From an optimization exercise on the open Yosys and OpenROAD flow, aimed at small area, a short achievable clock period and few clock cycles per item; shortcuts taken in it are not production practice.
At most, simulation tests tie the RTL to the original design; equivalence was not proved.
Some runs may be left out. An edit can pass the tests and still lose a function that they never use.
Only the layout flow was run in runs 3 to 11; the RTL was not checked for function there.

run_1/clock_wires.png
Scale: 4 px per um.
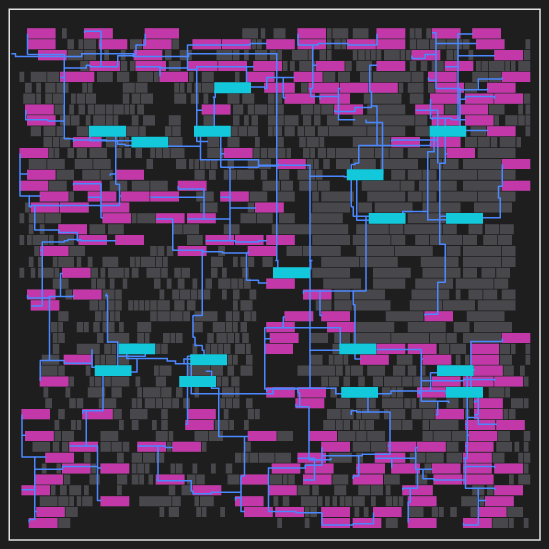
run_1/cts.png
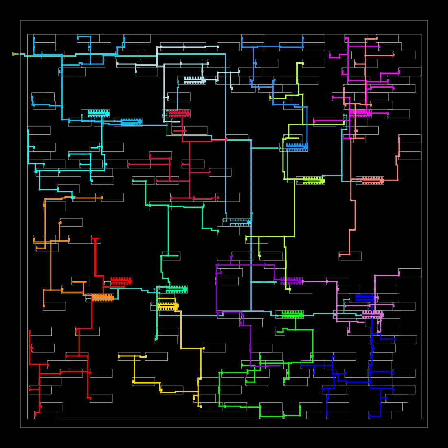
run_1/gates.png
Scale: 3 px per um.
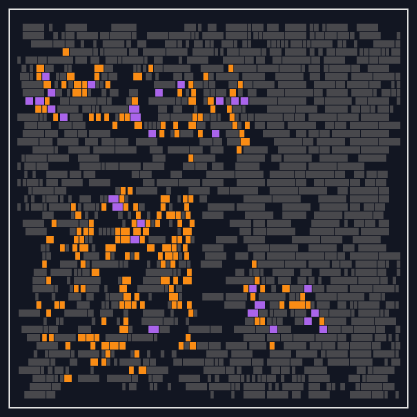
run_1/route_heat.png
Scale: 3 px per um. The die is cut into 26 by 26 equal tiles; dark blue is low, red is high, scaled to the fullest tile. Values are wire area over tile area, all layers added.
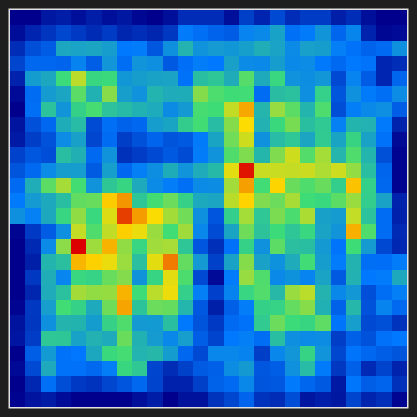
==> design.v <==
module rc5_encryption (
    input clk,
    input rst,
    input start,
    input [63:0] d_in,
    output ready,
    output done,
    output [63:0] d_out
);
    function [31:0] key;
        input [4:0] c;
        begin
            case (c)
                5'd1:  key = 32'h46F8E8C5;
                5'd2:  key = 32'h460C6085;
                5'd3:  key = 32'h70F83B8A;
                5'd4:  key = 32'h284B8303;
                5'd5:  key = 32'h513E1454;
                5'd6:  key = 32'hF621ED22;
                5'd7:  key = 32'h3125065D;
                5'd8:  key = 32'h11A83A5D;
                5'd9:  key = 32'hD427686B;
                5'd10: key = 32'h713AD82D;
                5'd11: key = 32'h4B792F99;
                5'd12: key = 32'h2799A4DD;
                5'd13: key = 32'hA7901C49;
                5'd14: key = 32'hDEDE871A;
                5'd15: key = 32'h36C03196;
                5'd16: key = 32'hA7EFC249;
                5'd17: key = 32'h61A78BB8;
                5'd18: key = 32'h3B0A1D2B;
                5'd19: key = 32'h4DBFCA76;
                5'd20: key = 32'hAE162167;
                5'd21: key = 32'h30D76B0A;
                5'd22: key = 32'h43192304;
                5'd23: key = 32'hF6CC1431;
                5'd24: key = 32'h65046380;
                default: key = 32'h0;
            endcase
        end
    endfunction
    function [31:0] rol;
        input [31:0] v;
        input [4:0] s;
        reg [31:0] t;
        begin
            t = v;
            if (s[0]) t = {t[30:0], t[31]};
            if (s[1]) t = {t[29:0], t[31:30]};
            if (s[2]) t = {t[27:0], t[31:28]};
            if (s[3]) t = {t[23:0], t[31:24]};
            if (s[4]) t = {t[15:0], t[31:16]};
            rol = t;
        end
    endfunction
    reg [31:0] xp, yp;
    reg [4:0]  ys_n;
    reg [4:0]  cp;
    reg        vp;
    reg [31:0] rq, yq;
    reg [4:0]  cq;
    reg        vq;
    reg [31:0] kq;       
    reg        ready_r, ready_o, done_r;   
    wire [31:0] rot = rol(xp ^ yp, ~ys_n);
    wire [31:0] sum = rq + kq;
    assign ready = ready_o;
    assign done  = done_r;
    assign d_out = {xp, yp};
    always @(posedge clk) begin
        xp <= yq;
        yp <= sum;
        ys_n <= ~sum[4:0];
        cp <= cq + 5'd1;
        kq <= key(ready_r ? 5'd0 : cp);
        if (ready_r) begin
            rq <= d_in[31:0];
            yq <= d_in[63:32];
            cq <= 5'd0;
        end else begin
            rq <= rot;
            yq <= yp;
            cq <= cp;
        end
        if (rst) begin
            vp      <= 1'b0;
            vq      <= 1'b0;
            done_r  <= 1'b0;
            ready_r <= 1'b1;
            ready_o <= 1'b1;
        end else begin
            vp      <= vq;
            vq      <= ready_r ? start : vp;
            done_r  <= vq && (cq == 5'd24);
            ready_r <= !vq || (cq == 5'd24);
            ready_o <= !vq || ((cq + 5'd1) == 5'd25);
        end
    end
endmodule
==> flow/run.sh <==
#!/bin/bash
export SETUP_SLACK_MARGIN=7.0
export BUFFER_PORTS_ARGS="-buffer_cell sky130_fd_sc_hd__buf_1"
bash standard.sh > standard.log 2>&1
==> standard.sh <==
#!/bin/bash
# synth_recipe.tcl (not shown) runs the flow's synth.tcl, then flattens the netlist and writes it again
# the make line also repeats each setting of config.mk as NAME=value (left out here)
make -C /OpenROAD-flow-scripts/flow DESIGN_CONFIG=/design/flow/config.mk WORK_HOME=/design/flow/orfs CLKGATE_MAP_FILE= SYNTH_SCRIPT=/design/flow/synth_recipe.tcl "${@:-finish}"
==> config.mk <==
export PLATFORM = sky130hd
export DESIGN_NAME = rc5_encryption
export DESIGN_NICKNAME = rc5_encryption
export VERILOG_FILES = /design/flow/design.v
export SDC_FILE = /design/flow/constraint.sdc
export NUM_CORES = 4
export LEC_CHECK = 0
export ABC_CLOCK_PERIOD_IN_PS = 2500
export CAP_MARGIN = 20
export CORE_MARGIN = 2
export CORE_UTILIZATION = 60
export CTS_BUF_LIST = sky130_fd_sc_hd__clkbuf_16
export CTS_CLUSTER_SIZE = 60
export SLEW_MARGIN = 20
export TNS_END_PERCENT = 100
==> constraint.sdc <==
create_clock -name core_clock -period 10.0 [get_ports {clk}]
set_input_delay 2.0000 -clock core_clock [delete_from_list [all_inputs] [get_ports {clk}]]
set_output_delay 2.0000 -clock core_clock [all_outputs]
set_load 0.01 [all_outputs]
==> out/qor.yml, run 1 <==
outcome: "no timing/DRC/antenna violations"
multi_input_cells: 639
final_util: 0.693
cp.required_ns: 8.00
drv_slew: 0
num_vias: 8029
clockBufferCount: 17
async_reset_ff_frac: 0
critical_path_class: "register to output pin"
fin_crit_sh: 0.297
syn_nets: 1011
max_slew_margin: 0.370
rsz0062_at_grt: "no"
cp-end-kind: "output pin"
tritoncts: "done"
cts_setup_buffers: 0
grt_pass1_wl_um: 44400
routedWlPerCell_um: 23.7
hold_viol: 0
vias_per_cell: 6.50
hold_depth: 0
layout.nonclk_buf_frac: 0.0550
drtIter0Drc: 971
post-route-drc-count: 0
arrival_ns: 0.97
routed_wl_um: 29300
slowest_delay_ns: 0.37
setup_viol: 0
final_nets: 1116
finalWorstSetupSlack_ns: 7.03
yosys_warnings: 1
numPortBuffers: 132
regArea_um2: 3630
n_all_buffers: 141
hold_buffers: 0
r2r-start: "xp[28]$_DFF_P_"
clock.fmax_mhz: 336
diodes: 0
regToRegSetupSlack_ns: 7.16
multi_input_area_share: 0.529
Testbench counts for the RTL of run 1, summed over its fixed seeds: cycles 19,206, blocks 768.
## Picture notes: clock_wires.png
legend:
  cyan:
    item: clock-net drivers
    count: 17
  blue:
    item: clock wires
    length: 2250 um
  magenta:
    item: flip-flops
    count: 180
flops lie: spread over the die
worst-skew pair later-pin latency: 0.44 ns
Setup Skew: 0.00986 ns

## Picture notes: cts.png
clk root buf: clkbuf_16
Seq Cell Count: 180

## Picture notes: gates.png
legend:
  orange:
    family: aoi and oai cells
    cells: 178
  purple:
    family: non-inverting ao/oa cells
    cells: 29

## Picture notes: route_heat.png
fullest tile: 0.86
densest ninth of the die: center
mean over tiles: 0.28
tiles over half the peak: 20%
nearly empty tiles: 4.0%

## run 1: metrics by stage
| stage | hold slack [ns] | instances |
|---|---|---|
| floorplan | 0.310 | 901 |
| global placement | 0.310 | 1203 |
| detailed placement | 0.313 | 1203 |
| CTS | 0.330 | 1235 |
| global route | 0.332 | 1235 |
| finish | 0.329 | 1235 |
## run 1: routing by layer
metal,routed length (um),share of wire,up-vias,GRT usage
met5,0,0,-,0
met2,13900,0.47,474,0.540
met3,2790,0.095,73,0.0865
li1,-,-,3601,-
met4,999,0.034,0,0.104
met1,11600,0.40,3881,0.433
## run 1: synth_stat cells (6+ instances only)
cell type | instances | share of area
dfxtp_1 | 180 | 0.36
a21oi_1 | 75 | 0.038
mux2_2 | 64 | 0.073
mux4_1 | 56 | 0.15
nand2_1 | 56 | 0.021
o21ai_0 | 51 | 0.026
xnor2_1 | 51 | 0.045
nor2_1 | 50 | 0.019
ha_1 | 42 | 0.053
clkbuf_1 | 37 | 0.014
mux2i_1 | 36 | 0.036
inv_1 | 25 | 0.0095
nand3_1 | 15 | 0.0076
a21o_1 | 14 | 0.011
xor2_1 | 14 | 0.012
mux4_2 | 9 | 0.021
nor3_1 | 9 | 0.0046
buf_6 | 8 | 0.0091
a31oi_1 | 6 | 0.0038
nand4_1 | 6 | 0.0038
o21a_1 | 6 | 0.0046
o221ai_1 | 6 | 0.0053
## run 1: state kept, by name (all words and copies together), names as in the netlist
name	cells
kq	32
rq	32
xp	32
yp	32
yq	32
cp	5
cq	5
ys_n	5
done_r	1
ready_o	1
ready_r	1
vp	1
vq	1
## run 1: cells by family (layout without fill, tap and decap cells)
group	after synthesis	in the layout	synth area share
AO/OA/AOI/OAI	207	207	0.129
XOR/XNOR	65	65	0.0576
adder cells (fa/ha/maj)	43	43	0.0552
buffers and inverters	82	200	0.0423
flip-flops	180	180	0.365
multiplexers	165	165	0.279
AND/OR/NAND/NOR	159	159	0.0724
## run 1: repair_timing
item,CTS,global route
gates resized for setup,12,46
pin swaps,0,0
endpoints found under the setup margin,10,43
==> run 1 -> run 2 <==
--- a/config.mk
+++ b/config.mk
@@ -5,7 +5,7 @@
 export SDC_FILE = /design/flow/constraint.sdc
 export NUM_CORES = 4
 export LEC_CHECK = 0
-export ABC_CLOCK_PERIOD_IN_PS = 2500
+export ABC_AREA = 1
 export CAP_MARGIN = 20
 export CORE_MARGIN = 2
 export CORE_UTILIZATION = 60
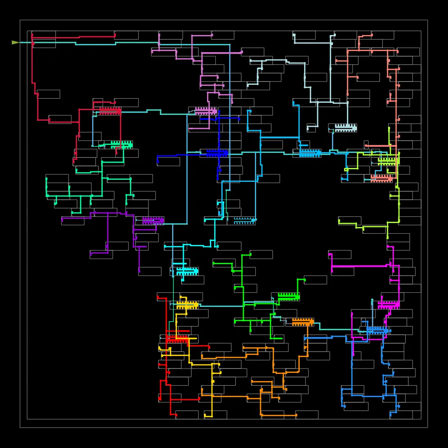
run_2/cts.png
CTS Buf Count: 17
Clock Sinks: 180
H-tree depth: 4

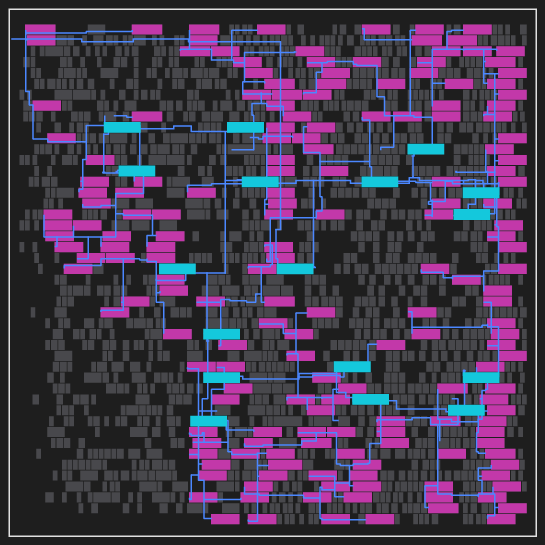
run_2/clock_wires.png
Scale: 4 px per um.
legend:
  blue:
    item: clock wires
    length: 2060 um
  cyan:
    item: clock-net drivers
    count: 17
  magenta:
    item: flip-flops
    count: 180
flops lie: spread over the die
routed clock nets: 18
Setup Skew: 0.0156 ns

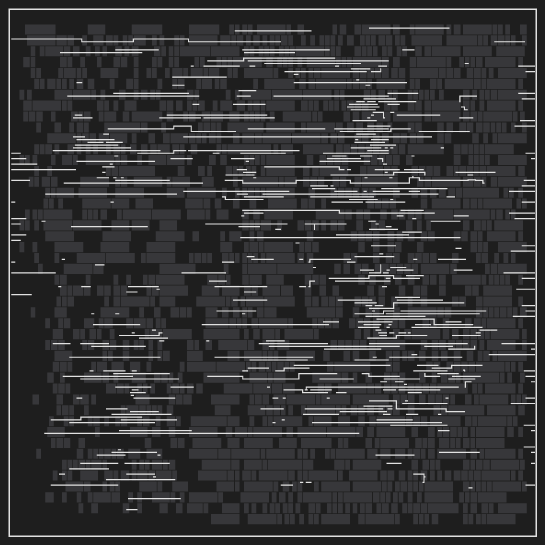
run_2/m3.png
Scale: 4 px per um.
nets with wire on the layer: 268
main direction: horizontal
share of all routed wire: 9.7%
longest straight run: 78.4 um
wire length on this layer: 3320 um
total number of vias: 10600
Total Wirelength: 34300 um
GR Util met3: 0.0826

==> out/qor.yml, run 2 <==
outcome: "no timing/DRC/antenna violations"
ys_top_cells_by_count: "390 x nand3_1, 305 x nand2_1, 180 x dfxtp_1"
yosysMostFrequentCell: "nand3_1"
dp_cells: 1714
slowest_delay_ns: 0.39
numPortBuffers: 132
critical_path_class: "register to output pin"
worstHoldStart: "yq[18]$_DFF_P_"
setup_viol: 0
grtUsageMet1: 0.489
finalWorstSetupSlack_ns: 7.00
fin_cells: 1746
cp.required_ns: 8.00
yosys_warnings: 1
clk_latency_ns: 0.45
cp-end-kind: "output pin"
synth_top_cell_by_area: "dfxtp_1"
grt_pass1_wl_um: 52800
use_met2: 0.649
max_slew_margin: 0.301
routedWlPerCell_um: 19.6
regToRegSetupSlack_ns: 7.11
tritoncts: "done"
syn_nets: 1530
arrival_ns: 1.00
vias_per_cell: 6.05
cts_setup_buffers: 0
fin_crit_sh: 0.300
root_buffer: "clkbuf_16"
hold_ws_ns: 0.318
hold_buffers: 0
final_nets: 1627
drv_slew: 0
diodes: 0
synth_area_um2: 9730
async_reset_ff_frac: 0
drtIter0Drc: 1449
busiest_layer: "met2"
synth_area_leaders: "dfxtp_1 37%, nand3_1 20%, nand2_1 12%"
hold_viol: 0
place_ws_ns: 6.92
hold_depth: 0
post-route-drc-count: 0
r2r-start: "ready_r$_SDFF_PP1_"
clock.fmax_mhz: 333
[run 2: worst max-delay path by stage]
stage                    start        endpoint  cells after the start  slack [ns]
2_1_floorplan    yp[0]$_DFF_P_        d_out[0]                      0        7.64
4_1_cts         yp[22]$_DFF_P_       d_out[22]                      1        7.00
5_1_grt          yp[4]$_DFF_P_        d_out[4]                      1        6.99
3_3_place_gp   ys_n[1]$_DFF_P_  rq[29]$_DFF_P_                      7        6.95
3_5_place_dp   ys_n[1]$_DFF_P_  rq[25]$_DFF_P_                      7        6.92
6_report         yp[7]$_DFF_P_        d_out[7]                      1        7.00
[run 2: stage by stage]
step                instance area [um2]   util
floorplan                          9730      -
finish                            10900  0.686
global placement                  10300  0.645
global route                      10900  0.686
CTS                               10800  0.682
detailed placement                10300  0.645
[run 2: repair_timing]
action	CTS	global route
endpoints found under the setup margin	14	32
endpoints found under the hold margin	0	0
gates resized for setup	10	39
[run 2: kinds of logic (layout without fill, tap and decap cells)]
kind of cell	after synthesis	count (layout)	share of synthesized area
adder cells (fa/ha/maj)	43	43	0.0561
flip-flops	180	180	0.370
AO/OA/AOI/OAI	178	178	0.0999
AND/OR/NAND/NOR	794	794	0.367
buffers and inverters	200	310	0.0841
XOR/XNOR	25	25	0.0225
[run 2: area by class of cell]
class	count	area (um2)	share of cell area
Multi-Input combinational cell	1040	5310	0.488
Sequential cell	180	3630	0.333
Timing Repair Buffer	138	578	0.0531
Inverter	140	526	0.0483
Clock buffer	17	425	0.0391
Tap cell	216	270	0.0248
Clock inverter	15	150	0.0138
[run 2: metal layers]
layer,routed length [um],up-vias
li1,-,4954
met3,3320,153
met2,16000,653
met1,13300,4804
met5,0,-
met4,1660,0
==> run 2 -> run 3 <==
--- a/design.v
+++ b/design.v
@@ -60,9 +60,9 @@
     reg [31:0] rq, yq;
     reg [4:0]  cq;
     reg        vq;
-    reg [31:0] kq;       
     reg        ready_r, ready_o, done_r;   
     wire [31:0] rot = rol(xp ^ yp, ~ys_n);
+    wire [31:0] kq  = key(cq);
     wire [31:0] sum = rq + kq;
     assign ready = ready_o;
     assign done  = done_r;
@@ -72,7 +72,6 @@
         yp <= sum;
         ys_n <= ~sum[4:0];
         cp <= cq + 5'd1;
-        kq <= key(ready_r ? 5'd0 : cp);
         if (ready_r) begin
             rq <= d_in[31:0];
             yq <= d_in[63:32];
--- a/config.mk
+++ b/config.mk
@@ -5,7 +5,7 @@
 export SDC_FILE = /design/flow/constraint.sdc
 export NUM_CORES = 4
 export LEC_CHECK = 0
-export ABC_AREA = 1
+export ABC_CLOCK_PERIOD_IN_PS = 2500
 export CAP_MARGIN = 20
 export CORE_MARGIN = 2
 export CORE_UTILIZATION = 60
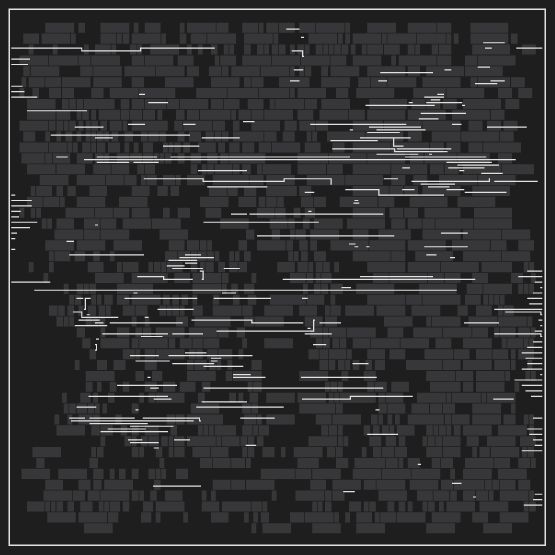
run_3/m3.png
Scale: 4 px per um.
wire length on this layer: 1980 um
longest straight run: 108 um
share of all routed wire: 6.8%

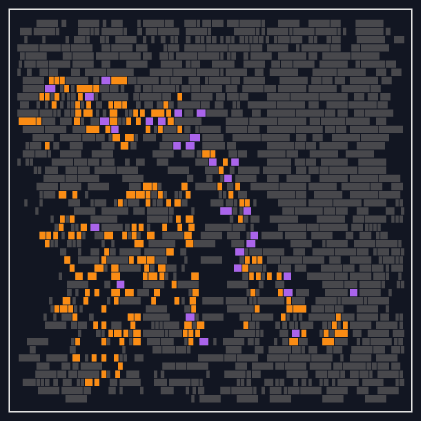
run_3/gates.png
Scale: 3 px per um.
legend:
  purple:
    family: non-inverting ao/oa cells
    cells: 29
  orange:
    family: aoi and oai cells
    cells: 180
multi-input combinational area share: 0.537
fin cells: 1250
most common cell after layout, fill and taps aside: dfxtp_1

==> out/qor.yml, run 3 <==
outcome: "no timing/DRC/antenna violations"
setup_viol: 0
cp.depth: 1
slowest_delay_ns: 0.39
setup_tns_ns: 0
async_reset_ff_frac: 0
grt_pass1_wl_um: 44000
finClkSkew_ns: 0.0123
vias_per_cell: 6.38
synth_area_um2: 10100
hold_buffers: 0
synth_area_leaders: "dfxtp_1 36%, mux4_1 15%, mux2_2 7.6%"
ys_top_cells_by_count: "180 x dfxtp_1, 68 x mux2_2, 66 x a21oi_1"
netlist_instances: 928
syn_nets: 1038
cp-end-kind: "output pin"
post-route-drc-count: 0
cp.required_ns: 8.00
drv_slew: 0
cts_sinks: 180
rsz0062_at_grt: "no"
final_nets: 1126
synth-simple-area-share: 0.0754
clock.fmax_mhz: 335
critical_path_class: "register to output pin"
yosysMostFrequentCell: "dfxtp_1"
hold_viol: 0
synth-compound-area-share: 0.134
synthXorXnorAreaFrac: 0.0538
drtIter0Drc: 833
muxShareOfSynthArea: 0.277
root_buffer: "clkbuf_16"
yosys.area_share.adder: 0.0541
fin_crit_sh: 0.298
numPortBuffers: 132
clk_latency_ns: 0.44
h-tree-depth: 4
max_slew_margin: 0.376
hold_ws_ns: 0.326
drtAntennaViolNets: 0
synth_top_cell_by_area: "dfxtp_1"
critPathCapture: "d_out[19]"
synth_top_family_by_area: "multiplexers"
routedWlPerCell_um: 23.3
r2r-start: "ready_r$_SDFF_PP1_"
yosys_warnings: 1
regToRegSetupSlack_ns: 7.22
tritoncts: "done"
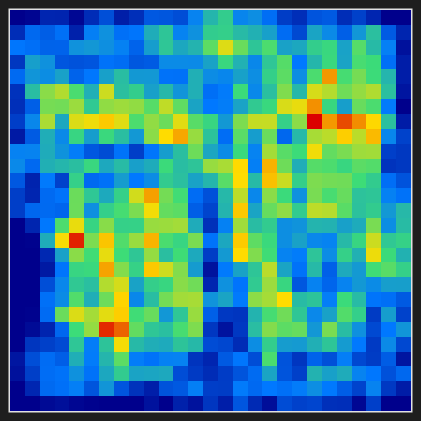
run_3/route_heat.png
Scale: 3 px per um. The die is cut into 27 by 27 equal tiles; dark blue is low, red is high, scaled to the fullest tile. Values are wire area over tile area, all layers added.
tiles over half the peak: 26%
mean over tiles: 0.27
fullest tile: 0.73
densest ninth of the die: center
total track usage: 0.325
total number of vias: 7975
Total Wirelength: 29100 um

-- run 3: cell count changes after synthesis, moves of 18 or more --
cell | previous run | this run
nand3_1 | 390 | 19
mux2_2 | 0 | 68
inv_1 | 135 | 26
xnor2_1 | 6 | 52
o21ai_0 | 83 | 45
mux4_1 | 0 | 56
mux2i_1 | 0 | 38
nand2_1 | 305 | 60
clkbuf_1 | 23 | 41
nor2_1 | 65 | 44
-- run 3: how the worst min path moves through the flow --
| stage | startpoint | endpoint | slack (ns) | cells past startpoint |
|---|---|---|---|---|
| after floorplan | yq[0]$_DFF_P_ | xp[0]$_DFF_P_ | 0.31 | 0 |
| after global placement | yq[18]$_DFF_P_ | xp[18]$_DFF_P_ | 0.31 | 0 |
| after detailed placement | yq[0]$_DFF_P_ | xp[0]$_DFF_P_ | 0.31 | 0 |
| after CTS | yq[31]$_DFF_P_ | xp[31]$_DFF_P_ | 0.32 | 0 |
| after global routing | yq[16]$_DFF_P_ | xp[16]$_DFF_P_ | 0.34 | 0 |
| final | yq[31]$_DFF_P_ | xp[31]$_DFF_P_ | 0.33 | 0 |
-- run 3: routing by layer --
layer  track usage  part of all wire
met1         0.424              0.42
met2         0.542              0.48
met3        0.0677             0.068
met4         0.108             0.034
met5             0                 0
-- run 3: area by class of cell --
class | instances | area [um2]
diodes | 1 | 2.50
clock buffers | 17 | 425
multi-input cells | 651 | 6010
inverters | 27 | 101
fillers | 1292 | 5340
well taps | 220 | 275
repair buffers | 139 | 611
clock inverters | 15 | 134
flip-flops and latches | 180 | 3630
-- run 3: metrics by stage --
step | setup slack, ns | utilization | instances | cell area, um2
2_1_floorplan | 7.63 | - | 928 | 10100
6_report | 7.02 | 0.677 | 1250 | 11200
4_1_cts | 7.00 | 0.673 | 1248 | 11100
3_3_place_gp | 6.65 | 0.637 | 1216 | 10500
3_5_place_dp | 6.59 | 0.637 | 1216 | 10500
5_1_grt | 6.99 | 0.677 | 1249 | 11200
-- run 3: repair_timing --
| item | CTS | global route |
|---|---|---|
| gates resized for setup | 13 | 42 |
| setup endpoints to repair | 34 | 41 |
| buffers inserted | 0 | 1 |
==> run 3 -> run 4 <==
--- a/config.mk
+++ b/config.mk
@@ -9,7 +9,7 @@
 export CAP_MARGIN = 20
 export CORE_MARGIN = 2
 export CORE_UTILIZATION = 60
-export CTS_BUF_LIST = sky130_fd_sc_hd__clkbuf_16
-export CTS_CLUSTER_SIZE = 60
+export CTS_BUF_LIST = sky130_fd_sc_hd__clkbuf_8
+export CTS_CLUSTER_SIZE = 30
 export SLEW_MARGIN = 20
 export TNS_END_PERCENT = 100
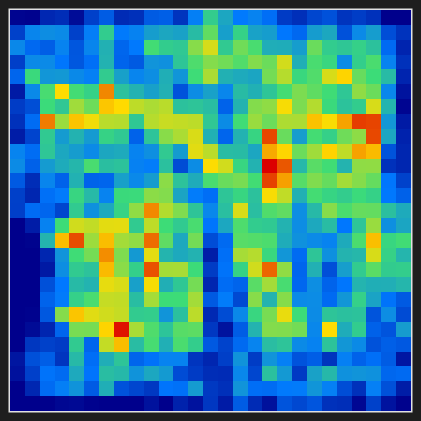
run_4/route_heat.png
Scale: 3 px per um. The die is cut into 27 by 27 equal tiles; dark blue is low, red is high, scaled to the fullest tile. Values are wire area over tile area, all layers added.
densest ninth of the die: center
nearly empty tiles: 4.5%
fullest tile: 0.72

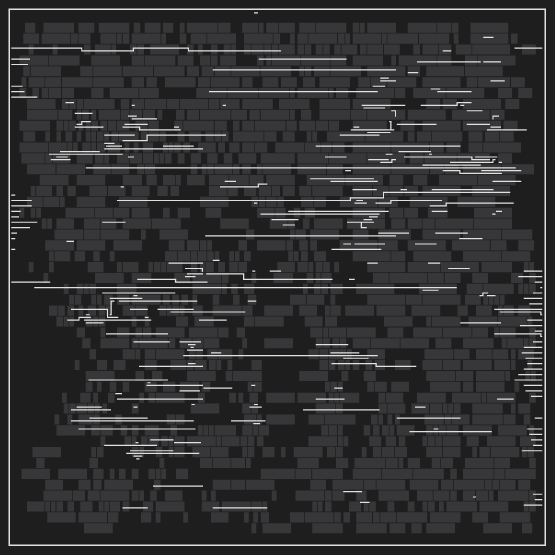
run_4/m3.png
Scale: 4 px per um.
share of all routed wire: 7.2%
nets with wire on the layer: 180
wire length on this layer: 2140 um
total number of vias: 8135
Total Wirelength: 29600 um
GR Util met3: 0.0635

==> out/qor.yml, run 4 <==
syn_nets: 1038
met3_length_um: 2140
yosysMostFrequentCell: "dfxtp_1"
max_slew_margin: 0.374
hold_buffers: 0
cts_sinks: 180
async_reset_ff_frac: 0
post-route-drc-count: 0
cp.required_ns: 8.00
fin_crit_sh: 0.299
drtAntennaViolNets: 0
final_util: 0.684
r2r-start: "ready_r$_SDFF_PP1_"
ys_types: 68
synth_top_cell_by_area: "dfxtp_1"
synth_top_area_share: 0.357
num-fill-cells: 1277
final_common_cell: "dfxtp_1"
outcome: "no timing/DRC/antenna violations"
setup_tns_ns: 0
hold_viol: 0
dr.max_layer_used: "met4"
grt-ovfl-total: 0
fin_cells: 1269
grt_use_total: 0.324
final_cell_mix: "117 x dfxtp_1, 68 x mux2_2, 68 x buf_1"
worstHoldStart: "yq[13]$_DFF_P_"
m1WireLength_um: 12200
final_nets: 1145
netlist_instances: 928
rsz0062_at_grt: "no"
min_to: "xp[13]$_DFF_P_"
cp-end-kind: "output pin"
crit_buf_inv: 1
critical_path_class: "register to output pin"
finClkSkew_ns: 0.0213
vias_per_cell: 6.41
ys_top_cells_by_count: "180 x dfxtp_1, 68 x mux2_2, 66 x a21oi_1"
arrival_ns: 0.99
yosys_warnings: 1
synth_area_leaders: "dfxtp_1 36%, mux4_1 15%, mux2_2 7.6%"
dp_cells: 1216
multiInputGateArea_um2: 6010
grt_pass1_wl_um: 43800
met2_length_um: 14300
place_ws_ns: 6.59
numPortBuffers: 132
clk_latency_ns: 0.49
synth_area_um2: 10100
routedWlPerCell_um: 23.3
setup_viol: 0
tritoncts: "done"
numCtsBuffers: 17
slowest_delay_ns: 0.35
drv_slew: 0
hold_depth: 0
clock.fmax_mhz: 335
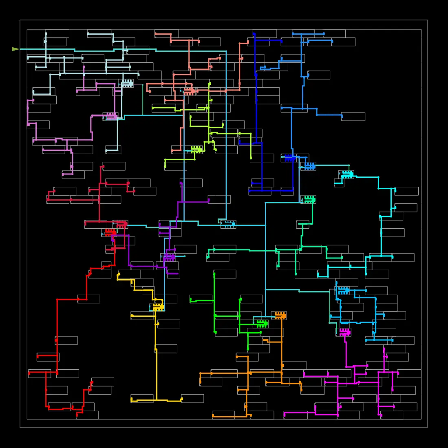
run_4/cts.png
clk root buf: clkbuf_8

## run 4: cell counts after synthesis
Identical to the previous run, type by type.
## run 4: per-layer routing
layer  global-route usage  vias up
met5                    0        -
met4                0.107        0
met3               0.0635       63
met2                0.541      403
met1                0.424     3986
li1                     -     3683
## run 4: layout make-up
| class | count | share of cell area |
|---|---|---|
| timing repair buffer | 158 | 0.0744 |
| tap | 220 | 0.0243 |
| sequential | 180 | 0.326 |
| clock inverter | 13 | 0.0112 |
| multi-input combinational | 651 | 0.531 |
| antenna | 1 | 0.000221 |
| clock buffer | 19 | 0.0231 |
| inverter | 27 | 0.00896 |
## run 4: logic make-up (layout without fill, tap and decap cells)
kind of cell               Yosys count  after routing  share of synthesized area
AOI/OAI and AO/OA                  209            209                      0.134
DFF                                180            180                      0.357
muxes                              170            170                      0.277
and+or+nand+nor                    167            167                     0.0754
buffers and inverters               97            217                     0.0478
xor gates and xnor gates            62             62                     0.0538
adders and majority gates           43             43                     0.0541
other                                0              1                          0
## run 4: stage by stage
| step | hold WS, ns | instance area (um2) |
|---|---|---|
| global placement | 0.310 | 10500 |
| global route | 0.339 | 11300 |
| detailed placement | 0.312 | 10500 |
| finish | 0.332 | 11300 |
| CTS | 0.330 | 11100 |
| floorplan | 0.310 | 10100 |
## run 4: timing repair
item / CTS / global route
pin swaps: 0 / 0
setup endpoints to repair: 86 / 65
buffers inserted: 0 / 20
gates resized for setup: 96 / 46
cloned: 0 / 0
hold endpoints to repair: 0 / 0
## run 4: how the worst max path moves through the flow
stage | from | endpoint | slack, ns | cells past startpoint
final | yp[20]$_DFF_P_ | d_out[20] | 7.01 | 1
after global placement | ready_r$_SDFF_PP1_ | kq[26]$_DFF_P_ | 6.65 | 6
after detailed placement | ready_r$_SDFF_PP1_ | kq[26]$_DFF_P_ | 6.59 | 8
after floorplan | yp[0]$_DFF_P_ | d_out[0] | 7.63 | 0
after CTS | xp[14]$_DFF_P_ | d_out[46] | 7.00 | 1
after global routing | yp[20]$_DFF_P_ | d_out[20] | 6.98 | 1
==> run 4 -> run 5 <==
--- a/design.v
+++ b/design.v
@@ -54,23 +54,20 @@
         end
     endfunction
     reg [31:0] xp, yp;
-    reg [4:0]  ys_n;
     reg [4:0]  cp;
     reg        vp;
     reg [31:0] rq, yq;
     reg [4:0]  cq;
     reg        vq;
-    reg        ready_r, ready_o, done_r;   
-    wire [31:0] rot = rol(xp ^ yp, ~ys_n);
-    wire [31:0] kq  = key(cq);
-    wire [31:0] sum = rq + kq;
-    assign ready = ready_o;
+    reg        ready_r, done_r;
+    wire [31:0] rot = rol(xp ^ yp, yp[4:0]);
+    wire [31:0] sum = rq + key(cq);
+    assign ready = ready_r;
     assign done  = done_r;
     assign d_out = {xp, yp};
     always @(posedge clk) begin
         xp <= yq;
         yp <= sum;
-        ys_n <= ~sum[4:0];
         cp <= cq + 5'd1;
         if (ready_r) begin
             rq <= d_in[31:0];
@@ -86,13 +83,11 @@
             vq      <= 1'b0;
             done_r  <= 1'b0;
             ready_r <= 1'b1;
-            ready_o <= 1'b1;
         end else begin
             vp      <= vq;
             vq      <= ready_r ? start : vp;
             done_r  <= vq && (cq == 5'd24);
             ready_r <= !vq || (cq == 5'd24);
-            ready_o <= !vq || ((cq + 5'd1) == 5'd25);
         end
     end
 endmodule
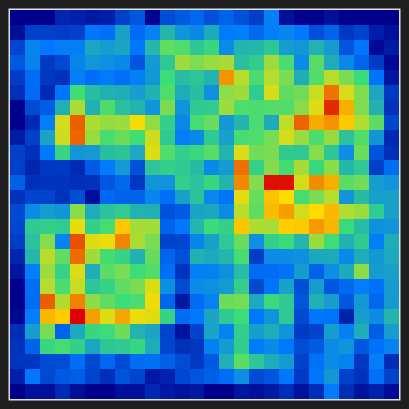
run_5/route_heat.png
Scale: 3 px per um. The die is cut into 26 by 26 equal tiles; dark blue is low, red is high, scaled to the fullest tile. Values are wire area over tile area, all layers added.
mean over tiles: 0.29
tiles over half the peak: 26%
densest ninth of the die: east
emptiest ninth of the die: south-east
fullest tile: 0.81
total track usage: 0.337
total number of vias: 8407
DR WL/cell: 21.6 um
Total Wirelength: 29100 um

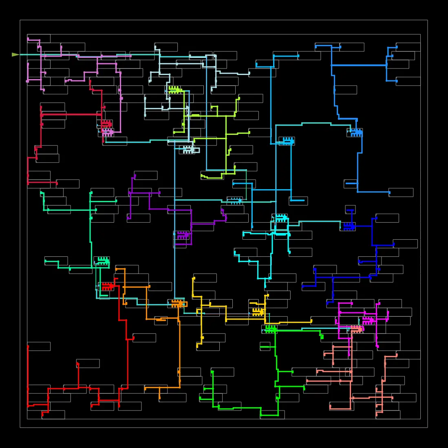
run_5/cts.png
Clock Sinks: 174
Seq Cell Count: 174

==> out/qor.yml, run 5 <==
root_buffer: "clkbuf_8"
cp-end-kind: "output pin"
diodes: 0
final_nets: 1232
ys_top_cells_by_count: "174 x dfxtp_1, 82 x a21oi_1, 81 x nand2_1"
fin_cells: 1346
setup_tns_ns: 0
outcome: "no timing/DRC/antenna violations"
h-tree-depth: 4
hold_buffers: 0
numPortBuffers: 132
arrival_ns: 1.06
grt_pass1_wl_um: 42500
clk_latency_ns: 0.48
fin_crit_sh: 0.306
ys_types: 66
drv_slew: 0
cp.required_ns: 8.00
yosysMostFrequentCell: "dfxtp_1"
hold_viol: 0
grt-ovfl-total: 0
placed_cell_area_um2: 10000
synth_area_leaders: "dfxtp_1 37%, mux4_2 6.7%, mux2_2 6.4%"
rsz0062_at_grt: "yes"
synth_area_um2: 9480
max_slew_margin: 0.297
numCtsBuffers: 17
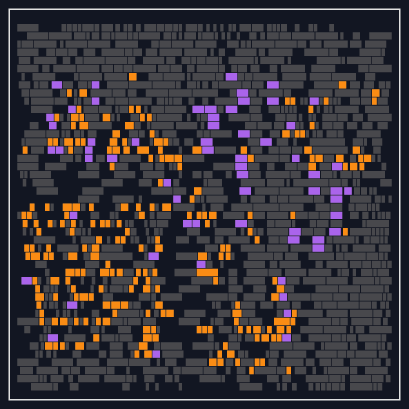
run_5/gates.png
Scale: 3 px per um.
legend:
  orange:
    family: aoi and oai cells
    cells: 213
  purple:
    family: non-inverting ao/oa cells
    cells: 62

## run 5: critical path, stage by stage (launching register included)
cell     delay, ns
dfxtp_4       0.36
buf_12        0.12
buf_6         0.11
## run 5: repair_timing
item	in CTS	in global routing
buffers inserted	13	30
gates cloned	3	0
hold endpoints to repair	0	0
gates resized for setup	104	56
setup endpoints to repair	63	68
## run 5: final cells by class
class                           count  area [um2]  share of cell area
Multi-Input combinational cell    716        5610               0.504
Sequential cell                   174        3580               0.322
Timing Repair Buffer              184        1170               0.105
Tap cell                          211         264              0.0237
Clock buffer                       17         234              0.0210
Clock inverter                     15         158              0.0142
Inverter                           29         113              0.0101
## run 5: metrics by stage
stage | setup slack [ns] | utilization
2_1_floorplan | 7.55 | -
3_3_place_gp | 6.85 | 0.654
3_5_place_dp | 6.84 | 0.654
4_1_cts | 6.84 | 0.703
5_1_grt | 6.91 | 0.727
6_report | 6.94 | 0.727
## run 5: path summary, 6_finish.rpt
check / start / endpoint / slack [ns] / depth (start not counted)
max: yp[0]$_DFF_P_ / d_out[0] / 6.94 / 2
min: yq[12]$_DFF_P_ / xp[12]$_DFF_P_ / 0.32 / 0
max reg2reg: rq[0]$_DFF_P_ / yp[30]$_DFF_P_ / 7.15 / 9
min reg2reg: yq[12]$_DFF_P_ / xp[12]$_DFF_P_ / 0.32 / 0
## run 5: routing by layer
layer,global-route usage,vias to the layer above,part of all wire
met5,0,-,0
met4,0.134,0,0.037
met3,0.0661,84,0.094
met2,0.530,513,0.46
met1,0.457,3931,0.41
li1,-,3879,-
## run 5: cells by family after synthesis
family                     synth area share
AOI/OAI and AO/OA                     0.200
xor gates and xnor gates             0.0582
adders and majority gates            0.0576
buffers and inverters                0.0409
DFF                                   0.368
muxes                                 0.171
and+or+nand+nor                       0.105
==> run 5 -> run 6 <==
==> flow/run.sh (replaced) <==
#!/bin/bash
export SETUP_SLACK_MARGIN=7.0
bash standard.sh > standard.log 2>&1
--- a/config.mk
+++ b/config.mk
@@ -8,8 +8,6 @@
 export ABC_CLOCK_PERIOD_IN_PS = 2500
 export CAP_MARGIN = 20
 export CORE_MARGIN = 2
-export CORE_UTILIZATION = 60
-export CTS_BUF_LIST = sky130_fd_sc_hd__clkbuf_8
-export CTS_CLUSTER_SIZE = 30
+export CORE_UTILIZATION = 40
 export SLEW_MARGIN = 20
 export TNS_END_PERCENT = 100
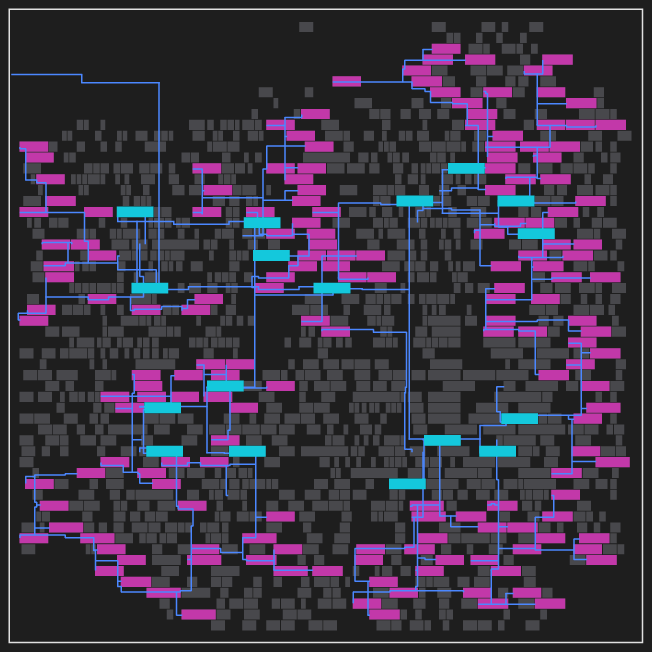
run_6/clock_wires.png
Scale: 4 px per um.
legend:
  blue:
    item: clock wires
    length: 2180 um
  magenta:
    item: flip-flops
    count: 174
  cyan:
    item: clock-net drivers
    count: 17
flops lie: spread over the die

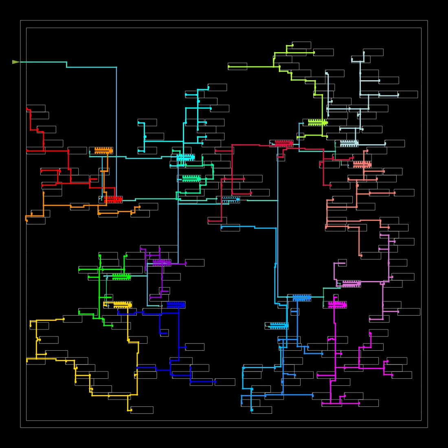
run_6/cts.png
clk root buf: clkbuf_16

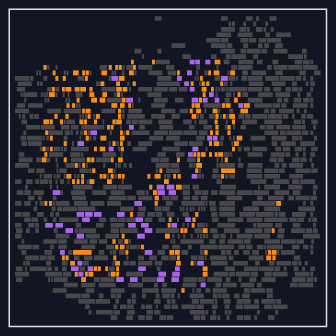
run_6/gates.png
Scale: 2 px per um.
legend:
  purple:
    family: non-inverting ao/oa cells
    cells: 62
  orange:
    family: aoi and oai cells
    cells: 213
fin cells: 1466
multi-input combinational area share: 0.467

==> out/qor.yml, run 6 <==
grt_pass1_wl_um: 48200
arrival_ns: 1.04
critical_path_class: "register to output pin"
drtAntennaViolNets: 0
synth_top_area_share: 0.368
setup_viol: 0
vias_per_cell: 5.76
grt_use_total: 0.262
tritoncts: "done"
diodes: 0
rsz0062_at_grt: "yes"
synth_area_leaders: "dfxtp_1 37%, mux4_2 6.7%, mux2_2 6.4%"
setup_tns_ns: 0
drv_slew: 0
max_slew_margin: 0.523
outcome: "no timing/DRC/antenna violations"
hold_buffers: 0
drtIter0Drc: 798
synth_top_family_by_area: "compound AO/OA/AOI/OAI gates"
synth_area_um2: 9480
ys_top_cells_by_count: "174 x dfxtp_1, 82 x a21oi_1, 81 x nand2_1"
routed_wl_um: 32300
num-fill-cells: 2197
cp.required_ns: 8.00
hold_viol: 0
finClkSkew_ns: 0.0153
routedWlPerCell_um: 22.0
clk_latency_ns: 0.44
h-tree-depth: 4
final_util: 0.516
numPortBuffers: 132
cp-end-kind: "output pin"
numCtsBuffers: 17
muxShareOfSynthArea: 0.171
syn_nets: 1097
synth_top_cell_by_area: "dfxtp_1"
[run 6: area by class of cell]
cell class              count  area, um2  area share
well taps                 319        399      0.0331
clock buffers              17        425      0.0353
clock inverters            14        120     0.00997
flip-flops and latches    174       3590       0.298
multi-input cells         716       5630       0.467
repair buffers            197       1770       0.147
inverters                  29        110     0.00914
[run 6: stage by stage]
stage | area [um2] | setup slack, ns
floorplan | 9480 | 7.55
global placement | 11000 | 6.09
detailed placement | 11000 | 6.10
CTS | 12100 | 6.94
global route | 12000 | 6.92
finish | 12000 | 6.96
[run 6: per-layer routing]
metal | vias up | track usage | routed length [um]
met5 | - | 0 | 0
met3 | 68 | 0.0813 | 3180
met2 | 433 | 0.393 | 14100
li1 | 3899 | - | -
met1 | 4049 | 0.347 | 13700
met4 | 0 | 0.109 | 1200
[run 6: final timing paths]
path,startpoint,to,slack (ns),depth (start not counted)
max,ready_r$_SDFF_PP1_,ready,6.96,2
min,yq[14]$_DFF_P_,xp[14]$_DFF_P_,0.32,0
max reg2reg,ready_r$_SDFF_PP1_,key$func$/design/flow/design.v:64$5471.$result[24]$_DFF_P_,7.19,9
min reg2reg,yq[14]$_DFF_P_,xp[14]$_DFF_P_,0.32,0
[run 6: repair_timing]
action / 4_1_cts / 5_1_grt
endpoints found under the setup margin: 97 / 37
gates resized for setup: 332 / 28
cloned: 7 / 0
pin swaps: 0 / 0
setup buffers: 51 / 0
[run 6: cell families after synthesis]
logic type               Yosys count
AND/OR/NAND/NOR                  215
flip-flops                       174
multiplexers                     120
AO/OA/AOI/OAI                    275
adder cells (fa/ha/maj)           43
XOR/XNOR                          63
buffers and inverters             97
[run 6: critical path, stage by stage (launching register included)]
cell,delay (ns)
dfxtp_4,0.37
buf_16,0.12
buf_6,0.11
==> run 6 -> run 7 <==
==> flow/run.sh (replaced) <==
#!/bin/bash
export SETUP_SLACK_MARGIN=7.0
export BUFFER_PORTS_ARGS="-buffer_cell sky130_fd_sc_hd__buf_1"
bash standard.sh > standard.log 2>&1
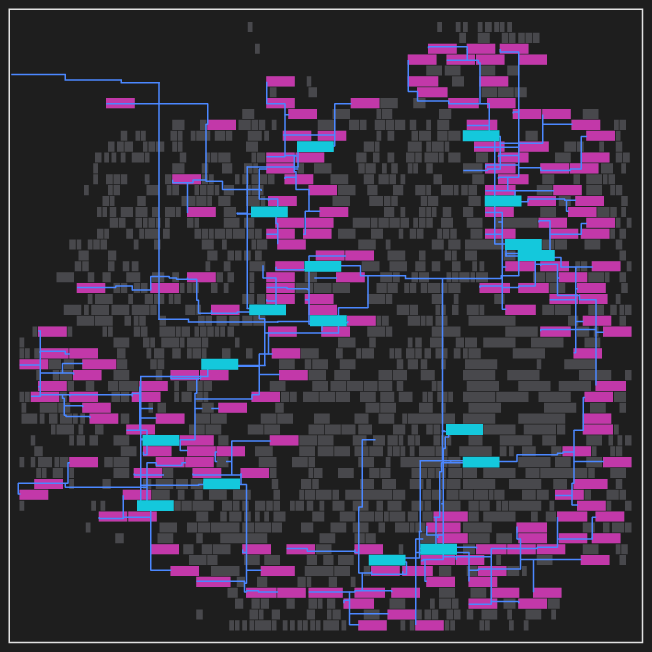
run_7/clock_wires.png
Scale: 4 px per um.
legend:
  blue:
    item: clock wires
    length: 2240 um
  magenta:
    item: flip-flops
    count: 174
  cyan:
    item: clock-net drivers
    count: 17
routed clock nets: 18
flops lie: spread over the die

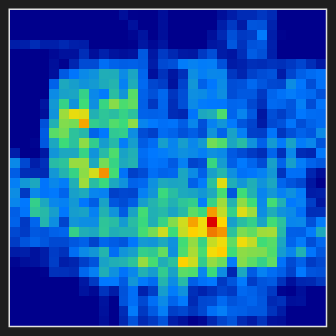
run_7/route_heat.png
Scale: 2 px per um. The die is cut into 32 by 32 equal tiles; dark blue is low, red is high, scaled to the fullest tile. Values are wire area over tile area, all layers added.
fullest tile: 0.93
mean over tiles: 0.20
tiles over half the peak: 8.9%
nearly empty tiles: 19%

==> out/qor.yml, run 7 <==
outcome: "no timing/DRC/antenna violations"
root_buffer: "clkbuf_16"
ys_types: 66
async_reset_ff_frac: 0
critical_path_class: "register to output pin"
synth_top_family_by_area: "compound AO/OA/AOI/OAI gates"
tritoncts: "done"
multiInputGateArea_um2: 5620
synth-compound-area-share: 0.200
numCtsBuffers: 17
synth_top_cell_by_area: "dfxtp_1"
worstHoldStart: "yq[16]$_DFF_P_"
yosysMostFrequentCell: "dfxtp_1"
synth-simple-area-share: 0.105
synth_area_um2: 9480
finalWorstSetupSlack_ns: 6.90
arrival_ns: 1.10
timing.critical_path.cells: "buf_16, buf_6"
grt_pass1_wl_um: 45900
clock.fmax_mhz: 323
clk_latency_ns: 0.44
grt_use_total: 0.251
r2r-start: "key$func$/design/flow/design.v:64$5471.$result[0]$_DFF_P_"
yosys.area_share.adder: 0.0576
synth_top_area_share: 0.368
max_slew_margin: 0.443
drv_slew: 0
setup_viol: 0
routedWlPerCell_um: 21.7
muxShareOfSynthArea: 0.171
num_vias: 8197
cts_sinks: 174
final_nets: 1209
num-fill-cells: 2207
regToRegSetupSlack_ns: 7.18
ys_top_cells_by_count: "174 x dfxtp_1, 82 x a21oi_1, 81 x nand2_1"
synthXorXnorAreaFrac: 0.0582
drtAntennaViolNets: 0
slowest_delay_ns: 0.39
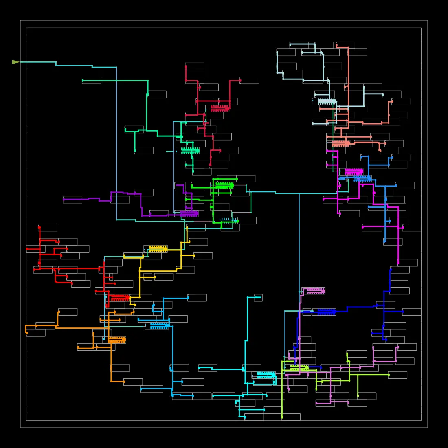
run_7/cts.png

-- run 7: layer usage --
| metal | track usage | part of all wire | vias to the layer above |
|---|---|---|---|
| met1 | 0.326 | 0.44 | 3927 |
| li1 | - | - | 3833 |
| met2 | 0.392 | 0.45 | 395 |
| met4 | 0.0948 | 0.026 | 0 |
| met5 | 0 | 0 | - |
| met3 | 0.0780 | 0.088 | 42 |
-- run 7: area by class of cell --
class | instances | share of cell area
multi-input cells | 716 | 0.497
flip-flops and latches | 174 | 0.314
repair buffers | 161 | 0.0928
clock buffers | 20 | 0.0404
well taps | 319 | 0.0353
clock inverters | 12 | 0.0112
inverters | 29 | 0.00974
-- run 7: worst paths after layout --
path / to
setup / recovery: ready
hold / removal: xp[16]$_DFF_P_
setup reg to reg: yp[30]$_DFF_P_
hold reg to reg: xp[16]$_DFF_P_
-- run 7: per-stage QoR --
step,std cells,hold slack (ns)
after floorplan,987,0.310
after detailed placement,1377,0.312
after global placement,1377,0.310
after global routing,1431,0.324
final,1431,0.320
after CTS,1430,0.324
-- run 7: cell families after synthesis --
family,Yosys count
fa+ha+maj,43
compound gates,275
flops,174
xor+xnor,63
mux,120
simple gates,215
buf+inv,97
-- run 7: critical path: cells and delay by family (launching register included) --
kind     cells  cell delay, ns
buf+inv      2            0.26
flops        1            0.39
-- run 7: repair_timing --
action,CTS,global route
buffers inserted,14,1
gates cloned,7,0
resized for setup,61,52
hold buffers,0,0
setup endpoints to repair,40,59
==> run 7 -> run 8 <==
==> run.sh (new file) <==
#!/bin/bash
# synth_recipe.tcl (not shown) runs the flow's synth.tcl, then flattens the netlist and writes it again
# the make line also repeats each setting of config.mk as NAME=value (left out here)
make -C /OpenROAD-flow-scripts/flow DESIGN_CONFIG=/design/flow/config.mk WORK_HOME=/design/flow/orfs CLKGATE_MAP_FILE= SYNTH_SCRIPT=/design/flow/synth_recipe.tcl finish
--- a/config.mk
+++ b/config.mk
@@ -5,9 +5,7 @@
 export SDC_FILE = /design/flow/constraint.sdc
 export NUM_CORES = 4
 export LEC_CHECK = 0
-export ABC_CLOCK_PERIOD_IN_PS = 2500
 export CAP_MARGIN = 20
 export CORE_MARGIN = 2
 export CORE_UTILIZATION = 40
 export SLEW_MARGIN = 20
-export TNS_END_PERCENT = 100
removed: flow/run.sh
removed: standard.sh
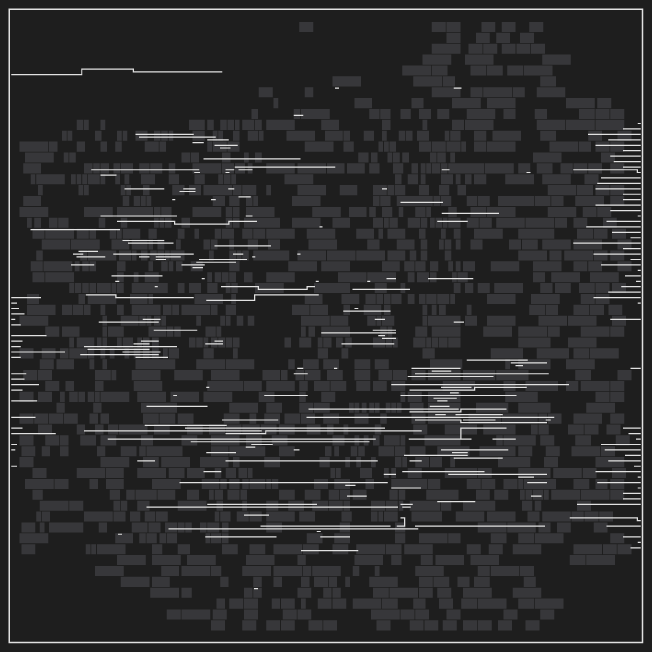
run_8/m3.png
Scale: 4 px per um.
longest straight run: 66.7 um
main direction: horizontal
nets with wire on the layer: 186
GR Util met3: 0.0627
Total Wirelength: 29900 um
total number of vias: 8078

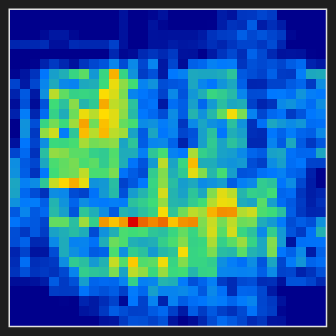
run_8/route_heat.png
Scale: 2 px per um. The die is cut into 32 by 32 equal tiles; dark blue is low, red is high, scaled to the fullest tile. Values are wire area over tile area, all layers added.
mean over tiles: 0.20
nearly empty tiles: 13%
fullest tile: 0.75
tiles over half the peak: 15%
total track usage: 0.242
DR WL/cell: 21.2 um

==> out/qor.yml, run 8 <==
outcome: "no timing/DRC/antenna violations"
finClkSkew_ns: 0.0145
netlist_instances: 987
multiInputGateArea_um2: 5610
cts_setup_buffers: 0
h-tree-depth: 4
synth_top_cell_by_area: "dfxtp_1"
drv_slew: 0
cp-end-kind: "output pin"
hold_buffers: 0
hold_viol: 0
synth_area_um2: 9480
numCtsBuffers: 17
grt-ovfl-total: 0
critical_path_class: "register to output pin"
placed_cell_area_um2: 11000
regArea_um2: 3490
crit_slowest_cell: "clkdlybuf4s50_1"
ys_top_cells_by_count: "174 x dfxtp_1, 82 x a21oi_1, 81 x nand2_1"
synth_area_leaders: "dfxtp_1 37%, mux4_2 6.7%, mux2_2 6.4%"
yosysMostFrequentCell: "dfxtp_1"
synth_top_area_share: 0.368
cts_resized: 0
vias_per_cell: 5.74
busiest_layer: "met2"
timing.critical_path.cells: "buf_4, clkdlybuf4s50_1"
clk_latency_ns: 0.44
numPortBuffers: 132
place_ws_ns: 6.10
setup_tns_ns: 0
cts_sinks: 174
ys_types: 66
grt_pass1_wl_um: 45000
grtUsageMet1: 0.333
finalInstanceArea_um2: 11500
post-route-drc-count: 0
use_met2: 0.360
async_reset_ff_frac: 0
fin_crit_sh: 0.434
syn_nets: 1097
final_cell_mix: "171 x dfxtp_1, 132 x clkdlybuf4s50_1, 82 x a21oi_1"
cp.required_ns: 8.00
num-fill-cells: 2201
drtIter0Drc: 705
rsz0062_at_grt: "no"
diodes: 0
setup_viol: 0
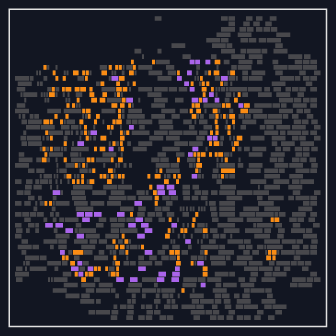
run_8/gates.png
Scale: 2 px per um.
legend:
  purple:
    family: non-inverting ao/oa cells
    cells: 62
  orange:
    family: aoi and oai cells
    cells: 213

## run 8: cell counts after synthesis
No cell type changed its count.
## run 8: routing by layer
layer	up-vias	routed length [um]
li1	3776	-
met1	3872	13400
met2	377	13000
met3	53	2470
met4	0	1000
met5	-	0
## run 8: final cells by class
class / instances / area share
clock buffer: 17 / 0.0369
clock inverter: 14 / 0.0104
inverter: 29 / 0.00943
multi-input combinational: 716 / 0.486
sequential: 174 / 0.302
tap: 319 / 0.0346
timing repair buffer: 139 / 0.121
## run 8: path summary, 6_finish.rpt
path,from,to,slack (ns),depth (start not counted)
min,yq[14]$_DFF_P_,xp[14]$_DFF_P_,0.32,0
min reg2reg,yq[14]$_DFF_P_,xp[14]$_DFF_P_,0.32,0
max reg2reg,ready_r$_SDFF_PP1_,key$func$/design/flow/design.v:64$5471.$result[26]$_DFF_P_,6.17,7
max,ready_r$_SDFF_PP1_,ready,5.66,2
## run 8: cell families after synthesis
logic type,share of synthesized area
AO/OA/AOI/OAI,0.200
XOR/XNOR,0.0582
adder cells (fa/ha/maj),0.0576
buffers and inverters,0.0409
flip-flops,0.368
multiplexers,0.171
AND/OR/NAND/NOR,0.105
## run 8: critical path: cells and delay by family (launching register included)
kind | cells | cell delay (ns)
buffers and inverters | 2 | 1.26
DFF | 1 | 0.63
## run 8: metrics by stage
step                      utilization  cells  hold WS, ns
after floorplan                     -    987        0.310
after global routing            0.495   1408        0.328
after global placement          0.470   1376        0.310
after CTS                       0.494   1407        0.324
final                           0.495   1408        0.323
after detailed placement        0.470   1376        0.312
==> run 8 -> run 9 <==
--- a/config.mk
+++ b/config.mk
@@ -5,7 +5,10 @@
 export SDC_FILE = /design/flow/constraint.sdc
 export NUM_CORES = 4
 export LEC_CHECK = 0
+export ABC_CLOCK_PERIOD_IN_PS = 2500
 export CAP_MARGIN = 20
 export CORE_MARGIN = 2
 export CORE_UTILIZATION = 40
+export SETUP_SLACK_MARGIN = 5
 export SLEW_MARGIN = 20
+export TNS_END_PERCENT = 100
==> out/qor.yml, run 9 <==
outcome: "no timing/DRC/antenna violations"
yosys_warnings: 1
ys_types: 66
regToRegSetupSlack_ns: 6.17
synth_area_um2: 9480
grt_pass1_wl_um: 45000
crit_path_start: "ready_r$_SDFF_PP1_"
critPathCapture: "ready"
final_nets: 1187
hold_ws_ns: 0.323
timing.critical_path.cells: "buf_4, clkdlybuf4s50_1"
num_vias: 8078
setup_tns_ns: 0
num-fill-cells: 2201
slowest_delay_ns: 0.66
cts_setup_buffers: 0
tritoncts: "done"
cp.required_ns: 8.00
drtIter0Drc: 705
arrival_ns: 2.34
hold_viol: 0
synth_top_area_share: 0.368
place_ws_ns: 6.10
h-tree-depth: 4
vias_per_cell: 5.74
critical_path_class: "register to output pin"
synth_top_cell_by_area: "dfxtp_1"
hold_buffers: 0
cts_sinks: 174
cts_resized: 0
setup_viol: 0
fin_crit_sh: 0.434
syn_nets: 1097
run 9: cell counts in the layout (fill, tap and decap cells not counted):
No cell type changed its count.
run 9: cells by family (layout without fill, tap and decap cells):
| logic type | count (synthesis) | in the layout | synth area share |
|---|---|---|---|
| buf+inv | 97 | 199 | 0.0409 |
| xor+xnor | 63 | 63 | 0.0582 |
| compound gates | 275 | 275 | 0.200 |
| flops | 174 | 174 | 0.368 |
| simple gates | 215 | 215 | 0.105 |
| fa+ha+maj | 43 | 43 | 0.0576 |
| mux | 120 | 120 | 0.171 |
run 9: per-stage QoR:
stage	util	cell area, um2	instances
3_3_place_gp	0.470	11000	1376
3_5_place_dp	0.470	11000	1376
6_report	0.495	11500	1408
5_1_grt	0.495	11500	1408
4_1_cts	0.494	11500	1407
2_1_floorplan	-	9480	987
run 9: cell type report:
class,count,area [um2],area share
repair buffers,139,1390,0.121
multi-input cells,716,5610,0.486
inverters,29,109,0.00943
flip-flops and latches,174,3490,0.302
well taps,319,399,0.0346
clock buffers,17,425,0.0369
clock inverters,14,120,0.0104
run 9: how the worst min path moves through the flow:
stage          slack (ns)      startpoint             end  cells past startpoint
2_1_floorplan        0.31   yq[0]$_DFF_P_   xp[0]$_DFF_P_                      0
3_3_place_gp         0.31   yq[6]$_DFF_P_   xp[6]$_DFF_P_                      0
3_5_place_dp         0.31  yq[14]$_DFF_P_  xp[14]$_DFF_P_                      0
4_1_cts              0.32  yq[14]$_DFF_P_  xp[14]$_DFF_P_                      0
5_1_grt              0.33   yq[6]$_DFF_P_   xp[6]$_DFF_P_                      0
6_report             0.32  yq[14]$_DFF_P_  xp[14]$_DFF_P_                      0
run 9: routing by layer:
layer / global-route usage / part of all wire / vias up
li1: - / - / 3776
met5: 0 / 0 / -
met4: 0.101 / 0.034 / 0
met2: 0.360 / 0.43 / 377
met1: 0.333 / 0.45 / 3872
met3: 0.0627 / 0.083 / 53
run 9: worst max-delay path, delay by kind of cell (launching register included):
| kind | cells | cell delay (ns) |
|---|---|---|
| flip-flops | 1 | 0.63 |
| buffers and inverters | 2 | 1.26 |
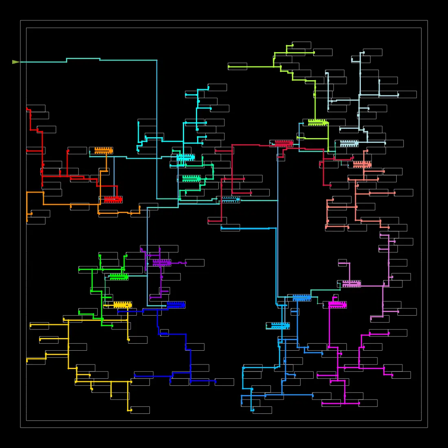
run_9/cts.png

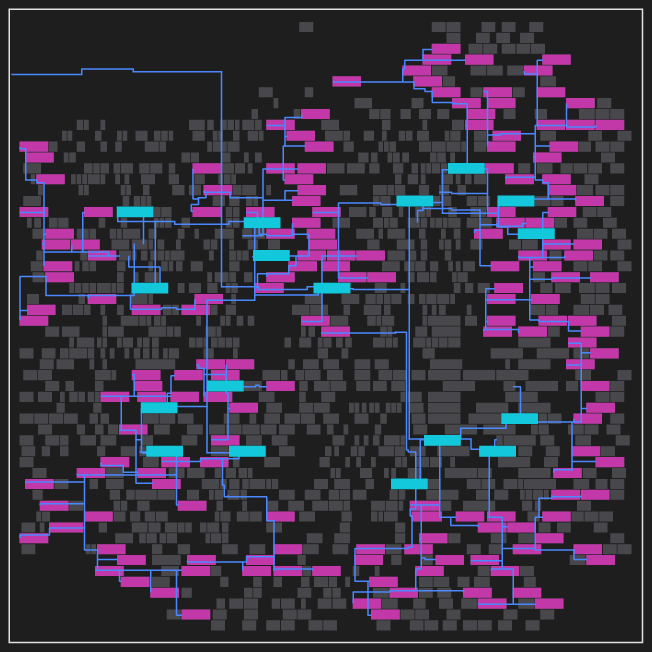
run_9/clock_wires.png
Scale: 4 px per um.
legend:
  magenta:
    item: flip-flops
    count: 174
  cyan:
    item: clock-net drivers
    count: 17
  blue:
    item: clock wires
    length: 2150 um
flops lie: spread over the die
Setup Skew: 0.0145 ns

==> run 9 -> run 10 <==
--- a/design.v
+++ b/design.v
@@ -10,33 +10,30 @@
     function [31:0] key;
         input [4:0] c;
         begin
-            case (c)
-                5'd1:  key = 32'h46F8E8C5;
-                5'd2:  key = 32'h460C6085;
-                5'd3:  key = 32'h70F83B8A;
-                5'd4:  key = 32'h284B8303;
-                5'd5:  key = 32'h513E1454;
-                5'd6:  key = 32'hF621ED22;
-                5'd7:  key = 32'h3125065D;
-                5'd8:  key = 32'h11A83A5D;
-                5'd9:  key = 32'hD427686B;
-                5'd10: key = 32'h713AD82D;
-                5'd11: key = 32'h4B792F99;
-                5'd12: key = 32'h2799A4DD;
-                5'd13: key = 32'hA7901C49;
-                5'd14: key = 32'hDEDE871A;
-                5'd15: key = 32'h36C03196;
-                5'd16: key = 32'hA7EFC249;
-                5'd17: key = 32'h61A78BB8;
-                5'd18: key = 32'h3B0A1D2B;
-                5'd19: key = 32'h4DBFCA76;
-                5'd20: key = 32'hAE162167;
-                5'd21: key = 32'h30D76B0A;
-                5'd22: key = 32'h43192304;
-                5'd23: key = 32'hF6CC1431;
-                5'd24: key = 32'h65046380;
-                default: key = 32'h0;
-            endcase
+            key = ({32{c == 5'd1}} & 32'h46F8E8C5)
+                | ({32{c == 5'd2}} & 32'h460C6085)
+                | ({32{c == 5'd3}} & 32'h70F83B8A)
+                | ({32{c == 5'd4}} & 32'h284B8303)
+                | ({32{c == 5'd5}} & 32'h513E1454)
+                | ({32{c == 5'd6}} & 32'hF621ED22)
+                | ({32{c == 5'd7}} & 32'h3125065D)
+                | ({32{c == 5'd8}} & 32'h11A83A5D)
+                | ({32{c == 5'd9}} & 32'hD427686B)
+                | ({32{c == 5'd10}} & 32'h713AD82D)
+                | ({32{c == 5'd11}} & 32'h4B792F99)
+                | ({32{c == 5'd12}} & 32'h2799A4DD)
+                | ({32{c == 5'd13}} & 32'hA7901C49)
+                | ({32{c == 5'd14}} & 32'hDEDE871A)
+                | ({32{c == 5'd15}} & 32'h36C03196)
+                | ({32{c == 5'd16}} & 32'hA7EFC249)
+                | ({32{c == 5'd17}} & 32'h61A78BB8)
+                | ({32{c == 5'd18}} & 32'h3B0A1D2B)
+                | ({32{c == 5'd19}} & 32'h4DBFCA76)
+                | ({32{c == 5'd20}} & 32'hAE162167)
+                | ({32{c == 5'd21}} & 32'h30D76B0A)
+                | ({32{c == 5'd22}} & 32'h43192304)
+                | ({32{c == 5'd23}} & 32'hF6CC1431)
+                | ({32{c == 5'd24}} & 32'h65046380);
         end
     endfunction
     function [31:0] rol;
==> flow/run.sh (new file) <==
#!/bin/bash
export SETUP_SLACK_MARGIN=7.0
bash standard.sh > standard.log 2>&1
==> standard.sh (new file) <==
#!/bin/bash
# synth_recipe.tcl (not shown) runs the flow's synth.tcl, then flattens the netlist and writes it again
# the make line also repeats each setting of config.mk as NAME=value (left out here)
make -C /OpenROAD-flow-scripts/flow DESIGN_CONFIG=/design/flow/config.mk WORK_HOME=/design/flow/orfs CLKGATE_MAP_FILE= SYNTH_SCRIPT=/design/flow/synth_recipe.tcl "${@:-finish}"
--- a/config.mk
+++ b/config.mk
@@ -9,6 +9,5 @@
 export CAP_MARGIN = 20
 export CORE_MARGIN = 2
 export CORE_UTILIZATION = 40
-export SETUP_SLACK_MARGIN = 5
 export SLEW_MARGIN = 20
 export TNS_END_PERCENT = 100
removed: run.sh
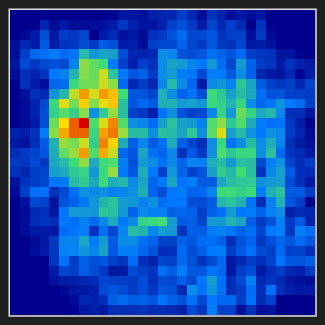
run_10/route_heat.png
Scale: 2 px per um. The die is cut into 31 by 31 equal tiles; dark blue is low, red is high, scaled to the fullest tile. Values are wire area over tile area, all layers added.
mean over tiles: 0.25
emptiest ninth of the die: south-west
tiles over half the peak: 6.7%
fullest tile: 1.2
nearly empty tiles: 9.7%
densest ninth of the die: west

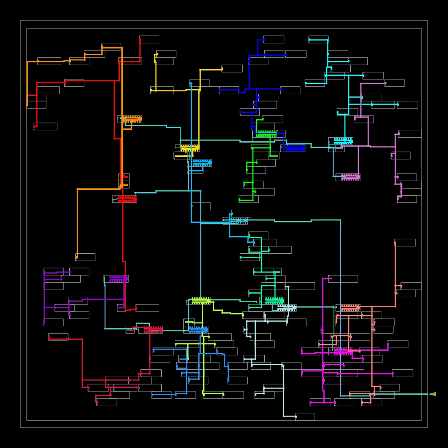
run_10/cts.png
Clock Sinks: 142
Seq Cell Count: 142

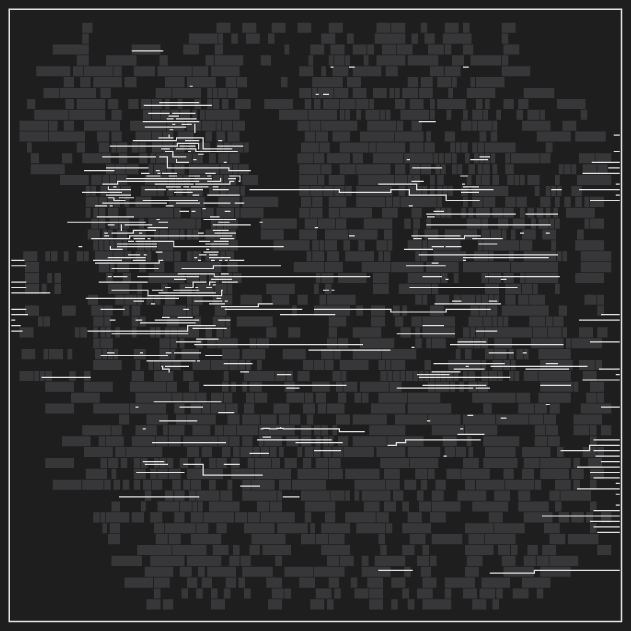
run_10/m3.png
Scale: 4 px per um.
share of all routed wire: 7.2%
main direction: horizontal
nets with wire on the layer: 212
wire length on this layer: 2440 um

==> out/qor.yml, run 10 <==
multi_input_cells: 814
seq-cell-share: 0.237
tritoncts: "done"
tap_cells: 280
inv_count: 22
timing.critical_path.cells: "inv_4, ha_4, buf_12, and2_4, o21ai_2, a21oi_2, or3_4, ha_4, fa_2, a21oi_2, nand3b_1, a31o_1, nor3b_2, nor2_2, o21ai_2, buf_4, buf_4, a31oi_4, xnor2_1"
setup_viol: 0
routedWlPerCell_um: 21.6
final_cell_mix: "149 x nand2_1, 107 x buf_4, 83 x nor2_1"
n_all_buffers: 268
layout.nonclk_buf_frac: 0.190
multiInputGateArea_um2: 6150
syn_nets: 1153
diodes: 1
slowest_delay_ns: 0.42
outcome: "no timing/DRC/antenna violations"
numCtsBuffers: 17
finalWorstSetupSlack_ns: 6.41
hold_buffers: 0
finClkSkew_ns: 0.0163
crit_buf_inv: 4
regToRegSetupSlack_ns: 6.41
cp-end-kind: "register"
regArea_um2: 2980
fin_crit_sh: 0.359
vias_per_cell: 5.87
min_to: "xp[14]$_DFF_P_"
clock.fmax_mhz: 279
r2r_cells: 19
netlist_instances: 1049
synth_top_cell_by_area: "dfxtp_1"
largestClassByArea: "multi-input combinational cells"
hold_depth: 0
multi_input_area_share: 0.488
final_nets: 1369
num_vias: 9148
routed_wl_um: 33700
ys_top_cells_by_count: "155 x nand2_1, 142 x dfxtp_1, 95 x nor2_1"
==> run 10: cell count changes after synthesis, moves of 14 or more <==
cell | before | now
nand2_1 | 81 | 155
a21oi_1 | 82 | 57
a31oi_1 | 2 | 16
dfxtp_1 | 174 | 142
nand2b_1 | 35 | 6
o221a_2 | 29 | 1
nor2_1 | 49 | 95
mux2_2 | 54 | 35
xor2_1 | 11 | 39
xnor2_1 | 52 | 22
o21ai_1 | 1 | 38
==> run 10: per-layer routing <==
| metal | global-route usage | up-vias | routed length [um] |
|---|---|---|---|
| met4 | 0.125 | 2 | 1790 |
| met1 | 0.347 | 4284 | 13500 |
| li1 | - | 4188 | - |
| met3 | 0.0503 | 159 | 2440 |
| met5 | 0 | - | 91 |
| met2 | 0.468 | 515 | 15900 |
==> run 10: cells by family (layout without fill, tap and decap cells) <==
family	after synthesis	count (layout)	share of synthesized area
XOR/XNOR	61	61	0.0604
multiplexers	90	90	0.144
flip-flops	142	142	0.321
buffers and inverters	93	322	0.0449
other	0	1	0
AO/OA/AOI/OAI	292	292	0.213
AND/OR/NAND/NOR	334	334	0.164
adder cells (fa/ha/maj)	37	37	0.0532
==> run 10: worst max-delay path by stage <==
stage                                start              to  slack (ns)
final                     cq[0]$_SDFF_PP0_  yp[24]$_DFF_P_        6.41
after CTS                 cq[0]$_SDFF_PP0_  yp[30]$_DFF_P_        6.43
after detailed placement  cq[4]$_SDFF_PP0_  yp[30]$_DFF_P_        5.88
after global placement    cq[4]$_SDFF_PP0_  yp[31]$_DFF_P_        5.77
after global routing      cq[1]$_SDFF_PP0_  yp[30]$_DFF_P_        6.32
after floorplan           cq[0]$_SDFF_PP0_  yp[31]$_DFF_P_        6.65
==> run 10: repair_timing <==
| item | CTS | global route |
|---|---|---|
| resized for setup | 412 | 85 |
| setup endpoints to repair | 93 | 54 |
| pin swaps | 39 | 30 |
| buffers inserted | 91 | 25 |
| gates cloned | 7 | 2 |
==> run 10: metrics by stage <==
step,instances,instance area [um2],hold WS [ns]
2_1_floorplan,1049,9020,0.310
3_3_place_gp,1401,10400,0.310
3_5_place_dp,1401,10400,0.312
4_1_cts,1531,12300,0.325
5_1_grt,1558,12600,0.329
6_report,1559,12600,0.325
==> run 10 -> run 11 <==
==> design.v (replaced) <==
module rc5_encryption (
    input clk,
    input rst,
    input start,
    input [63:0] d_in,
    output ready,
    output reg done,
    output reg [63:0] d_out
);
    parameter WORD_SIZE  = 32;
    parameter NUM_ROUNDS = 12;
    function [WORD_SIZE-1:0] rol;
        input [WORD_SIZE-1:0] value;
        input [4:0] shift;
        begin
            rol = (value << shift) | (value >> (WORD_SIZE-shift));
        end
    endfunction
    localparam IDLE    = 2'b00,
               INIT    = 2'b01,
               ENCRYPT = 2'b10,
               DONE    = 2'b11;
    reg [1:0] state;
    reg [31:0] A, B;
    reg [3:0] round_counter;
    reg [WORD_SIZE-1:0] key_a, key_b;
    always @(*) begin
        case (round_counter)
            4'd0: begin key_a = 32'h0; key_b = 32'h0; end
            4'd1: begin key_a = 32'h46F8E8C5; key_b = 32'h460C6085; end
            4'd2: begin key_a = 32'h70F83B8A; key_b = 32'h284B8303; end
            4'd3: begin key_a = 32'h513E1454; key_b = 32'hF621ED22; end
            4'd4: begin key_a = 32'h3125065D; key_b = 32'h11A83A5D; end
            4'd5: begin key_a = 32'hD427686B; key_b = 32'h713AD82D; end
            4'd6: begin key_a = 32'h4B792F99; key_b = 32'h2799A4DD; end
            4'd7: begin key_a = 32'hA7901C49; key_b = 32'hDEDE871A; end
            4'd8: begin key_a = 32'h36C03196; key_b = 32'hA7EFC249; end
            4'd9: begin key_a = 32'h61A78BB8; key_b = 32'h3B0A1D2B; end
            4'd10: begin key_a = 32'h4DBFCA76; key_b = 32'hAE162167; end
            4'd11: begin key_a = 32'h30D76B0A; key_b = 32'h43192304; end
            4'd12: begin key_a = 32'hF6CC1431; key_b = 32'h65046380; end
            default: begin key_a = 32'h0; key_b = 32'h0; end
        endcase
    end
    wire [31:0] nextA = rol((A ^ B), B[4:0]) + key_a;
    wire [31:0] nextB = rol((B ^ nextA), nextA[4:0]) + key_b;
    assign ready = (state == IDLE);
    always @(posedge clk) begin
        if (rst) begin
            state <= IDLE;
            done  <= 1'b0;
        end else begin
            done <= 1'b0;
            case (state)
                IDLE: begin
                    if (start) begin
                        A <= d_in[63:32];
                        B <= d_in[31:0];
                        state <= INIT;
                    end
                end
                INIT: begin
                    A <= A + 32'h0;
                    B <= B + 32'h0;
                    round_counter <= 1;
                    state <= ENCRYPT;
                end
                ENCRYPT: begin
                    if (round_counter < NUM_ROUNDS+1) begin
                        A <= nextA;
                        B <= nextB;
                        round_counter <= round_counter + 1;
                    end else begin
                        state <= DONE;
                    end
                end
                DONE: begin
                    d_out <= {A, B};
                    done  <= 1'b1;
                    state <= IDLE;
                end
                default: state <= IDLE;
            endcase
        end
    end
endmodule
==> run.sh (new file) <==
#!/bin/bash
# synth_recipe.tcl (not shown) runs the flow's synth.tcl, then flattens the netlist and writes it again
# the make line also repeats each setting of config.mk as NAME=value (left out here)
make -C /OpenROAD-flow-scripts/flow DESIGN_CONFIG=/design/flow/config.mk WORK_HOME=/design/flow/orfs CLKGATE_MAP_FILE= SYNTH_SCRIPT=/design/flow/synth_recipe.tcl finish
--- a/config.mk
+++ b/config.mk
@@ -5,9 +5,7 @@
 export SDC_FILE = /design/flow/constraint.sdc
 export NUM_CORES = 4
 export LEC_CHECK = 0
-export ABC_CLOCK_PERIOD_IN_PS = 2500
 export CAP_MARGIN = 20
 export CORE_MARGIN = 2
 export CORE_UTILIZATION = 40
 export SLEW_MARGIN = 20
-export TNS_END_PERCENT = 100
removed: flow/run.sh
removed: standard.sh
==> out/qor.yml, run 11 <==
outcome: "no timing/DRC/antenna violations"
synth_top_area_share: 0.214
max_slew_margin: 0.222
vias_per_cell: 6.30
root_buffer: "clkbuf_16"
grt_pass1_wl_um: 120000
tritoncts: "done"
clock.fmax_mhz: 106
routedWlPerCell_um: 28.9
r2r-start: "B[11]$_DFFE_PP_"
cts_sinks: 199
crit_path_start: "B[11]$_DFFE_PP_"
largestClassByArea: "multi-input combinational cells"
slowest_delay_ns: 0.60
synth-simple-area-share: 0.154
arrival_ns: 9.71
multi_input_cells: 1807
numCtsBuffers: 17
yosys.area_share.adder: 0.0581
cp.depth: 37
synth_top_cell_by_area: "edfxtp_1"
cpMostUsedCell: "nand2_1"
path_delay_family: "compound AO/OA/AOI/OAI gates"
async_reset_ff_frac: 0
final_cell_mix: "276 x nand2_1, 214 x nor2_1, 194 x a21oi_1"
critical_path_class: "register to register"
clk_share: 0.0279
ys_types: 94
multiInputGateArea_um2: 12700
hold_viol: 0
final_nets: 2455
syn_nets: 2343
synth_top_family_by_area: "compound AO/OA/AOI/OAI gates"
diodes: 2
cp-end-kind: "register"
critPathCapture: "B[25]$_DFFE_PP_"
crit_buf_inv: 1
setup_viol: 0
yosys_warnings: 1
num_vias: 18400
crit_slowest_cell: "xnor2_1"
layout.nonclk_buf_frac: 0.101
largest_reg_flops: 64
drv_slew: 0
setup_tns_ns: 0
yosysMostFrequentCell: "nand2_1"
synthXorXnorAreaFrac: 0.0878
placed_cell_area_um2: 21000
inv_count: 34
finalInstanceArea_um2: 21700
seq-cell-share: 0.244
synth_area_um2: 18600
n_all_buffers: 244
numPortBuffers: 132
## run 11: changes by cell type after synthesis, moves of 74 or more
| cell | before | now |
|---|---|---|
| a21oi_1 | 57 | 195 |
| clkbuf_1 | 41 | 115 |
| dfxtp_1 | 142 | 67 |
| edfxtp_1 | 0 | 132 |
| nand2_1 | 155 | 276 |
| nor2_1 | 95 | 214 |
| o21ai_0 | 67 | 193 |
## run 11: metal layers
| layer | part of all wire | wire [um] | track usage | vias to the layer above |
|---|---|---|---|---|
| met4 | 0.037 | 3100 | 0.120 | 0 |
| met2 | 0.45 | 38000 | 0.555 | 991 |
| met5 | 0 | 0 | 0 | - |
| li1 | - | - | - | 8323 |
| met1 | 0.43 | 36000 | 0.475 | 8929 |
| met3 | 0.086 | 7290 | 0.0638 | 141 |
## run 11: cell families after synthesis
logic type                 after synthesis
AOI/OAI and AO/OA                      716
DFF                                    199
buffers and inverters                  185
xor gates and xnor gates               159
muxes                                  191
adders and majority gates               85
and+or+nand+nor                        656
## run 11: worst min-delay path by stage
stage / endpoint / startpoint / cells past startpoint
after floorplan: d_out[1]$_DFFE_PP_ / B[1]$_DFFE_PP_ / 0
after global placement: d_out[37]$_DFFE_PP_ / A[5]$_DFFE_PP_ / 0
after detailed placement: d_out[37]$_DFFE_PP_ / A[5]$_DFFE_PP_ / 0
after CTS: d_out[58]$_DFFE_PP_ / A[26]$_DFFE_PP_ / 0
after global routing: d_out[38]$_DFFE_PP_ / A[6]$_DFFE_PP_ / 0
final: d_out[58]$_DFFE_PP_ / A[26]$_DFFE_PP_ / 0
## run 11: metrics by stage
| step | hold slack [ns] | utilization | worst slack (ns) | std cells |
|---|---|---|---|---|
| after floorplan | 0.421 | - | 0.658 | 2191 |
| after global placement | 0.453 | 0.460 | -0.00635 | 2884 |
| after detailed placement | 0.458 | 0.460 | 0.0922 | 2884 |
| after CTS | 0.474 | 0.474 | 0.0125 | 2916 |
| after global routing | 0.486 | 0.476 | -0.00218 | 2916 |
| final | 0.463 | 0.476 | 0.537 | 2918 |
## run 11: what timing repair did
action / in CTS / in global routing
setup buffers: 0 / 0
setup endpoints to repair: 0 / 14
gates resized for setup: 0 / 28
hold buffers: 0 / 0
endpoints found under the hold margin: 0 / 0
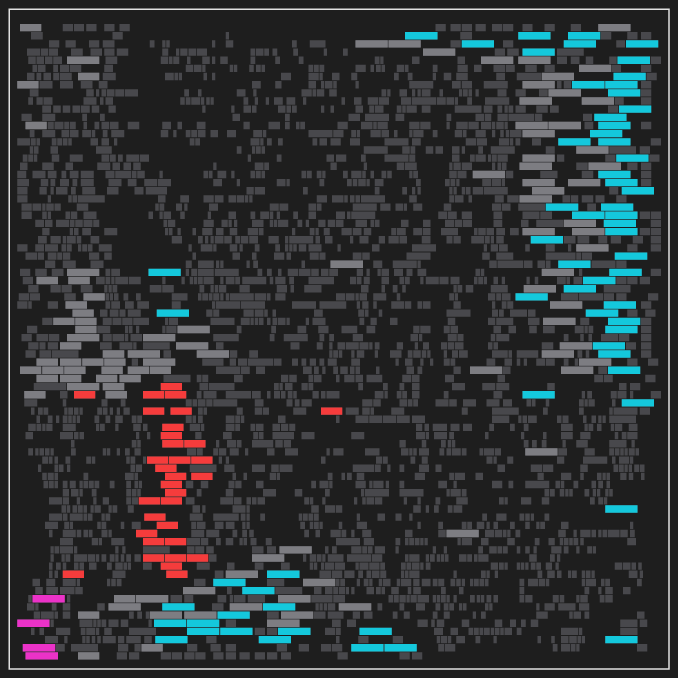
run_11/ff_map.png
Scale: 3 px per um. Other sequential cells in the stronger gray, the rest of the logic in the fainter gray.
legend:
  cyan:
    name_in_the_netlist: d_out
    placed_flops: 64
    where: spread over the die
  red:
    name_in_the_netlist: key_a
    placed_flops: 32
  magenta:
    name_in_the_netlist: round_counter
    placed_flops: 4
    where: south-west
not colored: 99
Layout Utilization: 0.476
Register Area: 5310 um2

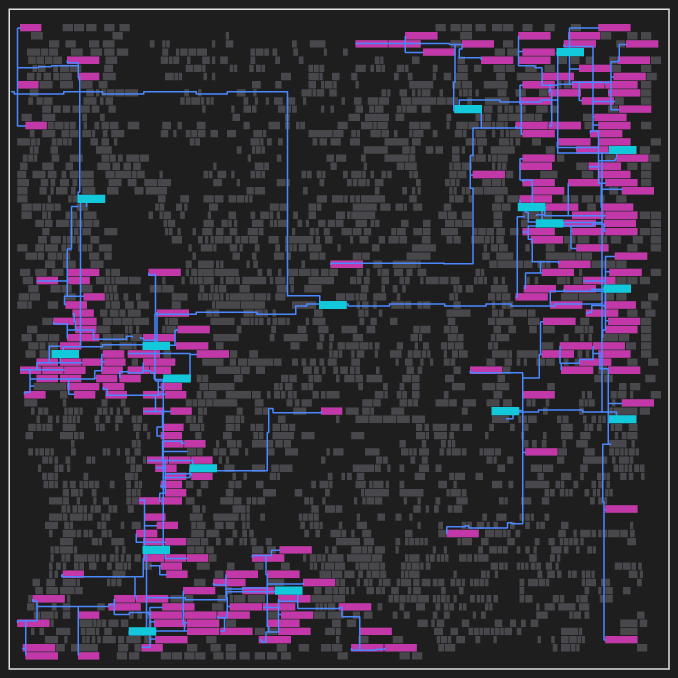
run_11/clock_wires.png
Scale: 3 px per um.
legend:
  magenta:
    item: flip-flops
    count: 199
  cyan:
    item: clock-net drivers
    count: 17
  blue:
    item: clock wires
    length: 2930 um
flops lie: spread over the die
routed clock nets: 18
Setup Skew: 0.0204 ns

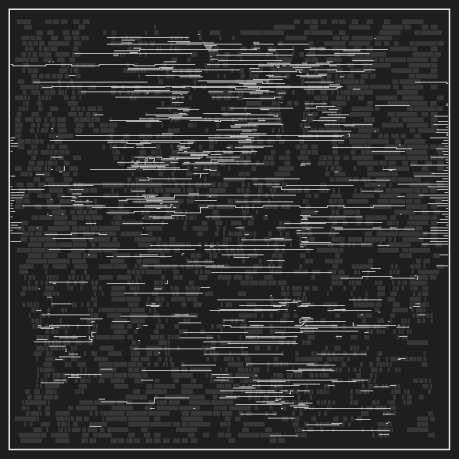
run_11/m3.png
Scale: 2 px per um.
main direction: horizontal
nets with wire on the layer: 386
share of all routed wire: 8.6%

[what the ideal ports hide]
The flow's constraints put no driver on any port. The routed layouts listed below were extracted and timed again, unchanged, in two steps. Step 1: set_driving_cell puts a clkbuf_16 on clk and a buf_2 on each other input, an assumption about the parent block. Step 2 adds t to the input delays and takes it off the output delays; t is the mean of the earliest and latest rising clock arrival at the registers after step 1. Input paths then give back, and output paths get back, about the clock's delay inside the block. a / b / c = ideal ports / drivers / drivers and shift; a / b = the first two.
| run | t (ns) | setup slack, ns | worst data-port slew with drivers (ns) |
|---|---|---|---|
| run 1 | 0.479 | 7.026 / 6.982 / 7.164 | 0.05 |
| run 2 | 0.485 | 7.001 / 6.956 / 7.106 | 0.04 |
| run 3 | 0.478 | 7.016 / 6.970 / 7.215 | 0.05 |
| run 4 | 0.516 | 7.011 / 6.969 / 7.227 | 0.05 |
| run 5 | 0.516 | 6.941 / 6.900 / 7.153 | 0.05 |
| run 6 | 0.481 | 6.957 / 6.911 / 7.025 | 0.05 |
| run 7 | 0.481 | 6.902 / 6.855 / 7.181 | 0.06 |
| run 8 | 0.479 | 5.658 / 5.613 / 6.092 | 0.05 |
| run 9 | 0.479 | 5.658 / 5.613 / 6.092 | 0.05 |
| run 10 | 0.488 | 6.414 / 6.414 / 6.414 | 0.05 |
| run 11 | 0.552 | 0.537 / 0.537 / 0.537 | 0.05 |
After both steps every run listed still meets setup and hold.
